This design comes from an exercise in tuning for a short achievable clock period and few clock cycles on the open sky130 flow, not from production work. Where RTL was checked, it was by simulation tests only, not by an equivalence proof against the original. Not every run is shown, and edits may drop behaviour that the tests do not exercise. No functional check of the RTL was part of run 2. Power is estimated from default activity; no workload was simulated.

File: flow/design.v
module MUX_2_1 (
    input  wire [31:0] I1,
    input  wire [31:0] I2,
    input  wire        S,
    output wire [31:0] out
);
assign out = (S == 1'b0) ? I1 : I2;
endmodule
module MUX_3_1 (
    input  wire [31:0] I1,
    input  wire [31:0] I2,
    input  wire [31:0] I3,
    input  wire [1:0]  S,
    output wire [31:0] out
);
assign out = (S == 2'b00) ? I1 :
             (S == 2'b01) ? I2 : I3;
endmodule
module ALU (
  input   wire [31:0] op_1,
  input   wire [31:0] op_2,
  input   wire [3:0]  alu_op,
  output  reg  [31:0] alu_out
);
  localparam OP_ADD = 4'b0000;
  localparam OP_SUB = 4'b0001;
  localparam OP_SLL = 4'b0010;
  localparam OP_SLT = 4'b0100;
  localparam OP_ULT = 4'b0110;
  localparam OP_XOR = 4'b1000;
  localparam OP_LSR = 4'b1010;
  localparam OP_ASR = 4'b1011;
  localparam OP_OR  = 4'b1100;
  localparam OP_AND = 4'b1110;
  localparam OP_BP  = 4'b0111;
  localparam OP_EQL = 4'b0011;
  localparam OP_UGT = 4'b0101;
  localparam OP_SGT = 4'b1001;
  reg signed [31:0] signed_op_1;
  reg signed [31:0] signed_op_2;
  always@(*) begin
    signed_op_1 = op_1;
    signed_op_2 = op_2;
    case (alu_op)
      OP_ADD : alu_out = op_1 + op_2;
      OP_SUB : alu_out = op_1 - op_2;
      OP_SLL : alu_out = op_1 << op_2[4:0];
      OP_SGT : alu_out = {31'h0, signed_op_1 >= signed_op_2};
      OP_UGT:  alu_out = {31'h0, op_1 >= op_2};
      OP_LSR:  alu_out = op_1>> op_2[4:0];
      OP_ASR:  alu_out = signed_op_1 >>> op_2[4:0];
      OP_OR :  alu_out = op_1 | op_2;
      OP_AND:  alu_out = op_1 & op_2;
      OP_XOR:  alu_out = op_1 ^ op_2;
      OP_EQL:  alu_out = {31'h0, op_1 == op_2};
      OP_ULT:  alu_out = {31'h0, op_1 < op_2};
      OP_SLT:  alu_out = {31'h0, signed_op_1 < signed_op_2};
      OP_BP :  alu_out = op_2;
      default: alu_out = 32'h0;
    endcase
  end
endmodule
module inst_decoder (
  input   wire [31:0]  instr,
  output  wire [4:0]   rs1,
  output  wire [4:0]   rs2,
  output  wire [4:0]   rd,
  output  wire [6:0]   opcode,
  output  wire [2:0]   funct3,
  output  wire [6:0]   funct7,
  output  reg  [31:0]  immediate 
);
  assign rd = instr[11:7];
  assign opcode = instr[6:0];
  assign funct3 = instr[14:12];
  assign funct7 = instr[31:25];
  assign rs1 = instr[19:15];
  assign rs2 = instr[24:20];
  assign rd = instr[11:7];
  always @(instr) begin
    case (opcode)
      7'b011_0011: 
      begin
          immediate = 32'hdeadbeef;
      end 
      7'b110_0111,
      7'b000_0011,
      7'b001_0011:
      begin
          immediate = {{20{instr[31]}},instr[31:20]}; 
      end
      7'b011_0111,
      7'b001_0111:
      begin 
        immediate = {instr[31:12],12'h0}; 
      end
      7'b110_1111:
      begin
        immediate = {{11{instr[31]}},instr[31], instr[19:12],instr[20], instr[30:21],1'b0};
      end	
      7'b110_0011:
      begin
            immediate = {{19{instr[31]}},instr[31],instr[7],instr[30:25],instr[11:8],1'b0};
      end	
      7'b010_0011:
      begin 
            immediate = {{20{instr[31]}},instr[31:25],instr[11:7]};
      end
      default:    immediate = 32'hdeadbeef;   
    endcase
  end
endmodule
module controller(
    input  wire       clk,
    input  wire       rst_n,
    input  wire [6:0] opcode,
    input  wire [2:0] funct3,
    input  wire [6:0] funct7,
    output reg         jump,
    output reg         branch,
    output reg         ALU_OP1_mux,
    output reg         ALU_OP2_mux,
    output reg  [3:0]  ALU_OP,
    output reg  [1:0]  reg_data_mux,
    output reg         reg_wr_en, 
    output reg         mem_wr_en,
    output reg  [2:0]  mem_control,
    output reg         mem_read
);
    localparam OP_ADD = 4'b0000;
    localparam OP_BP  = 4'b0111;
    always @(opcode or funct3 or funct7) begin
        jump         = 0;
        branch       = 0;
        mem_read     = 0;
        ALU_OP1_mux  = 0;
        ALU_OP2_mux  = 0;
        reg_wr_en    = 0;
        mem_wr_en    = 0;
        reg_data_mux = 0;
        ALU_OP       = 4'hf;
        mem_control  = 3'b010;
        case (opcode)
            7'b011_0011:  
            begin
                ALU_OP2_mux  = 1;
                reg_wr_en = 1; 
                reg_data_mux = 2'b01;
                ALU_OP = {funct3,funct7[5]};
            end
            7'b001_0011:  
            begin
                reg_data_mux = 2'b01;
                reg_wr_en = 1; 
                ALU_OP = (funct3 == 3'b101) ? {funct3,funct7[5]}:{funct3,1'b0};
            end
            7'b010_0011:  
            begin
                mem_wr_en = 1;
                reg_data_mux = 2'b01;
                mem_control = funct3;
                ALU_OP = OP_ADD;
            end
            7'b000_0011:  
            begin
                mem_control = funct3;
                reg_wr_en = 1;
                ALU_OP = OP_ADD;
                mem_read = 1;
            end 
            7'b110_0011:  
            begin 
                branch = 1;
                ALU_OP1_mux = 1; 
                ALU_OP = OP_ADD;
            end
            7'b110_0111:  
            begin
                reg_wr_en = 1;
                reg_data_mux = 2'b11;
                ALU_OP = OP_ADD;
                jump = 1;
            end
            7'b110_1111:  
            begin
                jump = 1;
                reg_wr_en = 1;
                ALU_OP1_mux = 1; 
                reg_data_mux = 2'b11;
                ALU_OP = OP_ADD;
            end
            7'b011_0111:  
            begin 
                reg_wr_en = 1;
                reg_data_mux = 2'b01;
                ALU_OP = OP_BP;
            end
            7'b001_0111:  
            begin 
                reg_wr_en = 1;
                ALU_OP1_mux = 1; 
                reg_data_mux = 2'b01;
                ALU_OP = OP_ADD;
            end
        endcase
    end
endmodule
module fwd_unit (
    input  [4:0] rs1_addr,
    input  [4:0] rs2_addr,
    input  [4:0] rd_addr_stg_4,
    input  [4:0] rd_addr_stg_5,
    input         rw_stg_4,
    input         rw_stg_5,
    output [1:0]  fwd_mux_1,
    output [1:0]  fwd_mux_2 
);
assign fwd_mux_1 = (rw_stg_4 && (rd_addr_stg_4 != 5'd0) && (rs1_addr == rd_addr_stg_4)) ? 2'b01 :  
                   (rw_stg_5 && (rd_addr_stg_5 != 5'd0) && (rs1_addr == rd_addr_stg_5)) ? 2'b10 : 
                   2'b00 ;
assign fwd_mux_2 = (rw_stg_4 && (rd_addr_stg_4 != 5'd0) && (rs2_addr == rd_addr_stg_4)) ? 2'b01 :  
                   (rw_stg_5 && (rd_addr_stg_5 != 5'd0) && (rs2_addr == rd_addr_stg_5)) ? 2'b10 : 
                   2'b00 ;
endmodule
module hazard_unit (
    input  [4:0] reg_wr_addr,
    input  [4:0] rs1_addr,
    input  [4:0] rs2_addr,
    input         mem_rd,
    output wire   load_hazard      
);
    assign load_hazard = mem_rd &&((reg_wr_addr == rs1_addr) || (reg_wr_addr == rs2_addr)); 
endmodule
module PC_counter (
    input  wire        clk,
    input  wire        rst_n,
    input  wire        PC_en,
    input  wire [31:0] PC_in,
    input  wire        input_sel,   
    output reg  [31:0] PC,
    output wire [31:0] PC_next
);
    assign PC_next = PC + 4;
    always @(posedge clk or negedge rst_n) 
    begin
        if (~ rst_n)
            PC <= 32'd4294967292; 
        else if(PC_en)
            PC <= input_sel ? PC_in :PC_next ;
    end
endmodule
module IF_reg (
    input         clk,
    input         clear,
    input         rst_n,
    input         wr_en,
    input  [31:0] PC_next_in,
    input  [31:0] instr_in,
    input  [31:0] instr_addr_in,
    output [31:0] PC_next_out,
    output [31:0] instr_out,
    output [31:0] instr_addr_out
);
    reg [95:0] IF_data;
    assign {PC_next_out,instr_out,instr_addr_out} = IF_data;
    always @(posedge clk or negedge rst_n) begin
        if (~rst_n)
            IF_data <= 96'h0;
        else if (clear)
            IF_data <= 96'h0;
        else if (wr_en)
            IF_data <= {PC_next_in,instr_in,instr_addr_in};
    end
endmodule
module ID_reg (
    input         clk,
    input         clear,
    input         rst_n,
    input         wr_en,
    input         jump_in,
    input         branch_in,
    input         mem_read_in,
    input         ALU_OP1_mux_in,
    input         ALU_OP2_mux_in,
    input  [3:0]  ALU_OP_in,
    input  [1:0]  reg_data_mux_in,
    input         reg_wr_en_in, 
    input         mem_wr_en_in,
    input  [2:0]  mem_control_in,
    input  [31:0] PC_next_in,
    input  [31:0] instr_addr_in,
    input  [31:0] rs1_in,
    input  [31:0] rs2_in,
    input  [31:0] immediate_in,
    input  [4:0]  reg_wr_addr_in,
    input  [4:0]  rs1_addr_in,
    input  [4:0]  rs2_addr_in,
    input  [6:0]  OPCODE_in,
    input  [2:0]  funct3_in,
    output         jump_out,
    output         branch_out,
    output         mem_read_out,
    output         ALU_OP1_mux_out,
    output         ALU_OP2_mux_out,
    output  [3:0]  ALU_OP_out,
    output  [1:0]  reg_data_mux_out,
    output         reg_wr_en_out, 
    output         mem_wr_en_out,
    output  [2:0]  mem_control_out,
    output  [31:0] PC_next_out,
    output  [31:0] instr_addr_out,
    output  [31:0] rs1_out,
    output  [31:0] rs2_out,
    output  [31:0] immediate_out,
    output  [4:0]  reg_wr_addr_out,
    output  [4:0]  rs1_addr_out,
    output  [4:0]  rs2_addr_out,
    output  [6:0]  OPCODE_out,
    output  [2:0]  funct3_out
);
    reg [200:0] ID_data;
    assign {jump_out,
            branch_out,
            mem_read_out,
            ALU_OP1_mux_out,
            ALU_OP2_mux_out,
            ALU_OP_out,
            reg_data_mux_out,
            reg_wr_en_out,
            mem_wr_en_out,
            mem_control_out,
            PC_next_out,
            instr_addr_out,
            rs1_out,
            rs2_out,
            immediate_out,
            reg_wr_addr_out,
            rs1_addr_out,
            rs2_addr_out,
            OPCODE_out,
            funct3_out
            } = ID_data;
    always @(posedge clk or negedge rst_n) begin
        if (~rst_n)
            ID_data <= 201'h0;
        else if (clear)
            ID_data <= 201'h0;
        else if (wr_en)
            ID_data <= { jump_in,
                        branch_in,
                        mem_read_in,
                        ALU_OP1_mux_in,
                        ALU_OP2_mux_in,
                        ALU_OP_in,
                        reg_data_mux_in,
                        reg_wr_en_in,
                        mem_wr_en_in,
                        mem_control_in,
                        PC_next_in,
                        instr_addr_in,
                        rs1_in,
                        rs2_in,
                        immediate_in,
                        reg_wr_addr_in,
                        rs1_addr_in,
                        rs2_addr_in,
                        OPCODE_in,
                        funct3_in
                        };
    end
endmodule
module EX_reg (
    input         clk,
    input         clear,
    input         rst_n,
    input         wr_en,
    input  [1:0]  reg_data_mux_in,
    input         reg_wr_en_in, 
    input         mem_wr_en_in,
    input  [2:0]  mem_control_in,
    input  [31:0] PC_next_in,
    input  [31:0] ALU_result_in,
    input  [31:0] rs_OP2_in,
    input  [4:0]  reg_wr_addr_in,
    output [1:0]  reg_data_mux_out,
    output        reg_wr_en_out, 
    output        mem_wr_en_out,
    output [2:0]  mem_control_out,
    output [31:0] PC_next_out,
    output [31:0] ALU_result_out,
    output [31:0] rs_OP2_out,
    output [4:0]  reg_wr_addr_out
);
    reg [107:0] EX_data;
    assign {reg_data_mux_out,
            reg_wr_en_out, 
            mem_wr_en_out,
            mem_control_out,
            PC_next_out,
            ALU_result_out,
            rs_OP2_out,
            reg_wr_addr_out
            } = EX_data;
    always @(posedge clk or negedge rst_n) begin
        if (~rst_n)
            EX_data <= 108'h0;
        else if (clear)
            EX_data <= 108'h0;
        else if (wr_en)
        EX_data <= { reg_data_mux_in,
                    reg_wr_en_in, 
                    mem_wr_en_in,
                    mem_control_in,
                    PC_next_in,
                    ALU_result_in,
                    rs_OP2_in,
                    reg_wr_addr_in
                    };
    end
endmodule
module WB_reg (
    input         clk,
    input         clear,
    input         rst_n,
    input         wr_en, 
    input  [1:0]  reg_data_mux_in,
    input         reg_wr_en_in, 
    input  [31:0] PC_next_in,
    input  [31:0] ALU_result_in,
    input  [4:0]  reg_wr_addr_in,
    input  [31:0] mem_data_read_in,
    output [1:0]  reg_data_mux_out,
    output        reg_wr_en_out, 
    output [31:0] PC_next_out,
    output [31:0] ALU_result_out,
    output [4:0]  reg_wr_addr_out,
    output [31:0] mem_data_read_out
);
reg [103:0] WB_data;
assign           { reg_data_mux_out,
                   reg_wr_en_out, 
                   PC_next_out,
                   ALU_result_out,
                   reg_wr_addr_out,
                   mem_data_read_out
                 } = WB_data;
    always @(posedge clk or negedge rst_n) begin
        if (~rst_n)
            WB_data <= 104'h0;
        else if (clear)
            WB_data <= 104'h0;
        else if (wr_en)
            WB_data <= { reg_data_mux_in,
                        reg_wr_en_in, 
                        PC_next_in,
                        ALU_result_in,
                        reg_wr_addr_in,
                        mem_data_read_in
                      };
    end
endmodule
module branch_comp (
    input wire  [31:0] branch_OP1,
    input wire  [31:0] branch_OP2,
    input wire  [2:0]  branch_OPCODE,
    output wire        branch_taken
);
    localparam OP_EQL = 3'b000;
    localparam OP_NEQ = 3'b001;
    localparam OP_UGT = 3'b111;  
    localparam OP_SGT = 3'b101;  
    localparam OP_SLT = 3'b100;
    localparam OP_ULT = 3'b110;
    reg signed [31:0] signed_op_1;
    reg signed [31:0] signed_op_2;
    always @(*) 
    begin
        signed_op_1 = branch_OP1;
        signed_op_2 = branch_OP2;
    end
    assign branch_taken =  
                          (branch_OPCODE == OP_EQL) ? (branch_OP1 == branch_OP2):
                          (branch_OPCODE == OP_NEQ) ? (branch_OP1 != branch_OP2):
                          (branch_OPCODE == OP_UGT) ? (branch_OP1 >= branch_OP2):
                          (branch_OPCODE == OP_ULT) ? (branch_OP1 <  branch_OP2):
                          (branch_OPCODE == OP_SGT) ? (signed_op_1 >= signed_op_2):
                          (branch_OPCODE == OP_SLT) ? (signed_op_1 < signed_op_2):
                          1'b0; 
endmodule
module reg_file (
  input   wire          clk,
  input   wire          rst_n,
  input   wire [4:0]    rs1_addr,
  input   wire [4:0]    rs2_addr,
  input   wire [4:0]    rd_addr,
  input   wire          wr_en,
  input   wire [31:0]   data_in,
  output  wire [31:0]   rs1_out,
  output  wire [31:0]   rs2_out
);  
  reg [31:0] regfile [31:0];	
  assign rs1_out = rs1_addr ? ((rs1_addr == rd_addr) && wr_en) ? data_in :regfile[rs1_addr] : 32'h0;
  assign rs2_out = rs2_addr ? ((rs2_addr == rd_addr) && wr_en) ? data_in :regfile[rs2_addr] : 32'h0;
  integer i;
  always @(posedge clk or negedge rst_n)
    begin
      if(~rst_n)
        for (i = 0; i < 32; i = i + 1) 
          regfile [i] <= 32'h0; 
      else
        if (wr_en)
            regfile[rd_addr] <=  data_in;
    end
endmodule
module data_mem_if (
    input   wire [2:0]    mem_control,
    input   wire          mem_wr_en,
    input   wire [31:0]   mem_addr,
    input   wire [31:0]   mem_data_in,
    input   wire [31:0]   bus_rdata,
    output  wire [31:0]   bus_addr,
    output  wire          bus_we,
    output  wire [3:0]    bus_wstrb,
    output  wire [31:0]   bus_wdata,
    output  wire [31:0]   mem_data_out
);
    wire [1:0]  ofs   = mem_addr[1:0];
    wire [31:0] shft  = bus_rdata >> {ofs, 3'b000};
    assign bus_addr = mem_addr;
    assign bus_we   = mem_wr_en;
    assign mem_data_out = (mem_control == 3'b010) ? bus_rdata :
                          (mem_control == 3'b001) ? {{16{shft[15]}}, shft[15:0]} :
                          (mem_control == 3'b000) ? {{24{shft[7]}}, shft[7:0]} :
                          (mem_control == 3'b101) ? {16'h0, shft[15:0]} :
                          (mem_control == 3'b100) ? {24'h0, shft[7:0]} : bus_rdata;
    assign bus_wstrb = (mem_control[1:0] == 2'b00) ? (4'b0001 << ofs) :
                       (mem_control[1:0] == 2'b01) ? (ofs[1] ? 4'b1100 : 4'b0011) :
                                                     4'b1111;
    assign bus_wdata = (mem_control[1:0] == 2'b00) ? {4{mem_data_in[7:0]}} :
                       (mem_control[1:0] == 2'b01) ? {2{mem_data_in[15:0]}} :
                                                     mem_data_in;
endmodule
module RiscV_pipeline (
    input  wire        clk,
    input  wire        rst_n,
    output wire [31:0] imem_addr,
    input  wire [31:0] imem_rdata,
    output wire [31:0] dmem_addr,
    output wire        dmem_we,
    output wire [3:0]  dmem_wstrb,
    output wire [31:0] dmem_wdata,
    input  wire [31:0] dmem_rdata
);
    wire [31:0] instr_0, instr_1, rs1_out_0, rs1_out_1, rs2_out_0, rs2_out_1,
                rs1_w_fwd, rs2_w_fwd_0, rs2_w_fwd_1,
                PC_next_0, PC_next_1, PC_next_2, PC_next_3, PC_next_4,
                ALU_OP1, ALU_OP2, immediate_0, immediate_1,
                ALU_result_0, ALU_result_1, ALU_result_2, reg_data_in,
                mem_data_out_0, mem_data_out_1,
                instr_mem_addr_0, instr_mem_addr_1, instr_mem_addr_2;
    wire        PC_mux, branch_0, branch_1, jump_0, jump_1,
                ALU_OP1_mux_0, ALU_OP1_mux_1, ALU_OP2_mux_0, ALU_OP2_mux_1,
                reg_wr_en_0, reg_wr_en_1, reg_wr_en_2, reg_wr_en_3,
                mem_wr_en_0, mem_wr_en_1, mem_wr_en_2,
                branch_taken, if_clear, if_en, id_clear, PC_en;
    wire [4:0]  rs1_addr_0, rs1_addr_1, rs2_addr_0, rs2_addr_1,
                rd_addr_0, rd_addr_1, rd_addr_2, rd_addr_3;
    wire        mem_read_0, mem_read_1, load_hazard;
    wire [6:0]  opcode_0, opcode_1;
    wire [2:0]  funct3_0, funct3_1;
    wire [6:0]  funct7;
    wire [2:0]  mem_control_0, mem_control_1, mem_control_2;
    wire [1:0]  reg_data_mux_0, reg_data_mux_1, reg_data_mux_2, reg_data_mux_3;
    wire [3:0]  ALU_OP_0, ALU_OP_1;
    wire [1:0]  fwd_mux_2_ctrl, fwd_mux_1_ctrl;
    assign imem_addr = instr_mem_addr_0;
    assign instr_0   = imem_rdata;
    assign PC_mux = jump_1 | (branch_1 & branch_taken );
    assign if_en = ~load_hazard;
    assign if_clear = PC_mux; 
    assign PC_en = if_en;
    assign id_clear = load_hazard | PC_mux;
    PC_counter    PC (
                    .clk(clk),
                    .rst_n(rst_n),
                    .PC_en(PC_en),
                    .PC_in({ALU_result_0[31:1], 1'b0}),
                    .input_sel(PC_mux),
                    .PC(instr_mem_addr_0),
                    .PC_next(PC_next_0)
                    );
    IF_reg      IFR ( 
                    .clk(clk),
                    .rst_n(rst_n),
                    .clear(if_clear),
                    .wr_en(if_en),
                    .PC_next_in(PC_next_0),
                    .instr_in(instr_0),    
                    .instr_addr_in(instr_mem_addr_0),
                    .PC_next_out(PC_next_1),
                    .instr_out(instr_1),
                    .instr_addr_out(instr_mem_addr_1)
                    );
    inst_decoder ID ( 
                    .instr(instr_1),
                    .rs1(rs1_addr_0),
                    .rs2(rs2_addr_0),
                    .rd(rd_addr_0),
                    .opcode(opcode_0),
                    .funct3(funct3_0),
                    .funct7(funct7),
                    .immediate(immediate_0)
                    );
    reg_file     RF ( 
                    .clk(clk),
                    .rst_n(rst_n),
                    .rs1_addr(rs1_addr_0),
                    .rs2_addr(rs2_addr_0),
                    .rd_addr(rd_addr_3),
                    .data_in(reg_data_in),
                    .wr_en(reg_wr_en_3),
                    .rs1_out(rs1_out_0),
                    .rs2_out(rs2_out_0)
                    );
    controller   CU ( 
                    .clk(clk),
                    .rst_n(rst_n),
                    .opcode(opcode_0),
                    .funct3(funct3_0),
                    .funct7(funct7),
                    .jump(jump_0),
                    .branch(branch_0),
                    .ALU_OP1_mux(ALU_OP1_mux_0),
                    .ALU_OP2_mux(ALU_OP2_mux_0),
                    .ALU_OP(ALU_OP_0),
                    .reg_data_mux(reg_data_mux_0),
                    .reg_wr_en(reg_wr_en_0),
                    .mem_wr_en(mem_wr_en_0),
                    .mem_control(mem_control_0),
                    .mem_read(mem_read_0)
                    );
    ID_reg      IDR (
                    .clk(clk),
                    .rst_n(rst_n),
                    .clear(id_clear),
                    .wr_en(1'b1),
                    .jump_in(jump_0),
                    .branch_in(branch_0),
                    .mem_read_in(mem_read_0),
                    .ALU_OP1_mux_in(ALU_OP1_mux_0),
                    .ALU_OP2_mux_in(ALU_OP2_mux_0),
                    .ALU_OP_in(ALU_OP_0),
                    .reg_data_mux_in(reg_data_mux_0),
                    .reg_wr_en_in(reg_wr_en_0),
                    .mem_wr_en_in(mem_wr_en_0),
                    .mem_control_in(mem_control_0),
                    .PC_next_in(PC_next_1),
                    .instr_addr_in(instr_mem_addr_1),
                    .rs1_in(rs1_out_0),
                    .rs2_in(rs2_out_0),
                    .immediate_in(immediate_0),
                    .reg_wr_addr_in(rd_addr_0),
                    .rs1_addr_in(rs1_addr_0),
                    .rs2_addr_in(rs2_addr_0),
                    .OPCODE_in(opcode_0),
                    .funct3_in(funct3_0),
                    .jump_out(jump_1),
                    .branch_out(branch_1),
                    .mem_read_out(mem_read_1),
                    .ALU_OP1_mux_out(ALU_OP1_mux_1),
                    .ALU_OP2_mux_out(ALU_OP2_mux_1),
                    .ALU_OP_out(ALU_OP_1),
                    .reg_data_mux_out(reg_data_mux_1),
                    .reg_wr_en_out(reg_wr_en_1),
                    .mem_wr_en_out(mem_wr_en_1),
                    .mem_control_out(mem_control_1),
                    .PC_next_out(PC_next_2),
                    .instr_addr_out(instr_mem_addr_2),
                    .rs1_out(rs1_out_1),
                    .rs2_out(rs2_out_1),
                    .immediate_out(immediate_1),
                    .reg_wr_addr_out(rd_addr_1),
                    .rs1_addr_out(rs1_addr_1),
                    .rs2_addr_out(rs2_addr_1),
                    .OPCODE_out(opcode_1),
                    .funct3_out(funct3_1)
                     ); 
    MUX_3_1      M4 (
                    .I1(rs1_out_1),  
                    .I2(ALU_result_1), 
                    .I3(reg_data_in),  
                    .S(fwd_mux_1_ctrl),
                    .out(rs1_w_fwd)
                    );
    MUX_3_1      M5 (
                    .I1(rs2_out_1), 
                    .I2(ALU_result_1), 
                    .I3(reg_data_in), 
                    .S(fwd_mux_2_ctrl),
                    .out(rs2_w_fwd_0)
                    );
    MUX_2_1      M1 (
                    .I1(rs1_w_fwd),
                    .I2(instr_mem_addr_2),
                    .S(ALU_OP1_mux_1),
                    .out(ALU_OP1)
                    );
    MUX_2_1      M2 (
                    .I1(immediate_1),
                    .I2(rs2_w_fwd_0),
                    .S(ALU_OP2_mux_1),
                    .out(ALU_OP2)
                    );
    ALU          A1 (
                    .op_1(ALU_OP1),
                    .op_2(ALU_OP2),
                    .alu_op(ALU_OP_1),
                    .alu_out(ALU_result_0)
                    );
    fwd_unit     FU (
                    .rs1_addr(rs1_addr_1),
                    .rs2_addr(rs2_addr_1),
                    .rd_addr_stg_4(rd_addr_2),
                    .rd_addr_stg_5(rd_addr_3),
                    .rw_stg_4(reg_wr_en_2),
                    .rw_stg_5(reg_wr_en_3),
                    .fwd_mux_1(fwd_mux_1_ctrl),
                    .fwd_mux_2(fwd_mux_2_ctrl)
                    );
    hazard_unit  HU (
                    .reg_wr_addr(rd_addr_1),
                    .rs1_addr(rs1_addr_0),
                    .rs2_addr(rs2_addr_0),
                    .mem_rd(mem_read_1),
                    .load_hazard(load_hazard)
                    );
    EX_reg      EXR (
                    .clk(clk),
                    .rst_n(rst_n),
                    .clear(1'b0),
                    .wr_en(1'b1),
                    .reg_data_mux_in(reg_data_mux_1),
                    .reg_wr_en_in(reg_wr_en_1), 
                    .mem_wr_en_in(mem_wr_en_1),
                    .mem_control_in(mem_control_1),
                    .PC_next_in(PC_next_2),
                    .ALU_result_in(ALU_result_0),
                    .rs_OP2_in(rs2_w_fwd_0),
                    .reg_wr_addr_in(rd_addr_1),
                    .reg_data_mux_out(reg_data_mux_2),
                    .reg_wr_en_out(reg_wr_en_2), 
                    .mem_wr_en_out(mem_wr_en_2),
                    .mem_control_out(mem_control_2),
                    .PC_next_out(PC_next_3),
                    .ALU_result_out(ALU_result_1),
                    .rs_OP2_out(rs2_w_fwd_1),
                    .reg_wr_addr_out(rd_addr_2)
                    );
    branch_comp  BC (
                    .branch_OP1(rs1_w_fwd),
                    .branch_OP2(rs2_w_fwd_0),
                    .branch_OPCODE(funct3_1),
                    .branch_taken(branch_taken)
    );
    data_mem_if  Mem (
                    .mem_control(mem_control_2),
                    .mem_wr_en(mem_wr_en_2),
                    .mem_addr(ALU_result_1),
                    .mem_data_in(rs2_w_fwd_1),
                    .bus_rdata(dmem_rdata),
                    .bus_addr(dmem_addr),
                    .bus_we(dmem_we),
                    .bus_wstrb(dmem_wstrb),
                    .bus_wdata(dmem_wdata),
                    .mem_data_out(mem_data_out_0)
                    );                      
    WB_reg      WBR (
                    .clk(clk),
                    .rst_n(rst_n),
                    .clear(1'b0),
                    .wr_en(1'b1),
                    .reg_data_mux_in(reg_data_mux_2),
                    .reg_wr_en_in(reg_wr_en_2), 
                    .PC_next_in(PC_next_3),
                    .ALU_result_in(ALU_result_1),
                    .reg_wr_addr_in(rd_addr_2),
                    .mem_data_read_in(mem_data_out_0),
                    .reg_data_mux_out(reg_data_mux_3),
                    .reg_wr_en_out(reg_wr_en_3), 
                    .PC_next_out(PC_next_4),
                    .ALU_result_out(ALU_result_2),
                    .reg_wr_addr_out(rd_addr_3),
                    .mem_data_read_out(mem_data_out_1)
                    );
    MUX_3_1      M3 (
                    .I1(mem_data_out_1),
                    .I2(ALU_result_2),
                    .I3(PC_next_4),
                    .S(reg_data_mux_3),
                    .out(reg_data_in)
                    );
endmodule
File: flow/run.sh
#!/bin/bash
# synth_recipe.tcl (not shown) runs the flow's synth.tcl, then flattens the netlist and writes it again
# the make line also repeats each setting of config.mk as NAME=value (left out here)
make -C /OpenROAD-flow-scripts/flow DESIGN_CONFIG=/design/flow/config.mk WORK_HOME=/design/flow/orfs CLKGATE_MAP_FILE= SYNTH_SCRIPT=/design/flow/synth_recipe.tcl finish
File: flow/config.mk
export PLATFORM = sky130hd
export DESIGN_NAME = RiscV_pipeline
export DESIGN_NICKNAME = RiscV_pipeline
export VERILOG_FILES = /design/flow/design.v
export SDC_FILE = /design/flow/constraint.sdc
export NUM_CORES = 4
export LEC_CHECK = 0
export CAP_MARGIN = 20
export CORE_MARGIN = 2
export CORE_UTILIZATION = 30
export PLACE_DENSITY = 0.45
export SLEW_MARGIN = 20
File: flow/constraint.sdc
create_clock -name core_clock -period 8.5 [get_ports {clk}]
set_input_delay 1.7000 -clock core_clock [delete_from_list [all_inputs] [get_ports {clk}]]
set_output_delay 1.7000 -clock core_clock [all_outputs]
set_load 0.01 [all_outputs]
==> summary.txt, run 1 <==
outcome - complete, no violations
standard-cell row count - 188
number of top-level design ports - 167
relative max-transition margin - 0.164
sequential area share after synthesis - 0.483
Post-synth EDFFs - 0
CTS tree - yes
hold violation total from the final report - 0
kind of end point of the critical path - flip-flop
RSZ-0062 raised after global routing - false
Synth Net Count - 8762
total setup violations reported at the end of the flow - 0
Tcrit/Tclk final - 0.900
Final Max Slew Viols - 0
required time of the critical path - 9260 ps
maximum net fanout on the critical path - 29
drt first pass iters - 9
Synth-to-Final Area Change - 16.2%
CTS buffer count - 176
top cells by area in the synthesized netlist - sky130_fd_sc_hd__dfrtp_1 (47%), sky130_fd_sc_hd__o21ai_0 (7.4%), sky130_fd_sc_hd__nand2_1 (6.8%), sky130_fd_sc_hd__a221oi_1 (4.5%), sky130_fd_sc_hd__a22o_1 (3.5%)
Clk pin slew, worst setup/hold paths - 70 ps
number of buffers inserted by hold repair at cts - 0
weighted congestion at the end of routability-driven global placement - 1.02
post-route ant nets - 0
post-synthesis cell type count - 93
overall routed net length - 477000 µm
library cell occupying the most area in the post-synthesis netlist - sky130_fd_sc_hd__dfrtp_1
first-pass GRT wire length - 642000 µm
Post-Syn Area - 78800 µm²
M1 GR Usage - 0.490
power per cell area - 222 nW/µm²
GRT overflow - 0
top-area cell type share of the netlist area - 0.473
most used flip-flop cell after synthesis - sky130_fd_sc_hd__dfrtp_1
Testbench counts for the RTL of run 1, summed over its fixed seeds: cycles 124,407.
==> run 1: metal layers <==
metal  vias to the layer above  wire (µm)  share of wire
met3                      1326      58000           0.12
met4                        42      25200          0.053
met1                     39400     200000           0.42
met2                      5897     193000           0.41
li1                      31300          -              -
met5                         -        389        0.00082
==> run 1: where the power goes <==
group	leakage [nW]	switching [W]	total, W	internal [W]
Sequential	20.3	0.00105	0.00911	0.00806
Clock	3.01	0.00343	0.00818	0.00475
Combinational	15.4	0.00202	0.00302	0.000996
==> run 1: per-stage QoR <==
step	hold WS (ps)	area, µm²
after floorplan	331	78800
after global placement	333	85300
after detailed placement	335	85400
after CTS	347	91600
after global routing	353	91600
final	345	91600
==> run 1: cell type report <==
class,count,share of cell area
inverters,153,0.00627
multi-input cells,6080,0.415
diodes,22,0.000601
flip-flops and latches,1520,0.416
clock inverters,67,0.0108
clock buffers,257,0.0566
repair buffers,494,0.0475
well taps,3515,0.0480
==> run 1: critical path, delay by kind of cell, from the launching register on <==
family | cells | cell delay [ps]
buf+inv | 3 | 700
mux | 1 | 950
compound gates | 8 | 2280
simple gates | 6 | 2580
flops | 1 | 540
fa+ha+maj | 1 | 500
==> run 1: registers in the layout (all words and copies together) (netlist names) <==
signal / cells
RF.regfile: 992
IDR.ID_data: 191
EXR.EX_data: 108
WBR.WB_data: 104
IFR.IF_data: 94
PC.PC: 31
==> run 1: kinds of logic after synthesis <==
kind of cell / share of synthesized area
simple gates: 0.144
fa+ha+maj: 0.0211
compound gates: 0.258
flops: 0.483
xor+xnor: 0.00867
other cells: 0.0000476
mux: 0.0357
buf+inv: 0.0489
==> run 1: final timing paths <==
kind / start / endpoint / slack [ps]
hold / removal: IDR.ID_data[157] / EXR.EX_data[73] / 340
max in group asynchronous: rst_n / IFR.IF_data[36] / 5620
hold reg to reg: IDR.ID_data[157] / EXR.EX_data[73] / 340
setup / recovery: WBR.WB_data[33] / PC.PC[26] / 850
min in group asynchronous: rst_n / RF.regfile[9][3] / 780
setup reg to reg: WBR.WB_data[33] / PC.PC[26] / 850
### Ports around the boundary, run 1

Pins as bars across the die edge, other pins in grey.
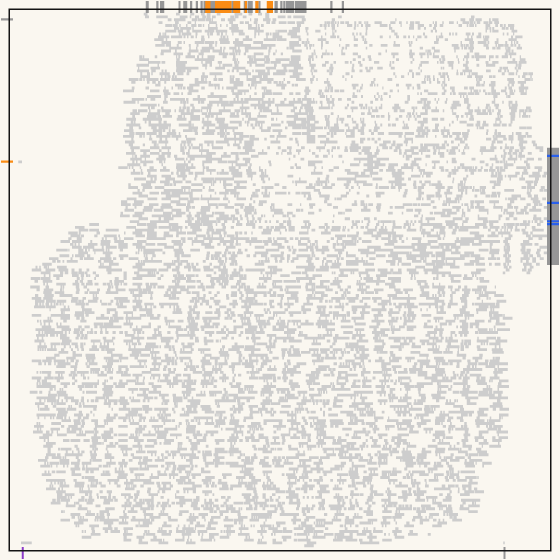
[purple] rst_n | pins: 1 | direction: input | edge: bottom
[orange] imem_rdata | pins: 32 | direction: input | edge: 31 top, 1 left
[blue] dmem_wstrb | pins: 4 | direction: output | edge: right
all pins by edge: 82 right, 81 top, 2 left, 2 bottom

### Placed cells, one colour a class, run 1

Fill, decap, tap and diode cells in grey.
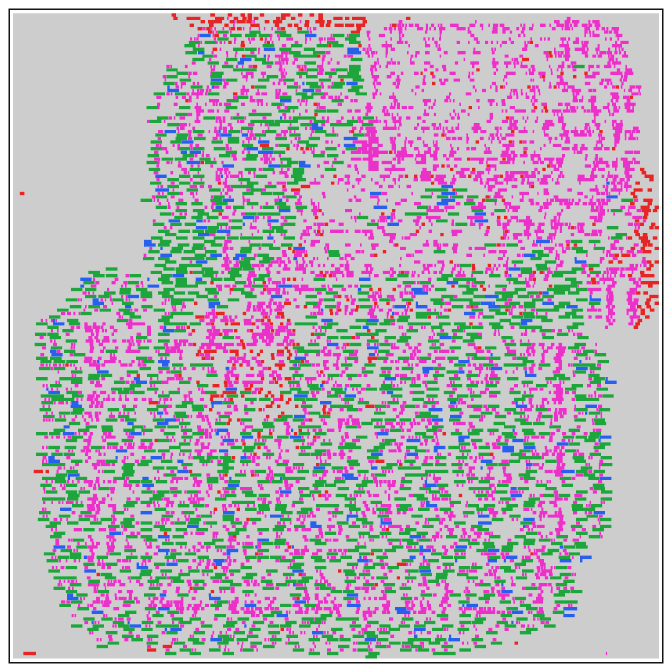
[green] sequential cells | cells: 1520
[red] remaining buffers and delay cells | cells: 494
[blue] clock drivers and dummy loads | cells: 324
[magenta] combinational and other logic | cells: 6233
post-route cell area: 91600 µm²
Std-Cell Core Area: 262000 µm²

### Sequential cells grouped by signal name, run 1

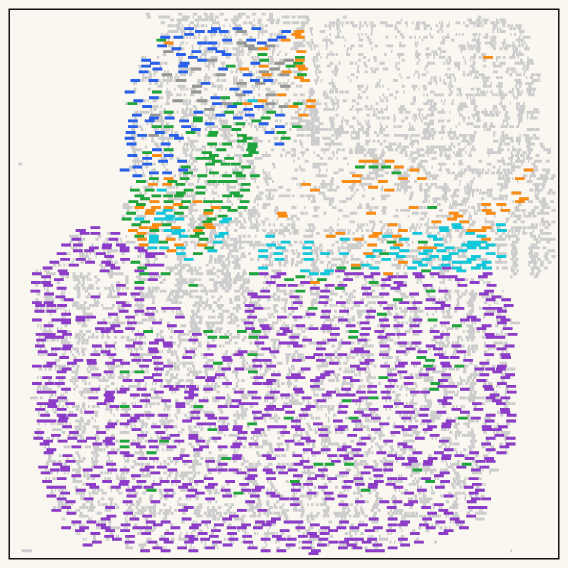
[cyan] WBR.WB_data | sequential cells: 104
[orange] EXR.EX_data | sequential cells: 108
[green] IDR.ID_data | sequential cells: 191
[purple] RF.regfile | sequential cells: 992
[blue] IFR.IF_data | sequential cells: 94
not coloured: 31

--- run 2 (changed files replaced; the others as in run 1) ---
==> flow/design.v <==
module RiscV_pipeline (
    input  wire        clk,
    input  wire        rst_n,
    output wire [31:0] imem_addr,
    input  wire [31:0] imem_rdata,
    output wire [31:0] dmem_addr,
    output wire        dmem_we,
    output wire [3:0]  dmem_wstrb,
    output wire [31:0] dmem_wdata,
    input  wire [31:0] dmem_rdata
);
    parameter LDFWD    = 2;
    parameter BTB_BITS = 5;
    parameter TAG_BITS = 8;
    parameter RAS_BITS = 4;
    localparam NBTB = 1 << BTB_BITS;
    localparam NRAS = 1 << RAS_BITS;
    reg  [31:0] pc_f;
    reg         v_d;
    reg  [31:0] ir_d, pc_d, ptgt_d;
    reg         pt_d, hit_d;
    reg  [1:0]  ctr_d;
    reg         v_e;
    reg  [31:0] a_e, b_e, s_e, pc_e, pc4_e, tgt_e, cres_e, jd0_e, jd1_e;
    reg  [3:0]  sa_e, sb_e, ss_e;           
    reg  [4:0]  rd_e;
    reg         we_e, ld_e, st_e, br_e, jal_e, jalr_e, sub_e, pt_e, mst_e;
    reg  [2:0]  f3_e;
    reg  [9:0]  rsel_e;                     
    reg         hit_e, ret_e;
    reg  [1:0]  ctr_e;
    reg  [31:0] res_m, addr_m, wdata_m;
    reg  [3:0]  wstrb_m;
    reg         st_m, ld_m, we_m;
    reg  [4:0]  rd_m;
    reg  [2:0]  f3_m;
    reg  [31:0] res_w;
    reg         we_w;
    reg  [4:0]  rd_w;
    reg         bu_v, bu_inv, bu_alloc, bu_taken, bu_unc, bu_ret;
    reg  [31:0] bu_pc, bu_tgt;
    reg  [1:0]  bu_ctr;
    wire        mis_e;
    wire [31:0] redir_pc;
    wire        stall;
    reg                 btb_v   [0:NBTB-1];
    reg  [TAG_BITS-1:0] btb_tag [0:NBTB-1];
    reg  [31:0]         btb_tgt [0:NBTB-1];
    reg  [1:0]          btb_ctr [0:NBTB-1];
    reg                 btb_ret [0:NBTB-1];
    reg  [31:0]         ras     [0:NRAS-1];
    reg  [RAS_BITS-1:0] ras_sp;
    wire [BTB_BITS-1:0] bidx_f = pc_f[BTB_BITS+1:2];
    wire [TAG_BITS-1:0] btag_f = pc_f[BTB_BITS+TAG_BITS+1:BTB_BITS+2];
    wire                hit_f  = btb_v[bidx_f] && (btb_tag[bidx_f] == btag_f);
    wire [1:0]          ctr_f  = btb_ctr[bidx_f];
    wire                pt_f   = hit_f && ctr_f[1];
    wire [31:0]         ptgt_f = btb_ret[bidx_f] ? ras[ras_sp] : btb_tgt[bidx_f];
    wire [31:0]         pc4_f  = pc_f + 32'd4;
    assign imem_addr = pc_f;
    always @(posedge clk or negedge rst_n) begin
        if (!rst_n)
            pc_f <= 32'd0;
        else if (mis_e)
            pc_f <= redir_pc;
        else if (!stall)
            pc_f <= pt_f ? ptgt_f : pc4_f;
    end
    always @(posedge clk or negedge rst_n) begin
        if (!rst_n)
            v_d <= 1'b0;
        else if (mis_e)
            v_d <= 1'b0;
        else if (!stall)
            v_d <= 1'b1;
    end
    always @(posedge clk) begin
        if (!stall) begin
            ir_d   <= imem_rdata;
            pc_d   <= pc_f;
            pt_d   <= pt_f;
            ptgt_d <= ptgt_f;
            hit_d  <= hit_f;
            ctr_d  <= ctr_f;
        end
    end
    integer i;
    wire [BTB_BITS-1:0] bidx_u = bu_pc[BTB_BITS+1:2];
    always @(posedge clk or negedge rst_n) begin
        if (!rst_n) begin
            for (i = 0; i < NBTB; i = i + 1)
                btb_v[i] <= 1'b0;
        end else if (bu_v) begin
            if (bu_inv)
                btb_v[bidx_u] <= 1'b0;
            else if (bu_alloc)
                btb_v[bidx_u] <= 1'b1;
        end
    end
    always @(posedge clk) begin
        if (bu_v && !bu_inv) begin
            if (bu_alloc) begin
                btb_tag[bidx_u] <= bu_pc[BTB_BITS+TAG_BITS+1:BTB_BITS+2];
                btb_ret[bidx_u] <= bu_ret;
                btb_tgt[bidx_u] <= bu_tgt;
                btb_ctr[bidx_u] <= bu_unc ? 2'b11 : 2'b10;
            end else begin
                if (bu_taken)
                    btb_tgt[bidx_u] <= bu_tgt;
                btb_ctr[bidx_u] <= bu_unc ? 2'b11 :
                                   bu_taken ? ((bu_ctr == 2'b11) ? 2'b11 : bu_ctr + 2'b01)
                                            : ((bu_ctr == 2'b00) ? 2'b00 : bu_ctr - 2'b01);
            end
        end
    end
    wire [6:0] op_d  = ir_d[6:0];
    wire [4:0] rd_d  = ir_d[11:7];
    wire [2:0] f3_d  = ir_d[14:12];
    wire [4:0] rs1_d = ir_d[19:15];
    wire [4:0] rs2_d = ir_d[24:20];
    wire       f7_d  = ir_d[30];
    wire i_lui   = (op_d == 7'b0110111);
    wire i_auipc = (op_d == 7'b0010111);
    wire i_jal   = (op_d == 7'b1101111);
    wire i_jalr  = (op_d == 7'b1100111);
    wire i_br    = (op_d == 7'b1100011);
    wire i_ld    = (op_d == 7'b0000011);
    wire i_st    = (op_d == 7'b0100011);
    wire i_opi   = (op_d == 7'b0010011);
    wire i_op    = (op_d == 7'b0110011);
    wire i_alu   = i_opi | i_op;
    wire [31:0] imm_i = {{20{ir_d[31]}}, ir_d[31:20]};
    wire [31:0] imm_s = {{20{ir_d[31]}}, ir_d[31:25], ir_d[11:7]};
    wire [31:0] imm_b = {{19{ir_d[31]}}, ir_d[31], ir_d[7], ir_d[30:25], ir_d[11:8], 1'b0};
    wire [31:0] imm_u = {ir_d[31:12], 12'h000};
    wire [31:0] imm_j = {{11{ir_d[31]}}, ir_d[31], ir_d[19:12], ir_d[20], ir_d[30:21], 1'b0};
    wire        use_imm = ~(i_op | i_br);
    wire [31:0] imm_d   = i_st ? imm_s : imm_i;
    wire [31:0] tgt_d   = pc_d + (i_jal ? imm_j : i_auipc ? imm_u : imm_b);
    wire [31:0] pc4_d   = pc_d + 32'd4;
    wire [31:0] cres_d  = i_lui ? imm_u : i_auipc ? tgt_d : pc4_d;
    wire        tok_d   = (ptgt_d == tgt_d);
    wire [31:0] jd0_d   = ptgt_d - imm_i;
    wire [31:0] jd1_d   = ptgt_d - imm_i + 32'd1;
    wire        wr_d    = (rd_d != 5'd0) & (i_lui | i_auipc | i_jal | i_jalr | i_ld | i_alu);
    wire        u1_d    = ~(i_lui | i_auipc | i_jal);
    wire        u2_d    = i_op | i_br | i_st;
    reg  [31:0] rf [1:31];
    wire [31:0] rf1 = (rs1_d == 5'd0) ? 32'd0 : (we_w && rd_w == rs1_d) ? res_w : rf[rs1_d];
    wire [31:0] rf2 = (rs2_d == 5'd0) ? 32'd0 : (we_w && rd_w == rs2_d) ? res_w : rf[rs2_d];
    always @(posedge clk or negedge rst_n) begin
        if (!rst_n) begin
            for (i = 1; i < 32; i = i + 1)
                rf[i] <= 32'd0;
        end else if (we_w)
            rf[rd_w] <= res_w;
    end
    wire m1 = v_e & we_e & (rd_e == rs1_d);
    wire m2 = v_e & we_e & (rd_e == rs2_d);
    wire w1 = we_m & (rd_m == rs1_d);
    wire w2 = we_m & (rd_m == rs2_d);
    wire [3:0] sel1 = m1 ? (ld_e ? 4'b1000 : 4'b0010) : w1 ? 4'b0100 : 4'b0001;
    wire [3:0] sel2 = m2 ? (ld_e ? 4'b1000 : 4'b0010) : w2 ? 4'b0100 : 4'b0001;
    wire       ldok = (LDFWD != 0);
    wire hz1 = m1 & ld_e & u1_d;
    wire hz2 = m2 & ld_e & u2_d & ~i_st;      
    generate
        if (LDFWD == 0)
            assign stall = v_d & (hz1 | hz2);
        else if (LDFWD == 1)
            assign stall = v_d & (hz1 | hz2) & (i_br | i_jalr);
        else
            assign stall = 1'b0;
    endgenerate
    wire mst_d = (pt_d & ~(i_br | i_jal | i_jalr)) |
                 (i_br & pt_d & ~tok_d) |
                 (i_jal & ~(pt_d & tok_d)) |
                 (i_jalr & ~pt_d);
    wire [9:0] rsel_d;
    assign rsel_d[0] = (i_alu & f3_d == 3'd0) | i_ld | i_st;
    assign rsel_d[1] = i_alu & f3_d == 3'd1;
    assign rsel_d[2] = i_alu & f3_d == 3'd2;
    assign rsel_d[3] = i_alu & f3_d == 3'd3;
    assign rsel_d[4] = i_alu & f3_d == 3'd4;
    assign rsel_d[5] = i_alu & f3_d == 3'd5 & ~f7_d;
    assign rsel_d[6] = i_alu & f3_d == 3'd5 & f7_d;
    assign rsel_d[7] = i_alu & f3_d == 3'd6;
    assign rsel_d[8] = i_alu & f3_d == 3'd7;
    assign rsel_d[9] = i_lui | i_auipc | i_jal | i_jalr;
    wire go_e = v_d & ~stall & ~mis_e;
    always @(posedge clk or negedge rst_n) begin
        if (!rst_n)
            v_e <= 1'b0;
        else
            v_e <= go_e;
    end
    always @(posedge clk) begin
        a_e    <= rf1;
        b_e    <= use_imm ? imm_d : rf2;
        s_e    <= rf2;
        sa_e   <= {sel1[3] & ldok, sel1[2:0]};
        sb_e   <= use_imm ? 4'b0001 : {sel2[3] & ldok, sel2[2:0]};
        ss_e   <= sel2;
        pc_e   <= pc_d;
        pc4_e  <= pc4_d;
        tgt_e  <= tgt_d;
        cres_e <= cres_d;
        jd0_e  <= jd0_d;
        jd1_e  <= jd1_d;
        rd_e   <= rd_d;
        we_e   <= wr_d;
        ld_e   <= i_ld;
        st_e   <= i_st;
        br_e   <= i_br;
        jal_e  <= i_jal;
        jalr_e <= i_jalr;
        sub_e  <= i_op & (f3_d == 3'd0) & f7_d;
        f3_e   <= f3_d;
        rsel_e <= rsel_d;
        pt_e   <= pt_d;
        mst_e  <= mst_d;
        hit_e  <= hit_d;
        ctr_e  <= ctr_d;
        ret_e  <= i_jalr & (rd_d == 5'd0) & (rs1_d == 5'd1);
    end
    wire call_d = (i_jal | i_jalr) & (rd_d == 5'd1);
    wire ret_d  = i_jalr & (rd_d == 5'd0) & (rs1_d == 5'd1);
    wire [RAS_BITS-1:0] sp_up = ras_sp + 1'b1;
    always @(posedge clk or negedge rst_n) begin
        if (!rst_n) begin
            for (i = 0; i < NRAS; i = i + 1)
                ras[i] <= 32'd0;
        end else if (v_d & ~stall & call_d)
            ras[sp_up] <= pc4_d;
    end
    always @(posedge clk or negedge rst_n) begin
        if (!rst_n)
            ras_sp <= {RAS_BITS{1'b0}};
        else if (go_e) begin
            if (call_d)
                ras_sp <= sp_up;
            else if (ret_d)
                ras_sp <= ras_sp - 1'b1;
        end
    end
    wire [31:0] ldata;      
    wire [31:0] A = ({32{sa_e[0]}} & a_e) | ({32{sa_e[1]}} & res_m) |
                    ({32{sa_e[2]}} & res_w) | ({32{sa_e[3]}} & ldata);
    wire [31:0] B = ({32{sb_e[0]}} & b_e) | ({32{sb_e[1]}} & res_m) |
                    ({32{sb_e[2]}} & res_w) | ({32{sb_e[3]}} & ldata);
    wire [31:0] S = ({32{ss_e[0]}} & s_e) | ({32{ss_e[1]}} & res_m) |
                    ({32{ss_e[2]}} & res_w) | ({32{ss_e[3]}} & ldata);
    wire [31:0] Ac, Bc;
    generate
        if (LDFWD == 2) begin : g_cf
            assign Ac = A;
            assign Bc = B;
        end else begin : g_cs
            assign Ac = ({32{sa_e[0]}} & a_e) | ({32{sa_e[1]}} & res_m) |
                        ({32{sa_e[2]}} & res_w);
            assign Bc = ({32{sb_e[0]}} & b_e) | ({32{sb_e[1]}} & res_m) |
                        ({32{sb_e[2]}} & res_w);
        end
    endgenerate
    wire [31:0] sum  = A + (B ^ {32{sub_e}}) + {31'd0, sub_e};
    wire [31:0] jsum = Ac + b_e;
    wire        eq   = (Ac == Bc);
    wire        lt   = ($signed(Ac) < $signed(Bc));
    wire        ltu  = (Ac < Bc);
    wire        slt  = ($signed(A) < $signed(B));
    wire        sltu = (A < B);
    wire [31:0] r_sll = A << B[4:0];
    wire [31:0] r_srl = A >> B[4:0];
    wire [31:0] r_sra = $signed(A) >>> B[4:0];
    wire [31:0] res_e = ({32{rsel_e[0]}} & sum) |
                        ({32{rsel_e[1]}} & r_sll) |
                        ({32{rsel_e[2]}} & {31'd0, slt}) |
                        ({32{rsel_e[3]}} & {31'd0, sltu}) |
                        ({32{rsel_e[4]}} & (A ^ B)) |
                        ({32{rsel_e[5]}} & r_srl) |
                        ({32{rsel_e[6]}} & r_sra) |
                        ({32{rsel_e[7]}} & (A | B)) |
                        ({32{rsel_e[8]}} & (A & B)) |
                        ({32{rsel_e[9]}} & cres_e);
    wire cmp   = f3_e[2] ? (f3_e[1] ? ltu : lt) : eq;
    wire taken = cmp ^ f3_e[0];
    wire jok   = (Ac == jd0_e) | (Ac == jd1_e);
    assign mis_e = v_e & (mst_e | (br_e & (taken ^ pt_e)) | (jalr_e & ~jok));
    assign redir_pc = jalr_e ? {jsum[31:1], 1'b0} :
                      (jal_e | (br_e & taken)) ? tgt_e : pc4_e;
    wire [3:0]  wstrb_e = (f3_e[1:0] == 2'b00) ? (4'b0001 << sum[1:0]) :
                          (f3_e[1:0] == 2'b01) ? (sum[1] ? 4'b1100 : 4'b0011) : 4'b1111;
    wire [31:0] wdata_e = (f3_e[1:0] == 2'b00) ? {4{S[7:0]}} :
                          (f3_e[1:0] == 2'b01) ? {2{S[15:0]}} : S;
    always @(posedge clk or negedge rst_n) begin
        if (!rst_n) begin
            st_m <= 1'b0;
            ld_m <= 1'b0;
            we_m <= 1'b0;
            bu_v <= 1'b0;
        end else begin
            st_m <= v_e & st_e;
            ld_m <= v_e & ld_e;
            we_m <= v_e & we_e;
            bu_v <= v_e & (br_e | jal_e | jalr_e | (hit_e & ~(br_e | jal_e | jalr_e)));
        end
    end
    always @(posedge clk) begin
        res_m    <= res_e;
        addr_m   <= sum;
        wdata_m  <= wdata_e;
        wstrb_m  <= wstrb_e;
        rd_m     <= rd_e;
        f3_m     <= f3_e;
        bu_pc    <= pc_e;
        bu_tgt   <= jalr_e ? {jsum[31:1], 1'b0} : tgt_e;
        bu_inv   <= hit_e & ~(br_e | jal_e | jalr_e);
        bu_taken <= jal_e | jalr_e | (br_e & taken);
        bu_alloc <= ~hit_e & (jal_e | jalr_e | (br_e & taken));
        bu_unc   <= jal_e | jalr_e;
        bu_ret   <= ret_e;
        bu_ctr   <= ctr_e;
    end
    assign dmem_addr  = addr_m;
    assign dmem_we    = st_m;
    assign dmem_wstrb = wstrb_m;
    assign dmem_wdata = wdata_m;
    wire [31:0] sh  = dmem_rdata >> {addr_m[1:0], 3'b000};
    assign ldata = (f3_m[1:0] == 2'b00) ? {{24{sh[7]  & ~f3_m[2]}}, sh[7:0]} :
                   (f3_m[1:0] == 2'b01) ? {{16{sh[15] & ~f3_m[2]}}, sh[15:0]} :
                                          dmem_rdata;
    always @(posedge clk or negedge rst_n) begin
        if (!rst_n)
            we_w <= 1'b0;
        else
            we_w <= we_m;
    end
    always @(posedge clk) begin
        res_w <= ld_m ? ldata : res_m;
        rd_w  <= rd_m;
    end
endmodule
### Ports around the boundary, run 2

Pins as bars across the die edge, other pins in grey.
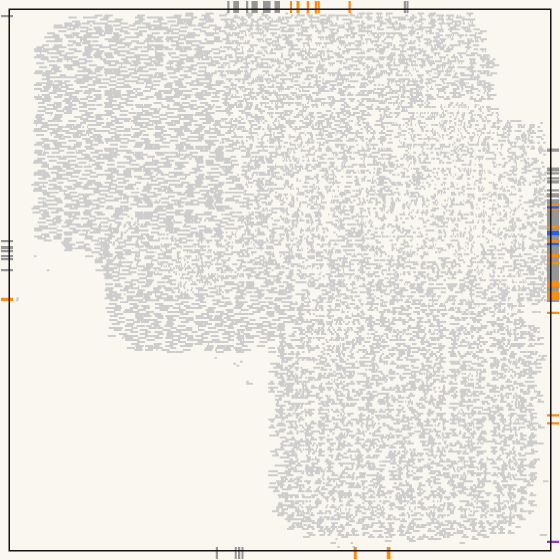
Die Y: 738 µm
count of buffers from port buffering: 166

### Placed cells, one colour a class, run 2

Fill, decap, tap and diode cells in grey.
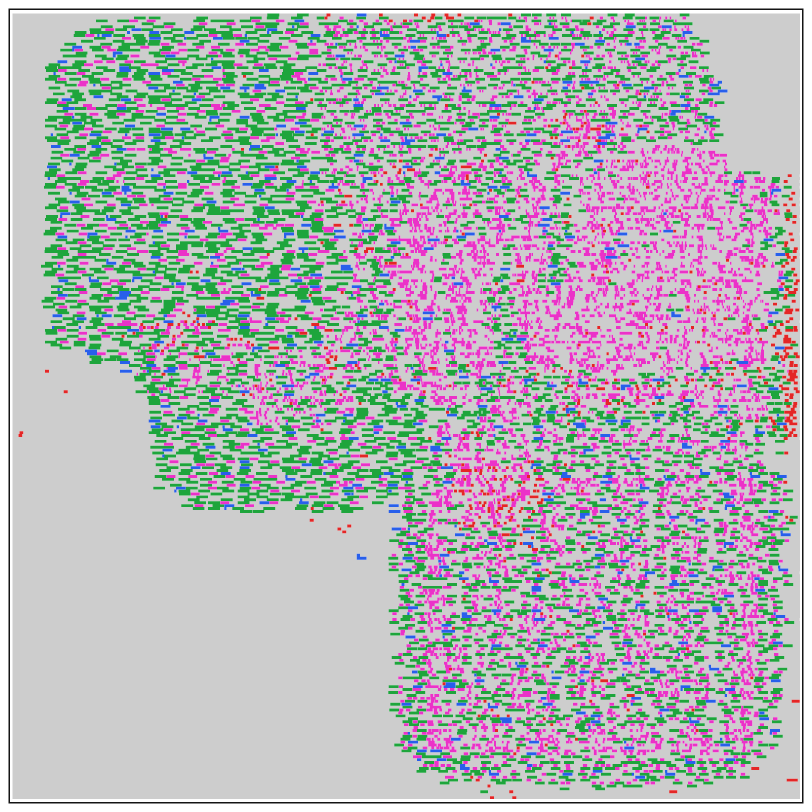
[green] sequential cells | cells: 3563
[magenta] combinational and other logic | cells: 8165
[blue] clock drivers and dummy loads | cells: 740
[red] remaining buffers and delay cells | cells: 626
sequential share of cell area: 0.497
standard-cell row count: 269
post-route cell area: 187000 µm²

==> summary.txt, run 2 <==
outcome - complete, no violations
launch instance of the worst register-to-register path - addr_m[0]
first-pass GRT wire length - 982000 µm
GRT overflow - 0
top cells by area in the synthesized netlist - sky130_fd_sc_hd__edfxtp_1 (26%), sky130_fd_sc_hd__dfrtp_1 (24%), sky130_fd_sc_hd__mux2_2 (7.9%), sky130_fd_sc_hd__dfxtp_1 (7.5%), sky130_fd_sc_hd__mux4_2 (6.0%)
relative max-transition margin - 0.0932
total setup violations reported at the end of the flow - 0
Post-synth EDFFs - 1376
number of buffers inserted by hold repair at cts - 0
drt first pass iters - 14
startpoint of the most critical setup path - addr_m[0]
Synth-to-Final Area Change - 16.0%
post-route ant nets - 0
overall routed net length - 718000 µm
CTS tree - yes
top-area cell type share of the netlist area - 0.256
sequential area share after synthesis - 0.576
Placed Instance Area - 174000 µm²
Tcrit/Tclk final - 0.902
number of flip-flops in the largest register - 1024
RSZ-0062 raised after global routing - false
number of top-level design ports - 167
Post-Syn Area - 162000 µm²
Most flops, register - btb_tgt
Register-to-Register Setup Slack - 830 ps
Clk pin slew, worst setup/hold paths - 60 ps
library cell occupying the most area in the post-synthesis netlist - sky130_fd_sc_hd__edfxtp_1
maximum net fanout on the critical path - 19
largest registers - btb_tgt (1024), rf (992), ras (512)
xor and xnor area share after synthesis - 0.0190
hold violation total from the final report - 0
Crit path buffers/inverters - 4
reg-to-reg endpoint - pc_f[29]
share of synthesized cell area in and, or, nand and nor gates - 0.0703
path length in cells of the critical path - 19
most used flip-flop cell after synthesis - sky130_fd_sc_hd__dfrtp_1
post-synthesis cell type count - 97
main combinational cell family by area after synthesis - multiplexers
power per cell area - 262 nW/µm²
share of synthesized cell area in full adder, half adder and majority cells - 0.0186
Synth Net Count - 13000
compound-gate portion of the synthesized area - 0.138
fraction of synthesized area in multiplexers - 0.149
required time of the critical path - 9360 ps
### Sequential cells grouped by signal name, run 2

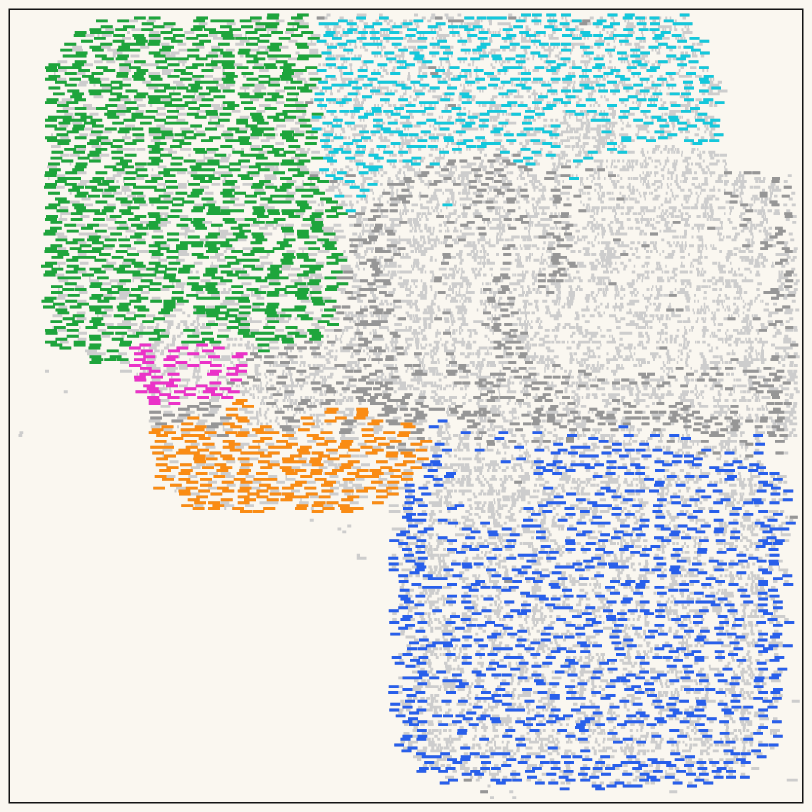
[orange] btb_tag | sequential cells: 256
[cyan] ras | sequential cells: 512
[magenta] btb_ctr | sequential cells: 64 | where: left middle
[green] btb_tgt | sequential cells: 1024 | where: top left
[blue] rf | sequential cells: 992
not coloured: 715
final design utilization: 0.349
register cell area after layout: 93100 µm²

==> run 2: cell types whose count changed after synthesis, moves of 122 or more <==
cell / previous run / this run
sky130_fd_sc_hd__mux4_2: 32 / 430
sky130_fd_sc_hd__xnor2_1: 59 / 213
sky130_fd_sc_hd__buf_1: 57 / 181
sky130_fd_sc_hd__nand2_1: 1438 / 524
sky130_fd_sc_hd__mux2_2: 56 / 1136
sky130_fd_sc_hd__o21ai_0: 1161 / 349
sky130_fd_sc_hd__edfxtp_1: 0 / 1376
sky130_fd_sc_hd__a222oi_1: 65 / 187
sky130_fd_sc_hd__nor2_1: 381 / 876
sky130_fd_sc_hd__a22oi_1: 305 / 722
sky130_fd_sc_hd__a22o_1: 313 / 183
sky130_fd_sc_hd__a21oi_1: 324 / 838
sky130_fd_sc_hd__dfxtp_1: 0 / 608
sky130_fd_sc_hd__a221oi_1: 401 / 251
==> run 2: routing by layer <==
metal	GRT usage	share of wire	up-vias
met5	0	0.00012	-
met4	0.116	0.056	12
met3	0.0545	0.088	1658
met2	0.378	0.43	6527
met1	0.358	0.43	62300
li1	-	-	49000
==> run 2: cells by family after synthesis <==
group	count (synthesis)
simple gates	2432
mux	1725
compound gates	3197
xor+xnor	343
flops	3563
fa+ha+maj	238
buf+inv	1245
==> run 2: metrics by stage <==
step	hold WS (ps)	total power, W
after floorplan	310	0.0263
after global placement	310	0.0312
after detailed placement	312	0.0312
after CTS	310	0.0493
after global routing	312	0.0507
final	307	0.0491
==> run 2: report_power, final <==
part | switching, W | total [W] | internal, W
Sequential | 0.00165 | 0.0211 | 0.0195
Combinational | 0.00624 | 0.00987 | 0.00363
Clock | 0.00763 | 0.0181 | 0.0105
==> run 2: layout make-up <==
cell class                 count  area (µm²)  area share
tap                         7181        8980      0.0480
timing repair buffer         626        5460      0.0291
sequential                  3563       93100       0.497
inverter                     230         865     0.00462
antenna                       35        87.6    0.000468
clock inverter               199        2450      0.0131
clock buffer                 541       11100      0.0595
multi-input combinational   7935       65300       0.349
==> run 2: how the worst min path moves through the flow <==
stage	startpoint	end	slack, ps	cells after the start
floorplan	ctr_e[0]	bu_ctr[0]	310	0
global placement	ctr_d[1]	ctr_e[1]	310	0
detailed placement	ret_e	bu_ret	310	0
CTS	ctr_d[0]	ctr_e[0]	310	0
global route	ctr_d[0]	ctr_e[0]	310	0
finish	ctr_d[0]	ctr_e[0]	310	0
==> run 3: a larger rewrite; changed files in full <==
==> flow/design.v <==
module RiscV_pipeline (
    input  wire        clk,
    input  wire        rst_n,
    output wire [31:0] imem_addr,
    input  wire [31:0] imem_rdata,
    output wire [31:0] dmem_addr,
    output wire        dmem_we,
    output wire [3:0]  dmem_wstrb,
    output wire [31:0] dmem_wdata,
    input  wire [31:0] dmem_rdata
);
    parameter BTB_BITS = 5;      
    parameter TAG_BITS = 8;      
    parameter TGT_HI   = 15;     
    parameter RAS_BITS = 3;      
    parameter GH_BITS  = 4;      
    parameter PH_PC    = 2;      
    localparam NBTB = 1 << BTB_BITS;
    localparam NRAS = 1 << RAS_BITS;
    localparam TW   = TGT_HI - 1;           
    localparam PW   = GH_BITS + PH_PC;      
    integer i;
    reg  [31:0] pc_f;
    reg         v_d;
    reg  [31:0] ir_d, pc_d, ptgt_d;
    reg         pt_d, hit_d;
    reg  [1:0]  ctr_d;
    reg  [PW-1:0] pidx_d;
    reg         v_e;
    reg  [31:0] a_e, b_e, s_e, pc_e, pc4_e, pcb_e, pcj_e, pcu_e, luiv_e, ptgt_e, jd0_e, jd1_e;
    reg  [2:0]  sa_e, sb_e, ss_e;           
    reg  [4:0]  rd_e;
    reg         we_e, ld_e, lw_e, st_e, br_e, jal_e, jalr_e, oth_e, pt_e;
    reg  [2:0]  f3_e;
    reg  [2:0]  bsel_e;                     
    reg         binv_e;
    reg  [10:0] rsel_e;                     
    reg         hit_e, ret_e, call_e, brl_e, sub_e, sra_e;
    reg         call_m, ras_m, sfb_e, sfb_m, lal_m, sub_m, sra_m;
    reg  [10:0] rsel_m;
    reg  [1:0]  ctr_e;
    reg  [PW-1:0] pidx_e;
    reg  [31:0] res_m, addr_m, wdata_m;
    reg  [3:0]  wstrb_m;
    reg         st_m, ld_m, we_m;
    reg  [4:0]  rd_m;
    reg  [2:0]  f3_m;
    reg  [1:0]  ofs_m;
    reg         brl_m, cu_m, xt_m, hit_m, ret_m, unc_m, oth_m, pt_m, tok_m;
    reg  [31:0] al_m, bl_m, pc_m, tgt_m, pc4_m, jtgt_m;
    reg         cb_m, cj_m, cjr_m, co_m, jok_m;
    reg  [TW-1:0] btgt_m;
    reg  [1:0]  ctr_m;
    reg  [PW-1:0] pidx_m;
    reg  [2:0]  bsel_m;
    reg         binv_m;
    reg  [31:0] res_w;
    reg         we_w;
    reg  [4:0]  rd_w;
    reg         bu_v, bu_inv, bu_alloc, bu_taken, bu_unc, bu_ret;
    reg  [31:0] bu_pc;
    reg  [TW-1:0] bu_tgt;
    reg  [1:0]  bu_ctr;
    wire        stall;
    wire [31:0] pnext;      
    wire [31:0] npc;        
    wire        mis_e;
    wire        mis_m;      
    wire        mis_w;      
    wire        kill_x;     
    wire        nul;        
    wire [31:0] ldata;      
    wire [31:0] mval;       
    wire [31:0] alu2;       
    reg                 btb_v   [0:NBTB-1];
    reg  [TAG_BITS-1:0] btb_tag [0:NBTB-1];
    reg  [TW-1:0]       btb_tgt [0:NBTB-1];
    reg  [1:0]          btb_ctr [0:NBTB-1];
    reg                 btb_ret [0:NBTB-1];
    reg  [TW-1:0]       ras     [0:NRAS-1];
    reg  [RAS_BITS-1:0] ras_sp;
    wire [BTB_BITS-1:0] bidx_f = pc_f[BTB_BITS+1:2];
    wire [TAG_BITS-1:0] btag_f = pc_f[BTB_BITS+TAG_BITS+1:BTB_BITS+2];
    wire                hit_f  = btb_v[bidx_f] && (btb_tag[bidx_f] == btag_f);
    wire [1:0]          ctr_f  = btb_ctr[bidx_f];
    reg  [1:0]          pht [0:(1<<PW)-1];
    reg  [GH_BITS-1:0]  ghr;
    wire [PW-1:0]       pidx_f = {pc_f[PH_PC+1:2], ghr};
    wire                pt_f   = hit_f && (ctr_f[1] | pht[pidx_f][1]);
    wire [TW-1:0]       plo_f  = btb_ret[bidx_f] ? ras[ras_sp] : btb_tgt[bidx_f];
    wire [31:0]         ptgt_f = {pc_f[31:TGT_HI+1], plo_f, 2'b00};
    wire [31:0]         pc4_f  = pc_f + 32'd4;
    assign pnext     = stall ? pc_f : pt_f ? ptgt_f : pc4_f;
    assign imem_addr = pc_f;
    always @(posedge clk or negedge rst_n) begin
        if (!rst_n)
            pc_f <= 32'd0;
        else
            pc_f <= npc;
    end
    always @(posedge clk or negedge rst_n) begin
        if (!rst_n)
            v_d <= 1'b0;
        else if (kill_x)
            v_d <= 1'b0;
        else if (!stall)
            v_d <= 1'b1;
    end
    always @(posedge clk) begin
        if (!stall) begin
            ir_d   <= imem_rdata;
            pc_d   <= pc_f;
            pt_d   <= pt_f;
            ptgt_d <= ptgt_f;
            hit_d  <= hit_f;
            ctr_d  <= ctr_f;
            pidx_d <= pidx_f;
        end
    end
    wire [BTB_BITS-1:0] bidx_u = bu_pc[BTB_BITS+1:2];
    always @(posedge clk or negedge rst_n) begin
        if (!rst_n) begin
            for (i = 0; i < NBTB; i = i + 1)
                btb_v[i] <= 1'b0;
        end else if (bu_v) begin
            if (bu_inv)
                btb_v[bidx_u] <= 1'b0;
            else if (bu_alloc)
                btb_v[bidx_u] <= 1'b1;
        end
    end
    always @(posedge clk) begin
        if (bu_v && !bu_inv) begin
            if (bu_alloc) begin
                btb_tag[bidx_u] <= bu_pc[BTB_BITS+TAG_BITS+1:BTB_BITS+2];
                btb_ret[bidx_u] <= bu_ret;
                btb_tgt[bidx_u] <= bu_tgt;
                btb_ctr[bidx_u] <= bu_unc ? 2'b11 : 2'b00;
            end else begin
                if (bu_taken)
                    btb_tgt[bidx_u] <= bu_tgt;
                btb_ctr[bidx_u] <= bu_unc ? 2'b11 : 2'b00;
            end
        end
    end
    wire [6:0] op_d  = ir_d[6:0];
    wire [4:0] rd_d  = ir_d[11:7];
    wire [2:0] f3_d  = ir_d[14:12];
    wire [4:0] rs1_d = ir_d[19:15];
    wire [4:0] rs2_d = ir_d[24:20];
    wire       f7_d  = ir_d[30];
    wire i_lui   = (op_d == 7'b0110111);
    wire i_auipc = (op_d == 7'b0010111);
    wire i_jal   = (op_d == 7'b1101111);
    wire i_jalr  = (op_d == 7'b1100111);
    wire i_br    = (op_d == 7'b1100011);
    wire i_ld    = (op_d == 7'b0000011);
    wire i_st    = (op_d == 7'b0100011);
    wire i_opi   = (op_d == 7'b0010011);
    wire i_op    = (op_d == 7'b0110011);
    wire i_alu   = i_opi | i_op;
    wire [31:0] imm_i = {{20{ir_d[31]}}, ir_d[31:20]};
    wire [31:0] imm_s = {{20{ir_d[31]}}, ir_d[31:25], ir_d[11:7]};
    wire [31:0] imm_b = {{19{ir_d[31]}}, ir_d[31], ir_d[7], ir_d[30:25], ir_d[11:8], 1'b0};
    wire [31:0] imm_u = {ir_d[31:12], 12'h000};
    wire [31:0] imm_j = {{11{ir_d[31]}}, ir_d[31], ir_d[19:12], ir_d[20], ir_d[30:21], 1'b0};
    wire [31:0] pcb_d = pc_d + imm_b;
    wire [31:0] pcj_d = pc_d + imm_j;
    wire [31:0] pcu_d = pc_d + imm_u;
    wire [31:0] jd0_d = ptgt_d - imm_i;
    wire [31:0] jd1_d = ptgt_d - imm_i + 32'd1;
    wire [31:0] pc4_d  = pc_d + 32'd4;
    wire        use_imm = ~(i_op | i_br);
    wire [31:0] imm_d   = i_st ? imm_s : imm_i;
    wire        wr_d    = (rd_d != 5'd0) & (i_lui | i_auipc | i_jal | i_jalr | i_ld | i_alu);
    wire        u1_d    = ~(i_lui | i_auipc | i_jal);
    wire        u2_d    = i_op | i_br | i_st;
    reg  [31:0] rf [1:31];
    wire [31:0] rf1 = (rs1_d == 5'd0) ? 32'd0 : (we_w && rd_w == rs1_d) ? res_w : rf[rs1_d];
    wire [31:0] rf2 = (rs2_d == 5'd0) ? 32'd0 : (we_w && rd_w == rs2_d) ? res_w : rf[rs2_d];
    always @(posedge clk or negedge rst_n) begin
        if (!rst_n) begin
            for (i = 1; i < 32; i = i + 1)
                rf[i] <= 32'd0;
        end else if (we_w)
            rf[rd_w] <= res_w;
    end
    wire m1 = v_e & we_e & ~nul & (rd_e == rs1_d);
    wire m2 = v_e & we_e & ~nul & (rd_e == rs2_d);
    wire w1 = we_m & (rd_m == rs1_d);
    wire w2 = we_m & (rd_m == rs2_d);
    wire [31:0] op1_d = w1 ? mval : rf1;
    wire [31:0] op2_d = w2 ? mval : rf2;
    wire        lx_e  = ld_e | brl_e;
    wire [2:0]  sel1  = m1 ? (lx_e ? 3'b100 : 3'b010) : 3'b001;
    wire [2:0]  sel2  = m2 ? (lx_e ? 3'b100 : 3'b010) : 3'b001;
    wire hz1 = m1 & lx_e & u1_d & ~(i_br | i_alu);
    wire hz2 = m2 & u2_d & ((lx_e & ~(i_br | i_alu) & ~i_st) | (brl_e & i_st));
    wire brl_d = (i_br | i_alu) & lx_e & ((m1 & u1_d) | (m2 & u2_d));
    wire stall_c = v_d & (hz1 | hz2);
    wire [6:0] op_n  = imem_rdata[6:0];
    wire [4:0] rs1_n = imem_rdata[19:15];
    wire [4:0] rs2_n = imem_rdata[24:20];
    wire n_lui = (op_n == 7'b0110111), n_auipc = (op_n == 7'b0010111), n_jal = (op_n == 7'b1101111);
    wire n_br  = (op_n == 7'b1100011), n_st = (op_n == 7'b0100011), n_op = (op_n == 7'b0110011);
    wire n_alu = n_op | (op_n == 7'b0010011);
    wire u1_n  = ~(n_lui | n_auipc | n_jal);
    wire u2_n  = n_op | n_br | n_st;
    wire hzn   = wr_d & (((i_ld | brl_d) & (((rs1_n == rd_d) & u1_n & ~(n_br | n_alu)) |
                                             ((rs2_n == rd_d) & u2_n & ~(n_br | n_alu) & ~n_st))) |
                         (brl_d & (rs2_n == rd_d) & n_st));
    reg  stall_q;
    always @(posedge clk or negedge rst_n) begin
        if (!rst_n)
            stall_q <= 1'b0;
        else
            stall_q <= v_d & ~stall_q & ~kill_x & hzn;
    end
    assign stall = stall_q;
    wire        is_sub = i_op & f7_d;
    wire [10:0] rsel_d;
    assign rsel_d[0]  = (i_alu & f3_d == 3'd0) | i_ld | i_st;
    assign rsel_d[1]  = i_auipc;
    assign rsel_d[2]  = i_alu & f3_d == 3'd1;
    assign rsel_d[3]  = i_alu & f3_d == 3'd2;
    assign rsel_d[4]  = i_alu & f3_d == 3'd3;
    assign rsel_d[5]  = i_alu & f3_d == 3'd4;
    assign rsel_d[6]  = i_alu & f3_d == 3'd5;
    assign rsel_d[7]  = i_lui;
    assign rsel_d[8]  = i_alu & f3_d == 3'd6;
    assign rsel_d[9]  = i_alu & f3_d == 3'd7;
    assign rsel_d[10] = i_jal | i_jalr;
    wire go_e = v_d & ~stall & ~kill_x;
    always @(posedge clk or negedge rst_n) begin
        if (!rst_n)
            v_e <= 1'b0;
        else
            v_e <= go_e;
    end
    always @(posedge clk) begin
        a_e    <= op1_d;
        b_e    <= use_imm ? imm_d : op2_d;
        s_e    <= op2_d;
        sa_e   <= sel1;
        sb_e   <= use_imm ? 3'b001 : sel2;
        ss_e   <= sel2;
        pc_e   <= pc_d;
        pc4_e  <= pc4_d;
        pcb_e  <= pcb_d;
        pcj_e  <= pcj_d;
        pcu_e  <= pcu_d;
        luiv_e <= imm_u;
        ptgt_e <= ptgt_d;
        jd0_e  <= jd0_d;
        jd1_e  <= jd1_d;
        rd_e   <= rd_d;
        we_e   <= wr_d;
        ld_e   <= i_ld;
        lw_e   <= i_ld & (f3_d == 3'b010);
        st_e   <= i_st;
        br_e   <= i_br;
        jal_e  <= i_jal;
        jalr_e <= i_jalr;
        oth_e  <= ~(i_br | i_jal | i_jalr);
        f3_e   <= f3_d;
        bsel_e <= {f3_d[2] & f3_d[1], f3_d[2] & ~f3_d[1], ~f3_d[2]};
        binv_e <= f3_d[0];
        rsel_e <= rsel_d;
        pt_e   <= pt_d;
        hit_e  <= hit_d;
        ctr_e  <= ctr_d;
        pidx_e <= pidx_d;
        ret_e  <= i_jalr & (rd_d == 5'd0) & (rs1_d == 5'd1);
        call_e <= (i_jal | i_jalr) & (rd_d == 5'd1);
        sfb_e  <= i_br & ~pt_d & (imm_b == 32'd8);
        brl_e  <= brl_d;
        sub_e  <= is_sub & (f3_d == 3'd0);
        sra_e  <= f7_d;
    end
    wire call_d = (i_jal | i_jalr) & (rd_d == 5'd1);
    wire ret_d  = i_jalr & (rd_d == 5'd0) & (rs1_d == 5'd1);
    wire [RAS_BITS-1:0] sp_up = ras_sp + 1'b1;
    always @(posedge clk or negedge rst_n) begin
        if (!rst_n) begin
            for (i = 0; i < NRAS; i = i + 1)
                ras[i] <= {TW{1'b0}};
        end else if (v_d & ~stall & call_d)
            ras[sp_up] <= pc4_d[TGT_HI:2];
    end
    reg  [RAS_BITS-1:0] ras_cp;
    wire [RAS_BITS-1:0] cp_n = ~ras_m ? ras_cp : call_m ? ras_cp + 1'b1 : ret_m ? ras_cp - 1'b1 : ras_cp;
    always @(posedge clk or negedge rst_n) begin
        if (!rst_n) begin
            ras_sp <= {RAS_BITS{1'b0}};
            ras_cp <= {RAS_BITS{1'b0}};
        end else begin
            ras_cp <= mis_w ? ras_cp : cp_n;
            if (mis_w)
                ras_sp <= ras_cp;
            else if (mis_m)
                ras_sp <= cp_n;
            else if (go_e) begin
                if (call_d)
                    ras_sp <= sp_up;
                else if (ret_d)
                    ras_sp <= ras_sp - 1'b1;
            end
        end
    end
    wire [31:0] A  = ({32{sa_e[0]}} & a_e) | ({32{sa_e[1]}} & res_m);
    wire [31:0] B  = ({32{sb_e[0]}} & b_e) | ({32{sb_e[1]}} & res_m);
    wire [31:0] S  = ({32{ss_e[0]}} & s_e) | ({32{ss_e[1]}} & res_m) | ({32{ss_e[2]}} & ldata);
    wire [31:0] Aj = A;
    wire [31:0] Al = A | ({32{sa_e[2]}} & mval);
    wire [31:0] Bl = B | ({32{sb_e[2]}} & mval);
    wire [31:0] sum   = A + (B ^ {32{sub_e}}) + {31'd0, sub_e};
    wire        ltu   = (A < B);
    wire        lt    = ltu ^ A[31] ^ B[31];
    wire        eq    = (A == B);
    wire [31:0] jsum  = Aj + b_e;
    wire [31:0] r_sll = A << B[4:0];
    wire [63:0] r_sx  = {{32{sra_e & A[31]}}, A} >> B[4:0];
    wire [31:0] r_sr  = r_sx[31:0];
    wire [31:0] tgt_e = jal_e ? pcj_e : pcb_e;
    wire [31:0] res_e = ({32{rsel_e[0]}}  & sum) |
                        ({32{rsel_e[1]}}  & pcu_e) |
                        ({32{rsel_e[7]}}  & luiv_e) |
                        ({32{rsel_e[2]}}  & r_sll) |
                        ({32{rsel_e[3]}}  & {31'd0, lt}) |
                        ({32{rsel_e[4]}}  & {31'd0, ltu}) |
                        ({32{rsel_e[5]}}  & (A ^ B)) |
                        ({32{rsel_e[6]}}  & r_sr) |
                        ({32{rsel_e[8]}}  & (A | B)) |
                        ({32{rsel_e[9]}}  & (A & B)) |
                        ({32{rsel_e[10]}} & pc4_e);
    wire        taken = ((bsel_e[0] & eq) | (bsel_e[1] & lt) | (bsel_e[2] & ltu)) ^ binv_e;
    wire        jok   = (Aj == jd0_e) | (Aj == jd1_e);
    wire        tok   = (tgt_e == ptgt_e);
    wire [31:0] jtgt  = {jsum[31:1], 1'b0};
    wire        eq_l  = (al_m == bl_m);
    wire        ltu_l = (al_m < bl_m);
    wire        lt_l  = ltu_l ^ al_m[31] ^ bl_m[31];
    wire        tk_l  = ((bsel_m[0] & eq_l) | (bsel_m[1] & lt_l) | (bsel_m[2] & ltu_l)) ^ binv_m;
    wire        tk_m  = brl_m ? tk_l : xt_m;
    assign nul   = cb_m & ~brl_m & sfb_m & xt_m & v_e & oth_e & ~pt_e;
    wire   mis_m0 = (cb_m & ~brl_m & ~nul & (xt_m ? ~(pt_m & tok_m) : pt_m)) |
                   (cjr_m & ~(pt_m & jok_m)) |
                   (cj_m & ~(pt_m & tok_m)) |
                   (co_m & pt_m);
    assign mis_m  = mis_m0 & ~mis_w;
    assign kill_x = mis_m | mis_w;
    reg         lb_w, tk_w, pt_w, tok_w, misw_q;
    reg  [31:0] tgt_w, pc4_w;
    always @(posedge clk or negedge rst_n) begin
        if (!rst_n) begin
            lb_w   <= 1'b0;
            misw_q <= 1'b0;
        end else begin
            lb_w   <= cb_m & brl_m & ~mis_w;
            misw_q <= cb_m & brl_m & ~mis_w & (tk_l ? ~(pt_m & tok_m) : pt_m);
        end
    end
    always @(posedge clk) begin
        tk_w  <= tk_l;
        pt_w  <= pt_m;
        tok_w <= tok_m;
        tgt_w <= tgt_m;
        pc4_w <= pc4_m;
    end
    assign mis_w = misw_q;
    assign npc = mis_w ? (tk_w ? tgt_w : pc4_w) :
                 mis_m ? (cjr_m ? jtgt_m : (cj_m | (cb_m & xt_m)) ? tgt_m : pc4_m) : pnext;
    assign mis_e = 1'b0;
    wire [3:0]  wstrb_e = (f3_e[1:0] == 2'b00) ? (4'b0001 << sum[1:0]) :
                          (f3_e[1:0] == 2'b01) ? (sum[1] ? 4'b1100 : 4'b0011) : 4'b1111;
    wire [31:0] wdata_e = (f3_e[1:0] == 2'b00) ? {4{S[7:0]}} :
                          (f3_e[1:0] == 2'b01) ? {2{S[15:0]}} : S;
    always @(posedge clk or negedge rst_n) begin
        if (!rst_n) begin
            st_m <= 1'b0;
            ld_m <= 1'b0;
            we_m <= 1'b0;
            bu_v <= 1'b0;
            brl_m <= 1'b0;
            lal_m <= 1'b0;
            cu_m <= 1'b0;
            cb_m  <= 1'b0;
            ras_m <= 1'b0;
            cj_m  <= 1'b0;
            cjr_m <= 1'b0;
            co_m  <= 1'b0;
        end else begin
            st_m <= v_e & st_e & ~kill_x & ~nul;
            ld_m <= v_e & ld_e & ~kill_x & ~nul;
            we_m <= v_e & we_e & ~kill_x & ~nul;
            brl_m <= v_e & brl_e & ~kill_x & ~nul;
            lal_m <= v_e & brl_e & ~br_e & ~kill_x & ~nul;
            cu_m <= v_e & (~oth_e | hit_e) & ~kill_x & ~nul;
            cb_m  <= v_e & br_e & ~kill_x & ~nul;
            ras_m <= v_e & (call_e | ret_e) & ~kill_x & ~nul;
            cj_m  <= v_e & jal_e & ~kill_x & ~nul;
            cjr_m <= v_e & jalr_e & ~kill_x & ~nul;
            co_m  <= v_e & oth_e & ~kill_x & ~nul;
            bu_v <= cu_m & ~mis_w;
        end
    end
    always @(posedge clk) begin
        res_m    <= res_e;
        addr_m   <= sum;
        ofs_m    <= sum[1:0];
        wdata_m  <= wdata_e;
        wstrb_m  <= wstrb_e;
        rd_m     <= rd_e;
        f3_m     <= f3_e;
        al_m     <= Al;
        rsel_m   <= rsel_e;
        sub_m    <= sub_e;
        sra_m    <= sra_e;
        bl_m     <= Bl;
        bsel_m   <= bsel_e;
        binv_m   <= binv_e;
        pt_m     <= pt_e;
        tok_m    <= tok;
        pc_m     <= pc_e;
        tgt_m    <= tgt_e;
        pc4_m    <= pc4_e;
        btgt_m   <= jalr_e ? jtgt[TGT_HI:2] : tgt_e[TGT_HI:2];
        xt_m     <= jal_e | jalr_e | (br_e & taken);
        jok_m    <= jok;
        jtgt_m   <= jtgt;
        hit_m    <= hit_e;
        oth_m    <= oth_e;
        unc_m    <= jal_e | jalr_e;
        ret_m    <= ret_e;
        call_m   <= call_e;
        sfb_m    <= sfb_e;
        ctr_m    <= ctr_e;
        pidx_m   <= pidx_e;
        bu_pc    <= pc_m;
        bu_tgt   <= btgt_m;
        bu_inv   <= hit_m & oth_m;
        bu_taken <= tk_m;
        bu_alloc <= ~hit_m & tk_m & ~sfb_m;
        bu_unc   <= unc_m;
        bu_ret   <= ret_m;
        bu_ctr   <= ctr_m;
    end
    reg           pu_v, pu_tk;
    reg  [PW-1:0] pu_idx;
    always @(posedge clk or negedge rst_n) begin
        if (!rst_n)
            pu_v <= 1'b0;
        else
            pu_v <= cb_m & ~mis_w;
    end
    always @(posedge clk) begin
        pu_tk  <= tk_m;
        pu_idx <= pidx_m;
    end
    always @(posedge clk or negedge rst_n) begin
        if (!rst_n) begin
            for (i = 0; i < (1 << PW); i = i + 1)
                pht[i] <= 2'b10;
            ghr <= {GH_BITS{1'b0}};
        end else if (pu_v) begin
            pht[pu_idx] <= pu_tk ? ((pht[pu_idx] == 2'b11) ? 2'b11 : pht[pu_idx] + 2'b01)
                                 : ((pht[pu_idx] == 2'b00) ? 2'b00 : pht[pu_idx] - 2'b01);
            ghr <= {ghr[GH_BITS-2:0], pu_tk};
        end
    end
    assign dmem_addr  = addr_m;
    assign dmem_we    = st_m & ~mis_w;
    assign dmem_wstrb = wstrb_m;
    assign dmem_wdata = wdata_m;
    wire [31:0] sh = dmem_rdata >> {ofs_m, 3'b000};
    assign ldata = (f3_m[1:0] == 2'b00) ? {{24{sh[7]  & ~f3_m[2]}}, sh[7:0]} :
                   (f3_m[1:0] == 2'b01) ? {{16{sh[15] & ~f3_m[2]}}, sh[15:0]} :
                                          dmem_rdata;
    assign mval = ld_m ? ldata : lal_m ? alu2 : res_m;
    wire [31:0] sum2  = al_m + (bl_m ^ {32{sub_m}}) + {31'd0, sub_m};
    wire        ltu2  = (al_m < bl_m);
    wire        lt2   = ltu2 ^ al_m[31] ^ bl_m[31];
    wire [31:0] sll2  = al_m << bl_m[4:0];
    wire [63:0] sx2   = {{32{sra_m & al_m[31]}}, al_m} >> bl_m[4:0];
    assign alu2 = ({32{rsel_m[0]}} & sum2) |
                  ({32{rsel_m[2]}} & sll2) |
                  ({32{rsel_m[3]}} & {31'd0, lt2}) |
                  ({32{rsel_m[4]}} & {31'd0, ltu2}) |
                  ({32{rsel_m[5]}} & (al_m ^ bl_m)) |
                  ({32{rsel_m[6]}} & sx2[31:0]) |
                  ({32{rsel_m[8]}} & (al_m | bl_m)) |
                  ({32{rsel_m[9]}} & (al_m & bl_m));
    always @(posedge clk or negedge rst_n) begin
        if (!rst_n)
            we_w <= 1'b0;
        else
            we_w <= we_m & ~mis_w;
    end
    always @(posedge clk) begin
        res_w <= mval;
        rd_w  <= rd_m;
    end
endmodule
==> flow/config.mk <==
export PLATFORM = sky130hd
export DESIGN_NAME = RiscV_pipeline
export DESIGN_NICKNAME = RiscV_pipeline
export VERILOG_FILES = /design/flow/design.v
export SDC_FILE = /design/flow/constraint.sdc
export NUM_CORES = 4
export LEC_CHECK = 0
export CAP_MARGIN = 20
export CORE_MARGIN = 2
export CORE_UTILIZATION = 50
export PLACE_DENSITY = 0.65
export SETUP_SLACK_MARGIN = 5
export SLEW_MARGIN = 20
### Ports around the boundary, run 3

Pins as bars across the die edge, other pins in grey.
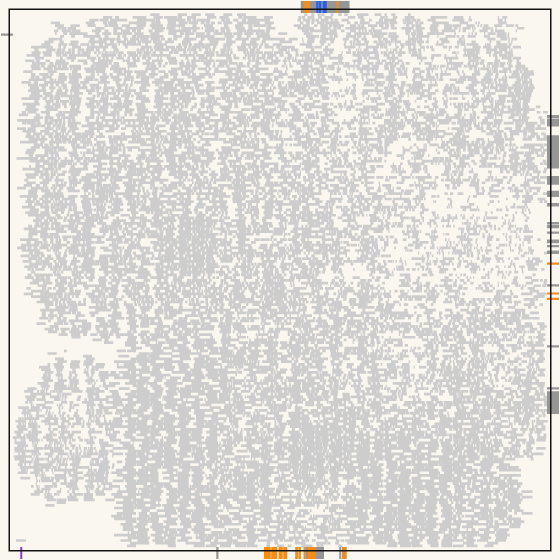
[orange] imem_rdata | pins: 32 | direction: input | edge: 25 bottom, 4 top, 3 right
[blue] dmem_wstrb | pins: 4 | direction: output | edge: top
[purple] rst_n | pins: 1 | direction: input | edge: bottom
all pins by edge: 74 right, 52 top, 40 bottom, 1 left

### Placed cells, one colour a class, run 3

Fill, decap, tap and diode cells in grey.
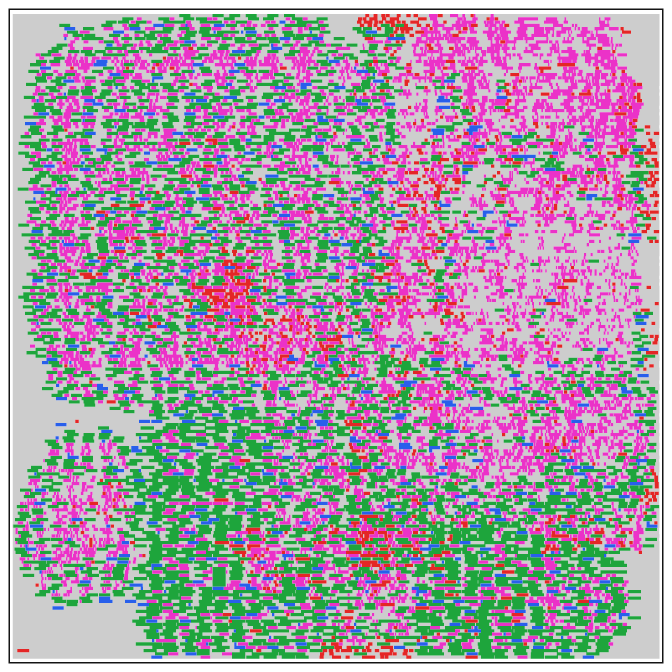
[blue] clock drivers and dummy loads | cells: 594
[magenta] combinational and other logic | cells: 8640
[green] sequential cells | cells: 3017
[red] remaining buffers and delay cells | cells: 1107
Std-Cell Core Area: 288000 µm²
final design utilization: 0.608
post-route cell area: 175000 µm²

==> summary.txt, run 3 <==
met2 wire length - 265000 µm
top-area cell type share of the netlist area - 0.218
post-route ant nets - 0
drt first pass iters - 17
maximum net fanout on the critical path - 9
total setup violations reported at the end of the flow - 0
instance count after placement with tap cells included - 15900
sequential area share after synthesis - 0.523
Most flops, register - rf
standard-cell row count - 197
routed length on met1 - 238000 µm
GRT overflow - 0
Post-synth EDFFs - 852
met2 track demand over resource - 0.594
Synth Net Count - 13000
WHS - 326 ps
kind of end point of the critical path - flip-flop
largest registers - rf (992), btb_tgt (448), btb_tag (256)
post-synthesis cell type count - 98
Design Power - 0.0434 W
Synth-to-Final Area Change - 21.0%
CTS tree - yes
RSZ-0062 raised after global routing - true
number of buffers inserted by hold repair at cts - 0
Final Max Slew Viols - 0
top cells by area in the synthesized netlist - sky130_fd_sc_hd__dfrtp_1 (22%), sky130_fd_sc_hd__edfxtp_1 (18%), sky130_fd_sc_hd__dfxtp_1 (12%), sky130_fd_sc_hd__mux2_2 (8.9%), sky130_fd_sc_hd__mux4_2 (4.3%)
Die Y - 542 µm
met3 usage - 0.161
CTS buffer count - 326
uppermost signal routing layer after detailed routing - met5
M1 GR Usage - 0.548
overall routed net length - 651000 µm
Most Used Layer, Global Route - met2
power per cell area - 248 nW/µm²
required time of the critical path - 9370 ps
met3 routed WL - 92900 µm
Tcrit/Tclk final - 0.457
weighted congestion at the end of routability-driven global placement - 1.03
outcome - complete, no violations
Testbench counts for the RTL of run 3, summed over its fixed seeds: cycles 90,445.
### Sequential cells grouped by signal name, run 3

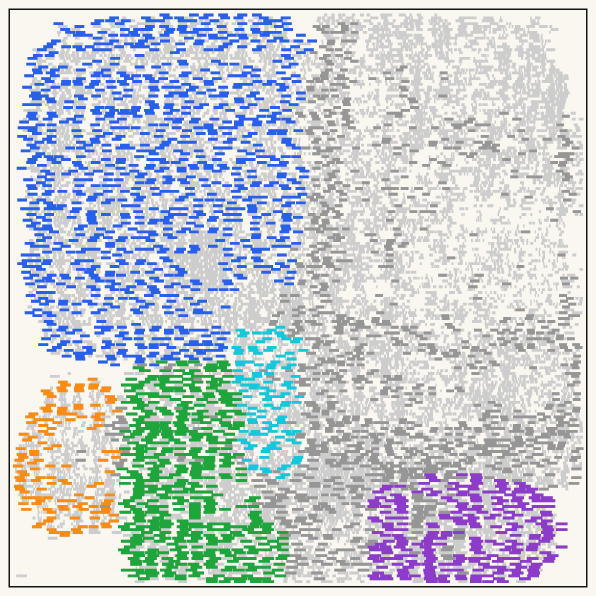
[blue] rf | sequential cells: 992
[purple] btb_tag | sequential cells: 256 | where: bottom right
[green] btb_tgt | sequential cells: 448
[cyan] ras | sequential cells: 112
[orange] pht | sequential cells: 128 | where: bottom left
power of the sequential group: 0.0177 W
register cell area after layout: 75900 µm²
sequential share of cell area: 0.434

## run 3: worst paths after layout
path                          start         to  slack (ps)  cells past startpoint
max                         pc_f[2]    pc_f[3]        4610                     13
max reg2reg                 pc_f[2]    pc_f[3]        4610                     13
min reg2reg                pc_m[11]  bu_pc[11]         330                      0
min                        pc_m[11]  bu_pc[11]         330                      0
max in group asynchronous     rst_n   rf[1][9]        5790                      3
min in group asynchronous     rst_n  pht[0][0]         670                      1
## run 3: critical path: stages (launching register included)
cell and delay (ps):
sky130_fd_sc_hd__dfrtp_4 530, sky130_fd_sc_hd__buf_12 150, sky130_fd_sc_hd__buf_12 140, sky130_fd_sc_hd__buf_12 130, sky130_fd_sc_hd__clkbuf_16 170, sky130_fd_sc_hd__mux4_2 450
sky130_fd_sc_hd__mux4_2 640, sky130_fd_sc_hd__mux2i_4 220, sky130_fd_sc_hd__buf_12 180, sky130_fd_sc_hd__nor2_1 60, sky130_fd_sc_hd__a31oi_1 560, sky130_fd_sc_hd__mux2i_4 140
sky130_fd_sc_hd__a31o_1 260, sky130_fd_sc_hd__a21oi_2 130
## run 3: logic make-up (layout without fill, tap and decap cells)
kind of cell,Yosys count,count (layout),share of synthesized area
XOR/XNOR,452,452,0.0276
adder cells (fa/ha/maj),393,400,0.0343
flip-flops,3017,3017,0.523
AND/OR/NAND/NOR,2700,2704,0.0872
buffers and inverters,1212,2001,0.0324
multiplexers,1598,1599,0.144
other,0,26,0
AO/OA/AOI/OAI,3184,3185,0.151
## run 3: area by class of cell
| cell class | instances | area, µm² |
|---|---|---|
| repair buffers | 1107 | 11600 |
| multi-input cells | 8340 | 70400 |
| well taps | 3781 | 4730 |
| repair inverters | 1 | 7.51 |
| inverters | 299 | 1230 |
| flip-flops and latches | 3017 | 75900 |
| clock buffers | 458 | 9330 |
| diodes | 26 | 65.1 |
| fillers | 22600 | 113000 |
| clock inverters | 136 | 1730 |
## run 3: power by group
| group | leakage (nW) | internal, W | total [W] | switching [W] |
|---|---|---|---|---|
| combinational | 34.1 | 0.00439 | 0.0108 | 0.00638 |
| sequential | 33.1 | 0.0164 | 0.0177 | 0.00133 |
| clock | 5.37 | 0.00862 | 0.0149 | 0.00626 |
## run 3: repair_timing
| item | CTS | global route |
|---|---|---|
| pin swaps | 218 | 344 |
| cloned | 33 | 23 |
| gates resized for setup | 947 | 612 |
| buffers inserted | 297 | 242 |
| setup endpoints to repair | 612 | 515 |
==> run 4: changes to the inputs <==
--- a/flow/design.v
+++ b/flow/design.v
@@ -27,7 +27,8 @@
     reg  [1:0]  ctr_d;
     reg  [PW-1:0] pidx_d;
     reg         v_e;
-    reg  [31:0] a_e, b_e, s_e, pc_e, pc4_e, pcb_e, pcj_e, pcu_e, luiv_e, ptgt_e, jd0_e, jd1_e;
+    reg  [31:0] a_e, b_e, s_e, pc_e, pc4_e, pcb_e, pcj_e, pcu_e, luiv_e, ptgt_e, jd0_e;
+    reg         jodd_e;
     reg  [2:0]  sa_e, sb_e, ss_e;           
     reg  [4:0]  rd_e;
     reg         we_e, ld_e, lw_e, st_e, br_e, jal_e, jalr_e, oth_e, pt_e;
@@ -81,7 +82,14 @@
     reg  [RAS_BITS-1:0] ras_sp;
     wire [BTB_BITS-1:0] bidx_f = pc_f[BTB_BITS+1:2];
     wire [TAG_BITS-1:0] btag_f = pc_f[BTB_BITS+TAG_BITS+1:BTB_BITS+2];
-    wire                hit_f  = btb_v[bidx_f] && (btb_tag[bidx_f] == btag_f);
+    wire [NBTB-1:0]     bm_f;
+    genvar g;
+    generate
+        for (g = 0; g < NBTB; g = g + 1) begin : g_bm
+            assign bm_f[g] = btb_v[g] & (btb_tag[g] == btag_f);
+        end
+    endgenerate
+    wire                hit_f  = bm_f[bidx_f];
     wire [1:0]          ctr_f  = btb_ctr[bidx_f];
     reg  [1:0]          pht [0:(1<<PW)-1];
     reg  [GH_BITS-1:0]  ghr;
@@ -91,12 +99,16 @@
     wire [31:0]         ptgt_f = {pc_f[31:TGT_HI+1], plo_f, 2'b00};
     wire [31:0]         pc4_f  = pc_f + 32'd4;
     assign pnext     = stall ? pc_f : pt_f ? ptgt_f : pc4_f;
-    assign imem_addr = pc_f;
+    reg  [31:0] pcq_n;
+    assign imem_addr = ~pcq_n;
     always @(posedge clk or negedge rst_n) begin
-        if (!rst_n)
-            pc_f <= 32'd0;
-        else
-            pc_f <= npc;
+        if (!rst_n) begin
+            pc_f  <= 32'd0;
+            pcq_n <= 32'hffffffff;
+        end else begin
+            pc_f  <= npc;
+            pcq_n <= ~npc;
+        end
     end
     always @(posedge clk or negedge rst_n) begin
         if (!rst_n)
@@ -168,7 +180,6 @@
     wire [31:0] pcj_d = pc_d + imm_j;
     wire [31:0] pcu_d = pc_d + imm_u;
     wire [31:0] jd0_d = ptgt_d - imm_i;
-    wire [31:0] jd1_d = ptgt_d - imm_i + 32'd1;
     wire [31:0] pc4_d  = pc_d + 32'd4;
     wire        use_imm = ~(i_op | i_br);
     wire [31:0] imm_d   = i_st ? imm_s : imm_i;
@@ -252,7 +263,7 @@
         luiv_e <= imm_u;
         ptgt_e <= ptgt_d;
         jd0_e  <= jd0_d;
-        jd1_e  <= jd1_d;
+        jodd_e <= ir_d[20];
         rd_e   <= rd_d;
         we_e   <= wr_d;
         ld_e   <= i_ld;
@@ -334,7 +345,7 @@
                         ({32{rsel_e[9]}}  & (A & B)) |
                         ({32{rsel_e[10]}} & pc4_e);
     wire        taken = ((bsel_e[0] & eq) | (bsel_e[1] & lt) | (bsel_e[2] & ltu)) ^ binv_e;
-    wire        jok   = (Aj == jd0_e) | (Aj == jd1_e);
+    wire        jok   = ~jodd_e & (Aj[31:1] == jd0_e[31:1]);
     wire        tok   = (tgt_e == ptgt_e);
     wire [31:0] jtgt  = {jsum[31:1], 1'b0};
     wire        eq_l  = (al_m == bl_m);
### Placed cells, one colour a class, run 4

Fill, decap, tap and diode cells in grey.
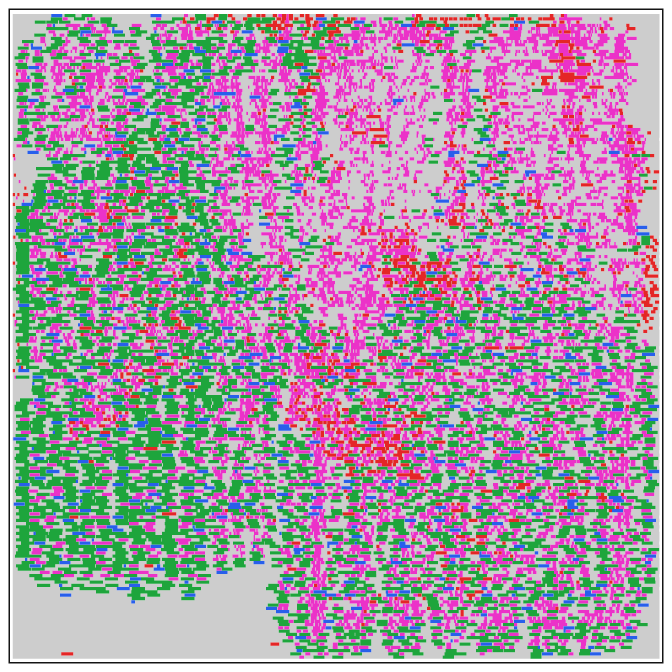
[blue] clock drivers and dummy loads | cells: 595
[red] remaining buffers and delay cells | cells: 1104
[green] sequential cells | cells: 3017
[magenta] combinational and other logic | cells: 8661
standard-cell row count: 198
Std-Cell Core Area: 291000 µm²

### Sequential cells grouped by signal name, run 4

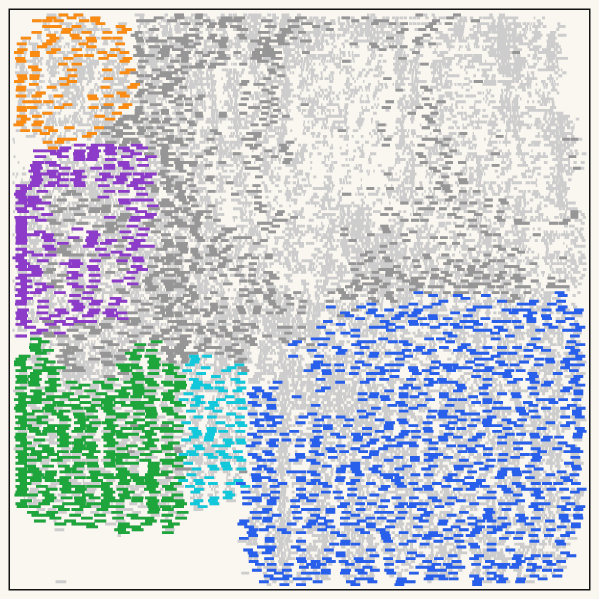
[cyan] ras | sequential cells: 112
[purple] btb_tag | sequential cells: 256
[blue] rf | sequential cells: 992
[orange] pht | sequential cells: 128 | where: top left
[green] btb_tgt | sequential cells: 448 | where: bottom left
not coloured: 1081
sequential share of cell area: 0.432
power of the sequential group: 0.0181 W
final design utilization: 0.606
register cell area after layout: 76100 µm²

==> summary.txt, run 4 <==
outcome - complete, no violations
top cells by area in the synthesized netlist - sky130_fd_sc_hd__dfrtp_1 (22%), sky130_fd_sc_hd__edfxtp_1 (18%), sky130_fd_sc_hd__dfxtp_1 (11%), sky130_fd_sc_hd__mux2_2 (9.6%), sky130_fd_sc_hd__mux4_2 (3.4%)
Most flops, register - rf
largest registers - rf (992), btb_tgt (448), btb_tag (256)
Tcrit/Tclk final - 0.454
uppermost signal routing layer after detailed routing - met5
CTS buffer count - 324
met2 wire length - 276000 µm
total setup violations reported at the end of the flow - 0
overall routed net length - 665000 µm
CTS tree - yes
library cell occupying the most area in the post-synthesis netlist - sky130_fd_sc_hd__dfrtp_1
Crit path buffers/inverters - 5
Top Family by Delay on Critical Path - compound AO/OA/AOI/OAI gates
hold violation total from the final report - 0
power per cell area - 247 nW/µm²
Final Max Slew Viols - 0
GRT overflow - 0
number of flip-flops in the largest register - 992
number of buffers inserted by hold repair at cts - 0
post-route cell area - 176000 µm²
weighted congestion at the end of routability-driven global placement - 1.04
most numerous cell on the critical path - sky130_fd_sc_hd__buf_4
top-area cell type share of the netlist area - 0.216
instance count after placement with tap cells included - 16100
routed length on met1 - 237000 µm
Clk pin slew, worst setup/hold paths - 60 ps
post-synthesis cell type count - 107
critical-path cell list - buf_12, buf_16, clkinvlp_4, buf_4, and3_2, buf_4, a22o_1, a221oi_1, nand4_1, nor3_4, a211oi_1, a21oi_1, o21ai_0, a21o_1
number of top-level design ports - 167
post-route ant nets - 0
most frequent cells in the layout - sky130_fd_sc_hd__dfrtp_1 (1241), sky130_fd_sc_hd__mux2_2 (1235), sky130_fd_sc_hd__edfxtp_1 (852), sky130_fd_sc_hd__nand2_1 (763), sky130_fd_sc_hd__dfxtp_1 (707)
Synth-to-Final Area Change - 20.6%
Post-synth EDFFs - 852
sequential area share after synthesis - 0.519
Max stage delay on crit path - 400 ps
standard cell with the maximum stage delay on the critical path - sky130_fd_sc_hd__nor3_4
RSZ-0062 raised after global routing - true
Post-Syn Area - 146000 µm²
kind of end point of the critical path - flip-flop
drt first pass iters - 17
relative max-transition margin - 0.0852
first-pass GRT wire length - 908000 µm
required time of the critical path - 9320 ps
count of buffers from port buffering - 166
Synth Net Count - 13100
Placed Instance Area - 153000 µm²
Testbench counts for the RTL of run 4, summed over its fixed seeds: cycles 90,445.
### Ports around the boundary, run 4

Pins as bars across the die edge, other pins in grey.
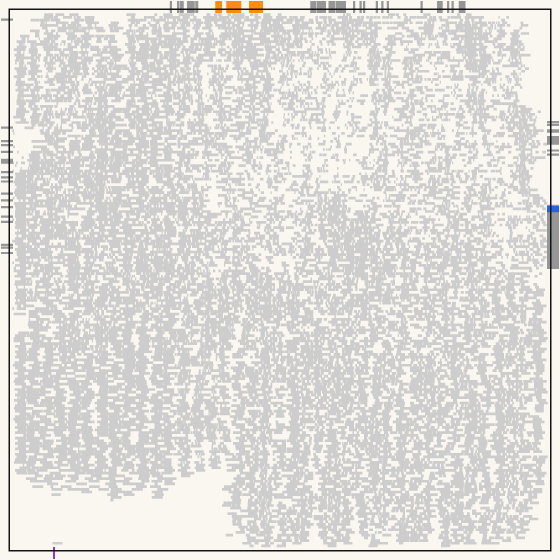
[purple] rst_n | pins: 1 | direction: input | edge: bottom
[orange] imem_rdata | pins: 32 | direction: input | edge: top
[blue] dmem_wstrb | pins: 4 | direction: output | edge: right
width of the chip: 545 µm
Die Y: 545 µm

[run 4: what timing repair did]
item	CTS	global route
endpoints found under the setup margin	692	546
gates cloned	43	11
gates resized for setup	1071	573
setup buffers	306	202
pin swaps	224	291
[run 4: routing by layer]
layer,track usage,up-vias
met5,0.00260,-
met4,0.314,34
met3,0.149,3087
met2,0.620,10200
met1,0.541,61500
li1,-,48500
[run 4: final cells by class]
| cell class | count | area [µm²] | area share |
|---|---|---|---|
| Clock buffer | 443 | 9130 | 0.0518 |
| Clock inverter | 152 | 1760 | 0.00998 |
| Sequential cell | 3017 | 76100 | 0.432 |
| Tap cell | 3900 | 4880 | 0.0277 |
| Timing Repair Buffer | 1104 | 11600 | 0.0657 |
| Multi-Input combinational cell | 8309 | 71200 | 0.404 |
| Inverter | 351 | 1480 | 0.00839 |
| Antenna cell | 32 | 80.1 | 0.000455 |
| Timing Repair inverter | 1 | 7.51 | 0.0000426 |
[run 4: power breakdown]
part	switching, W	total, W	internal (W)
clock	0.00627	0.0147	0.00841
combinational	0.00671	0.0108	0.00410
sequential	0.00145	0.0181	0.0166
[run 4: path summary, 6_finish.rpt]
| kind | startpoint | slack (ps) | end | cells past startpoint |
|---|---|---|---|---|
| worst min-delay path | tgt_m[29] | 320 | tgt_w[29] | 0 |
| max in group asynchronous | rst_n | 5910 | rf[6][31] | 3 |
| worst max register to register | ir_d[24] | 4640 | b_e[28] | 14 |
| worst max-delay path | ir_d[24] | 4640 | b_e[28] | 14 |
| worst min register to register | tgt_m[29] | 320 | tgt_w[29] | 0 |
| min in group asynchronous | rst_n | 670 | rf[22][2] | 1 |
[run 4: kinds of logic after synthesis]
kind of cell / synth area share
flip-flops: 0.519
multiplexers: 0.142
AND/OR/NAND/NOR: 0.0835
AO/OA/AOI/OAI: 0.148
buffers and inverters: 0.0353
XOR/XNOR: 0.0382
adder cells (fa/ha/maj): 0.0337
[run 4: stage by stage]
stage	hold WS [ps]	worst slack, ps
final	321	4640
after CTS	323	4800
after detailed placement	313	3410
after global routing	324	4690
after global placement	313	3520
after floorplan	310	4700

[port drivers added, routing unchanged]
In the flow no input, the clock included, has a driving cell. The finished layouts below were timed again as built, in two steps. Step 1 sets driving cells, clkbuf_16 on the clock port and buf_2 on the other inputs (assumed; they add their load-dependent delay and slew). Step 2 times the ports against the registers' clock, not the clock port: input delays grow and output delays shrink by t, the midpoint of the rising clock arrivals with the driver on. Slacks: no drivers / after step 1 / after step 2; pairs: no drivers / after step 1.
| run | shift t [ns] | slack for setup (ns) | pins driven straight from the clock port |
|---|---|---|---|
| run 1 | 0.965 | 0.852 / 0.852 / 0.852 | 1 |
| run 2 | 1.122 | 0.833 / 0.833 / -0.049 | 1 |
| run 3 | 1.026 | 4.614 / 4.614 / 3.988 | 1 |
| run 4 | 1.038 | 4.637 / 4.637 / 3.923 | 1 |
Met with ideal ports but missed after step 2: setup timing in run 2. For run 2, which loses most, drivers alone change the setup slack by 0.000 ns; drivers and shift together by -0.882 ns.
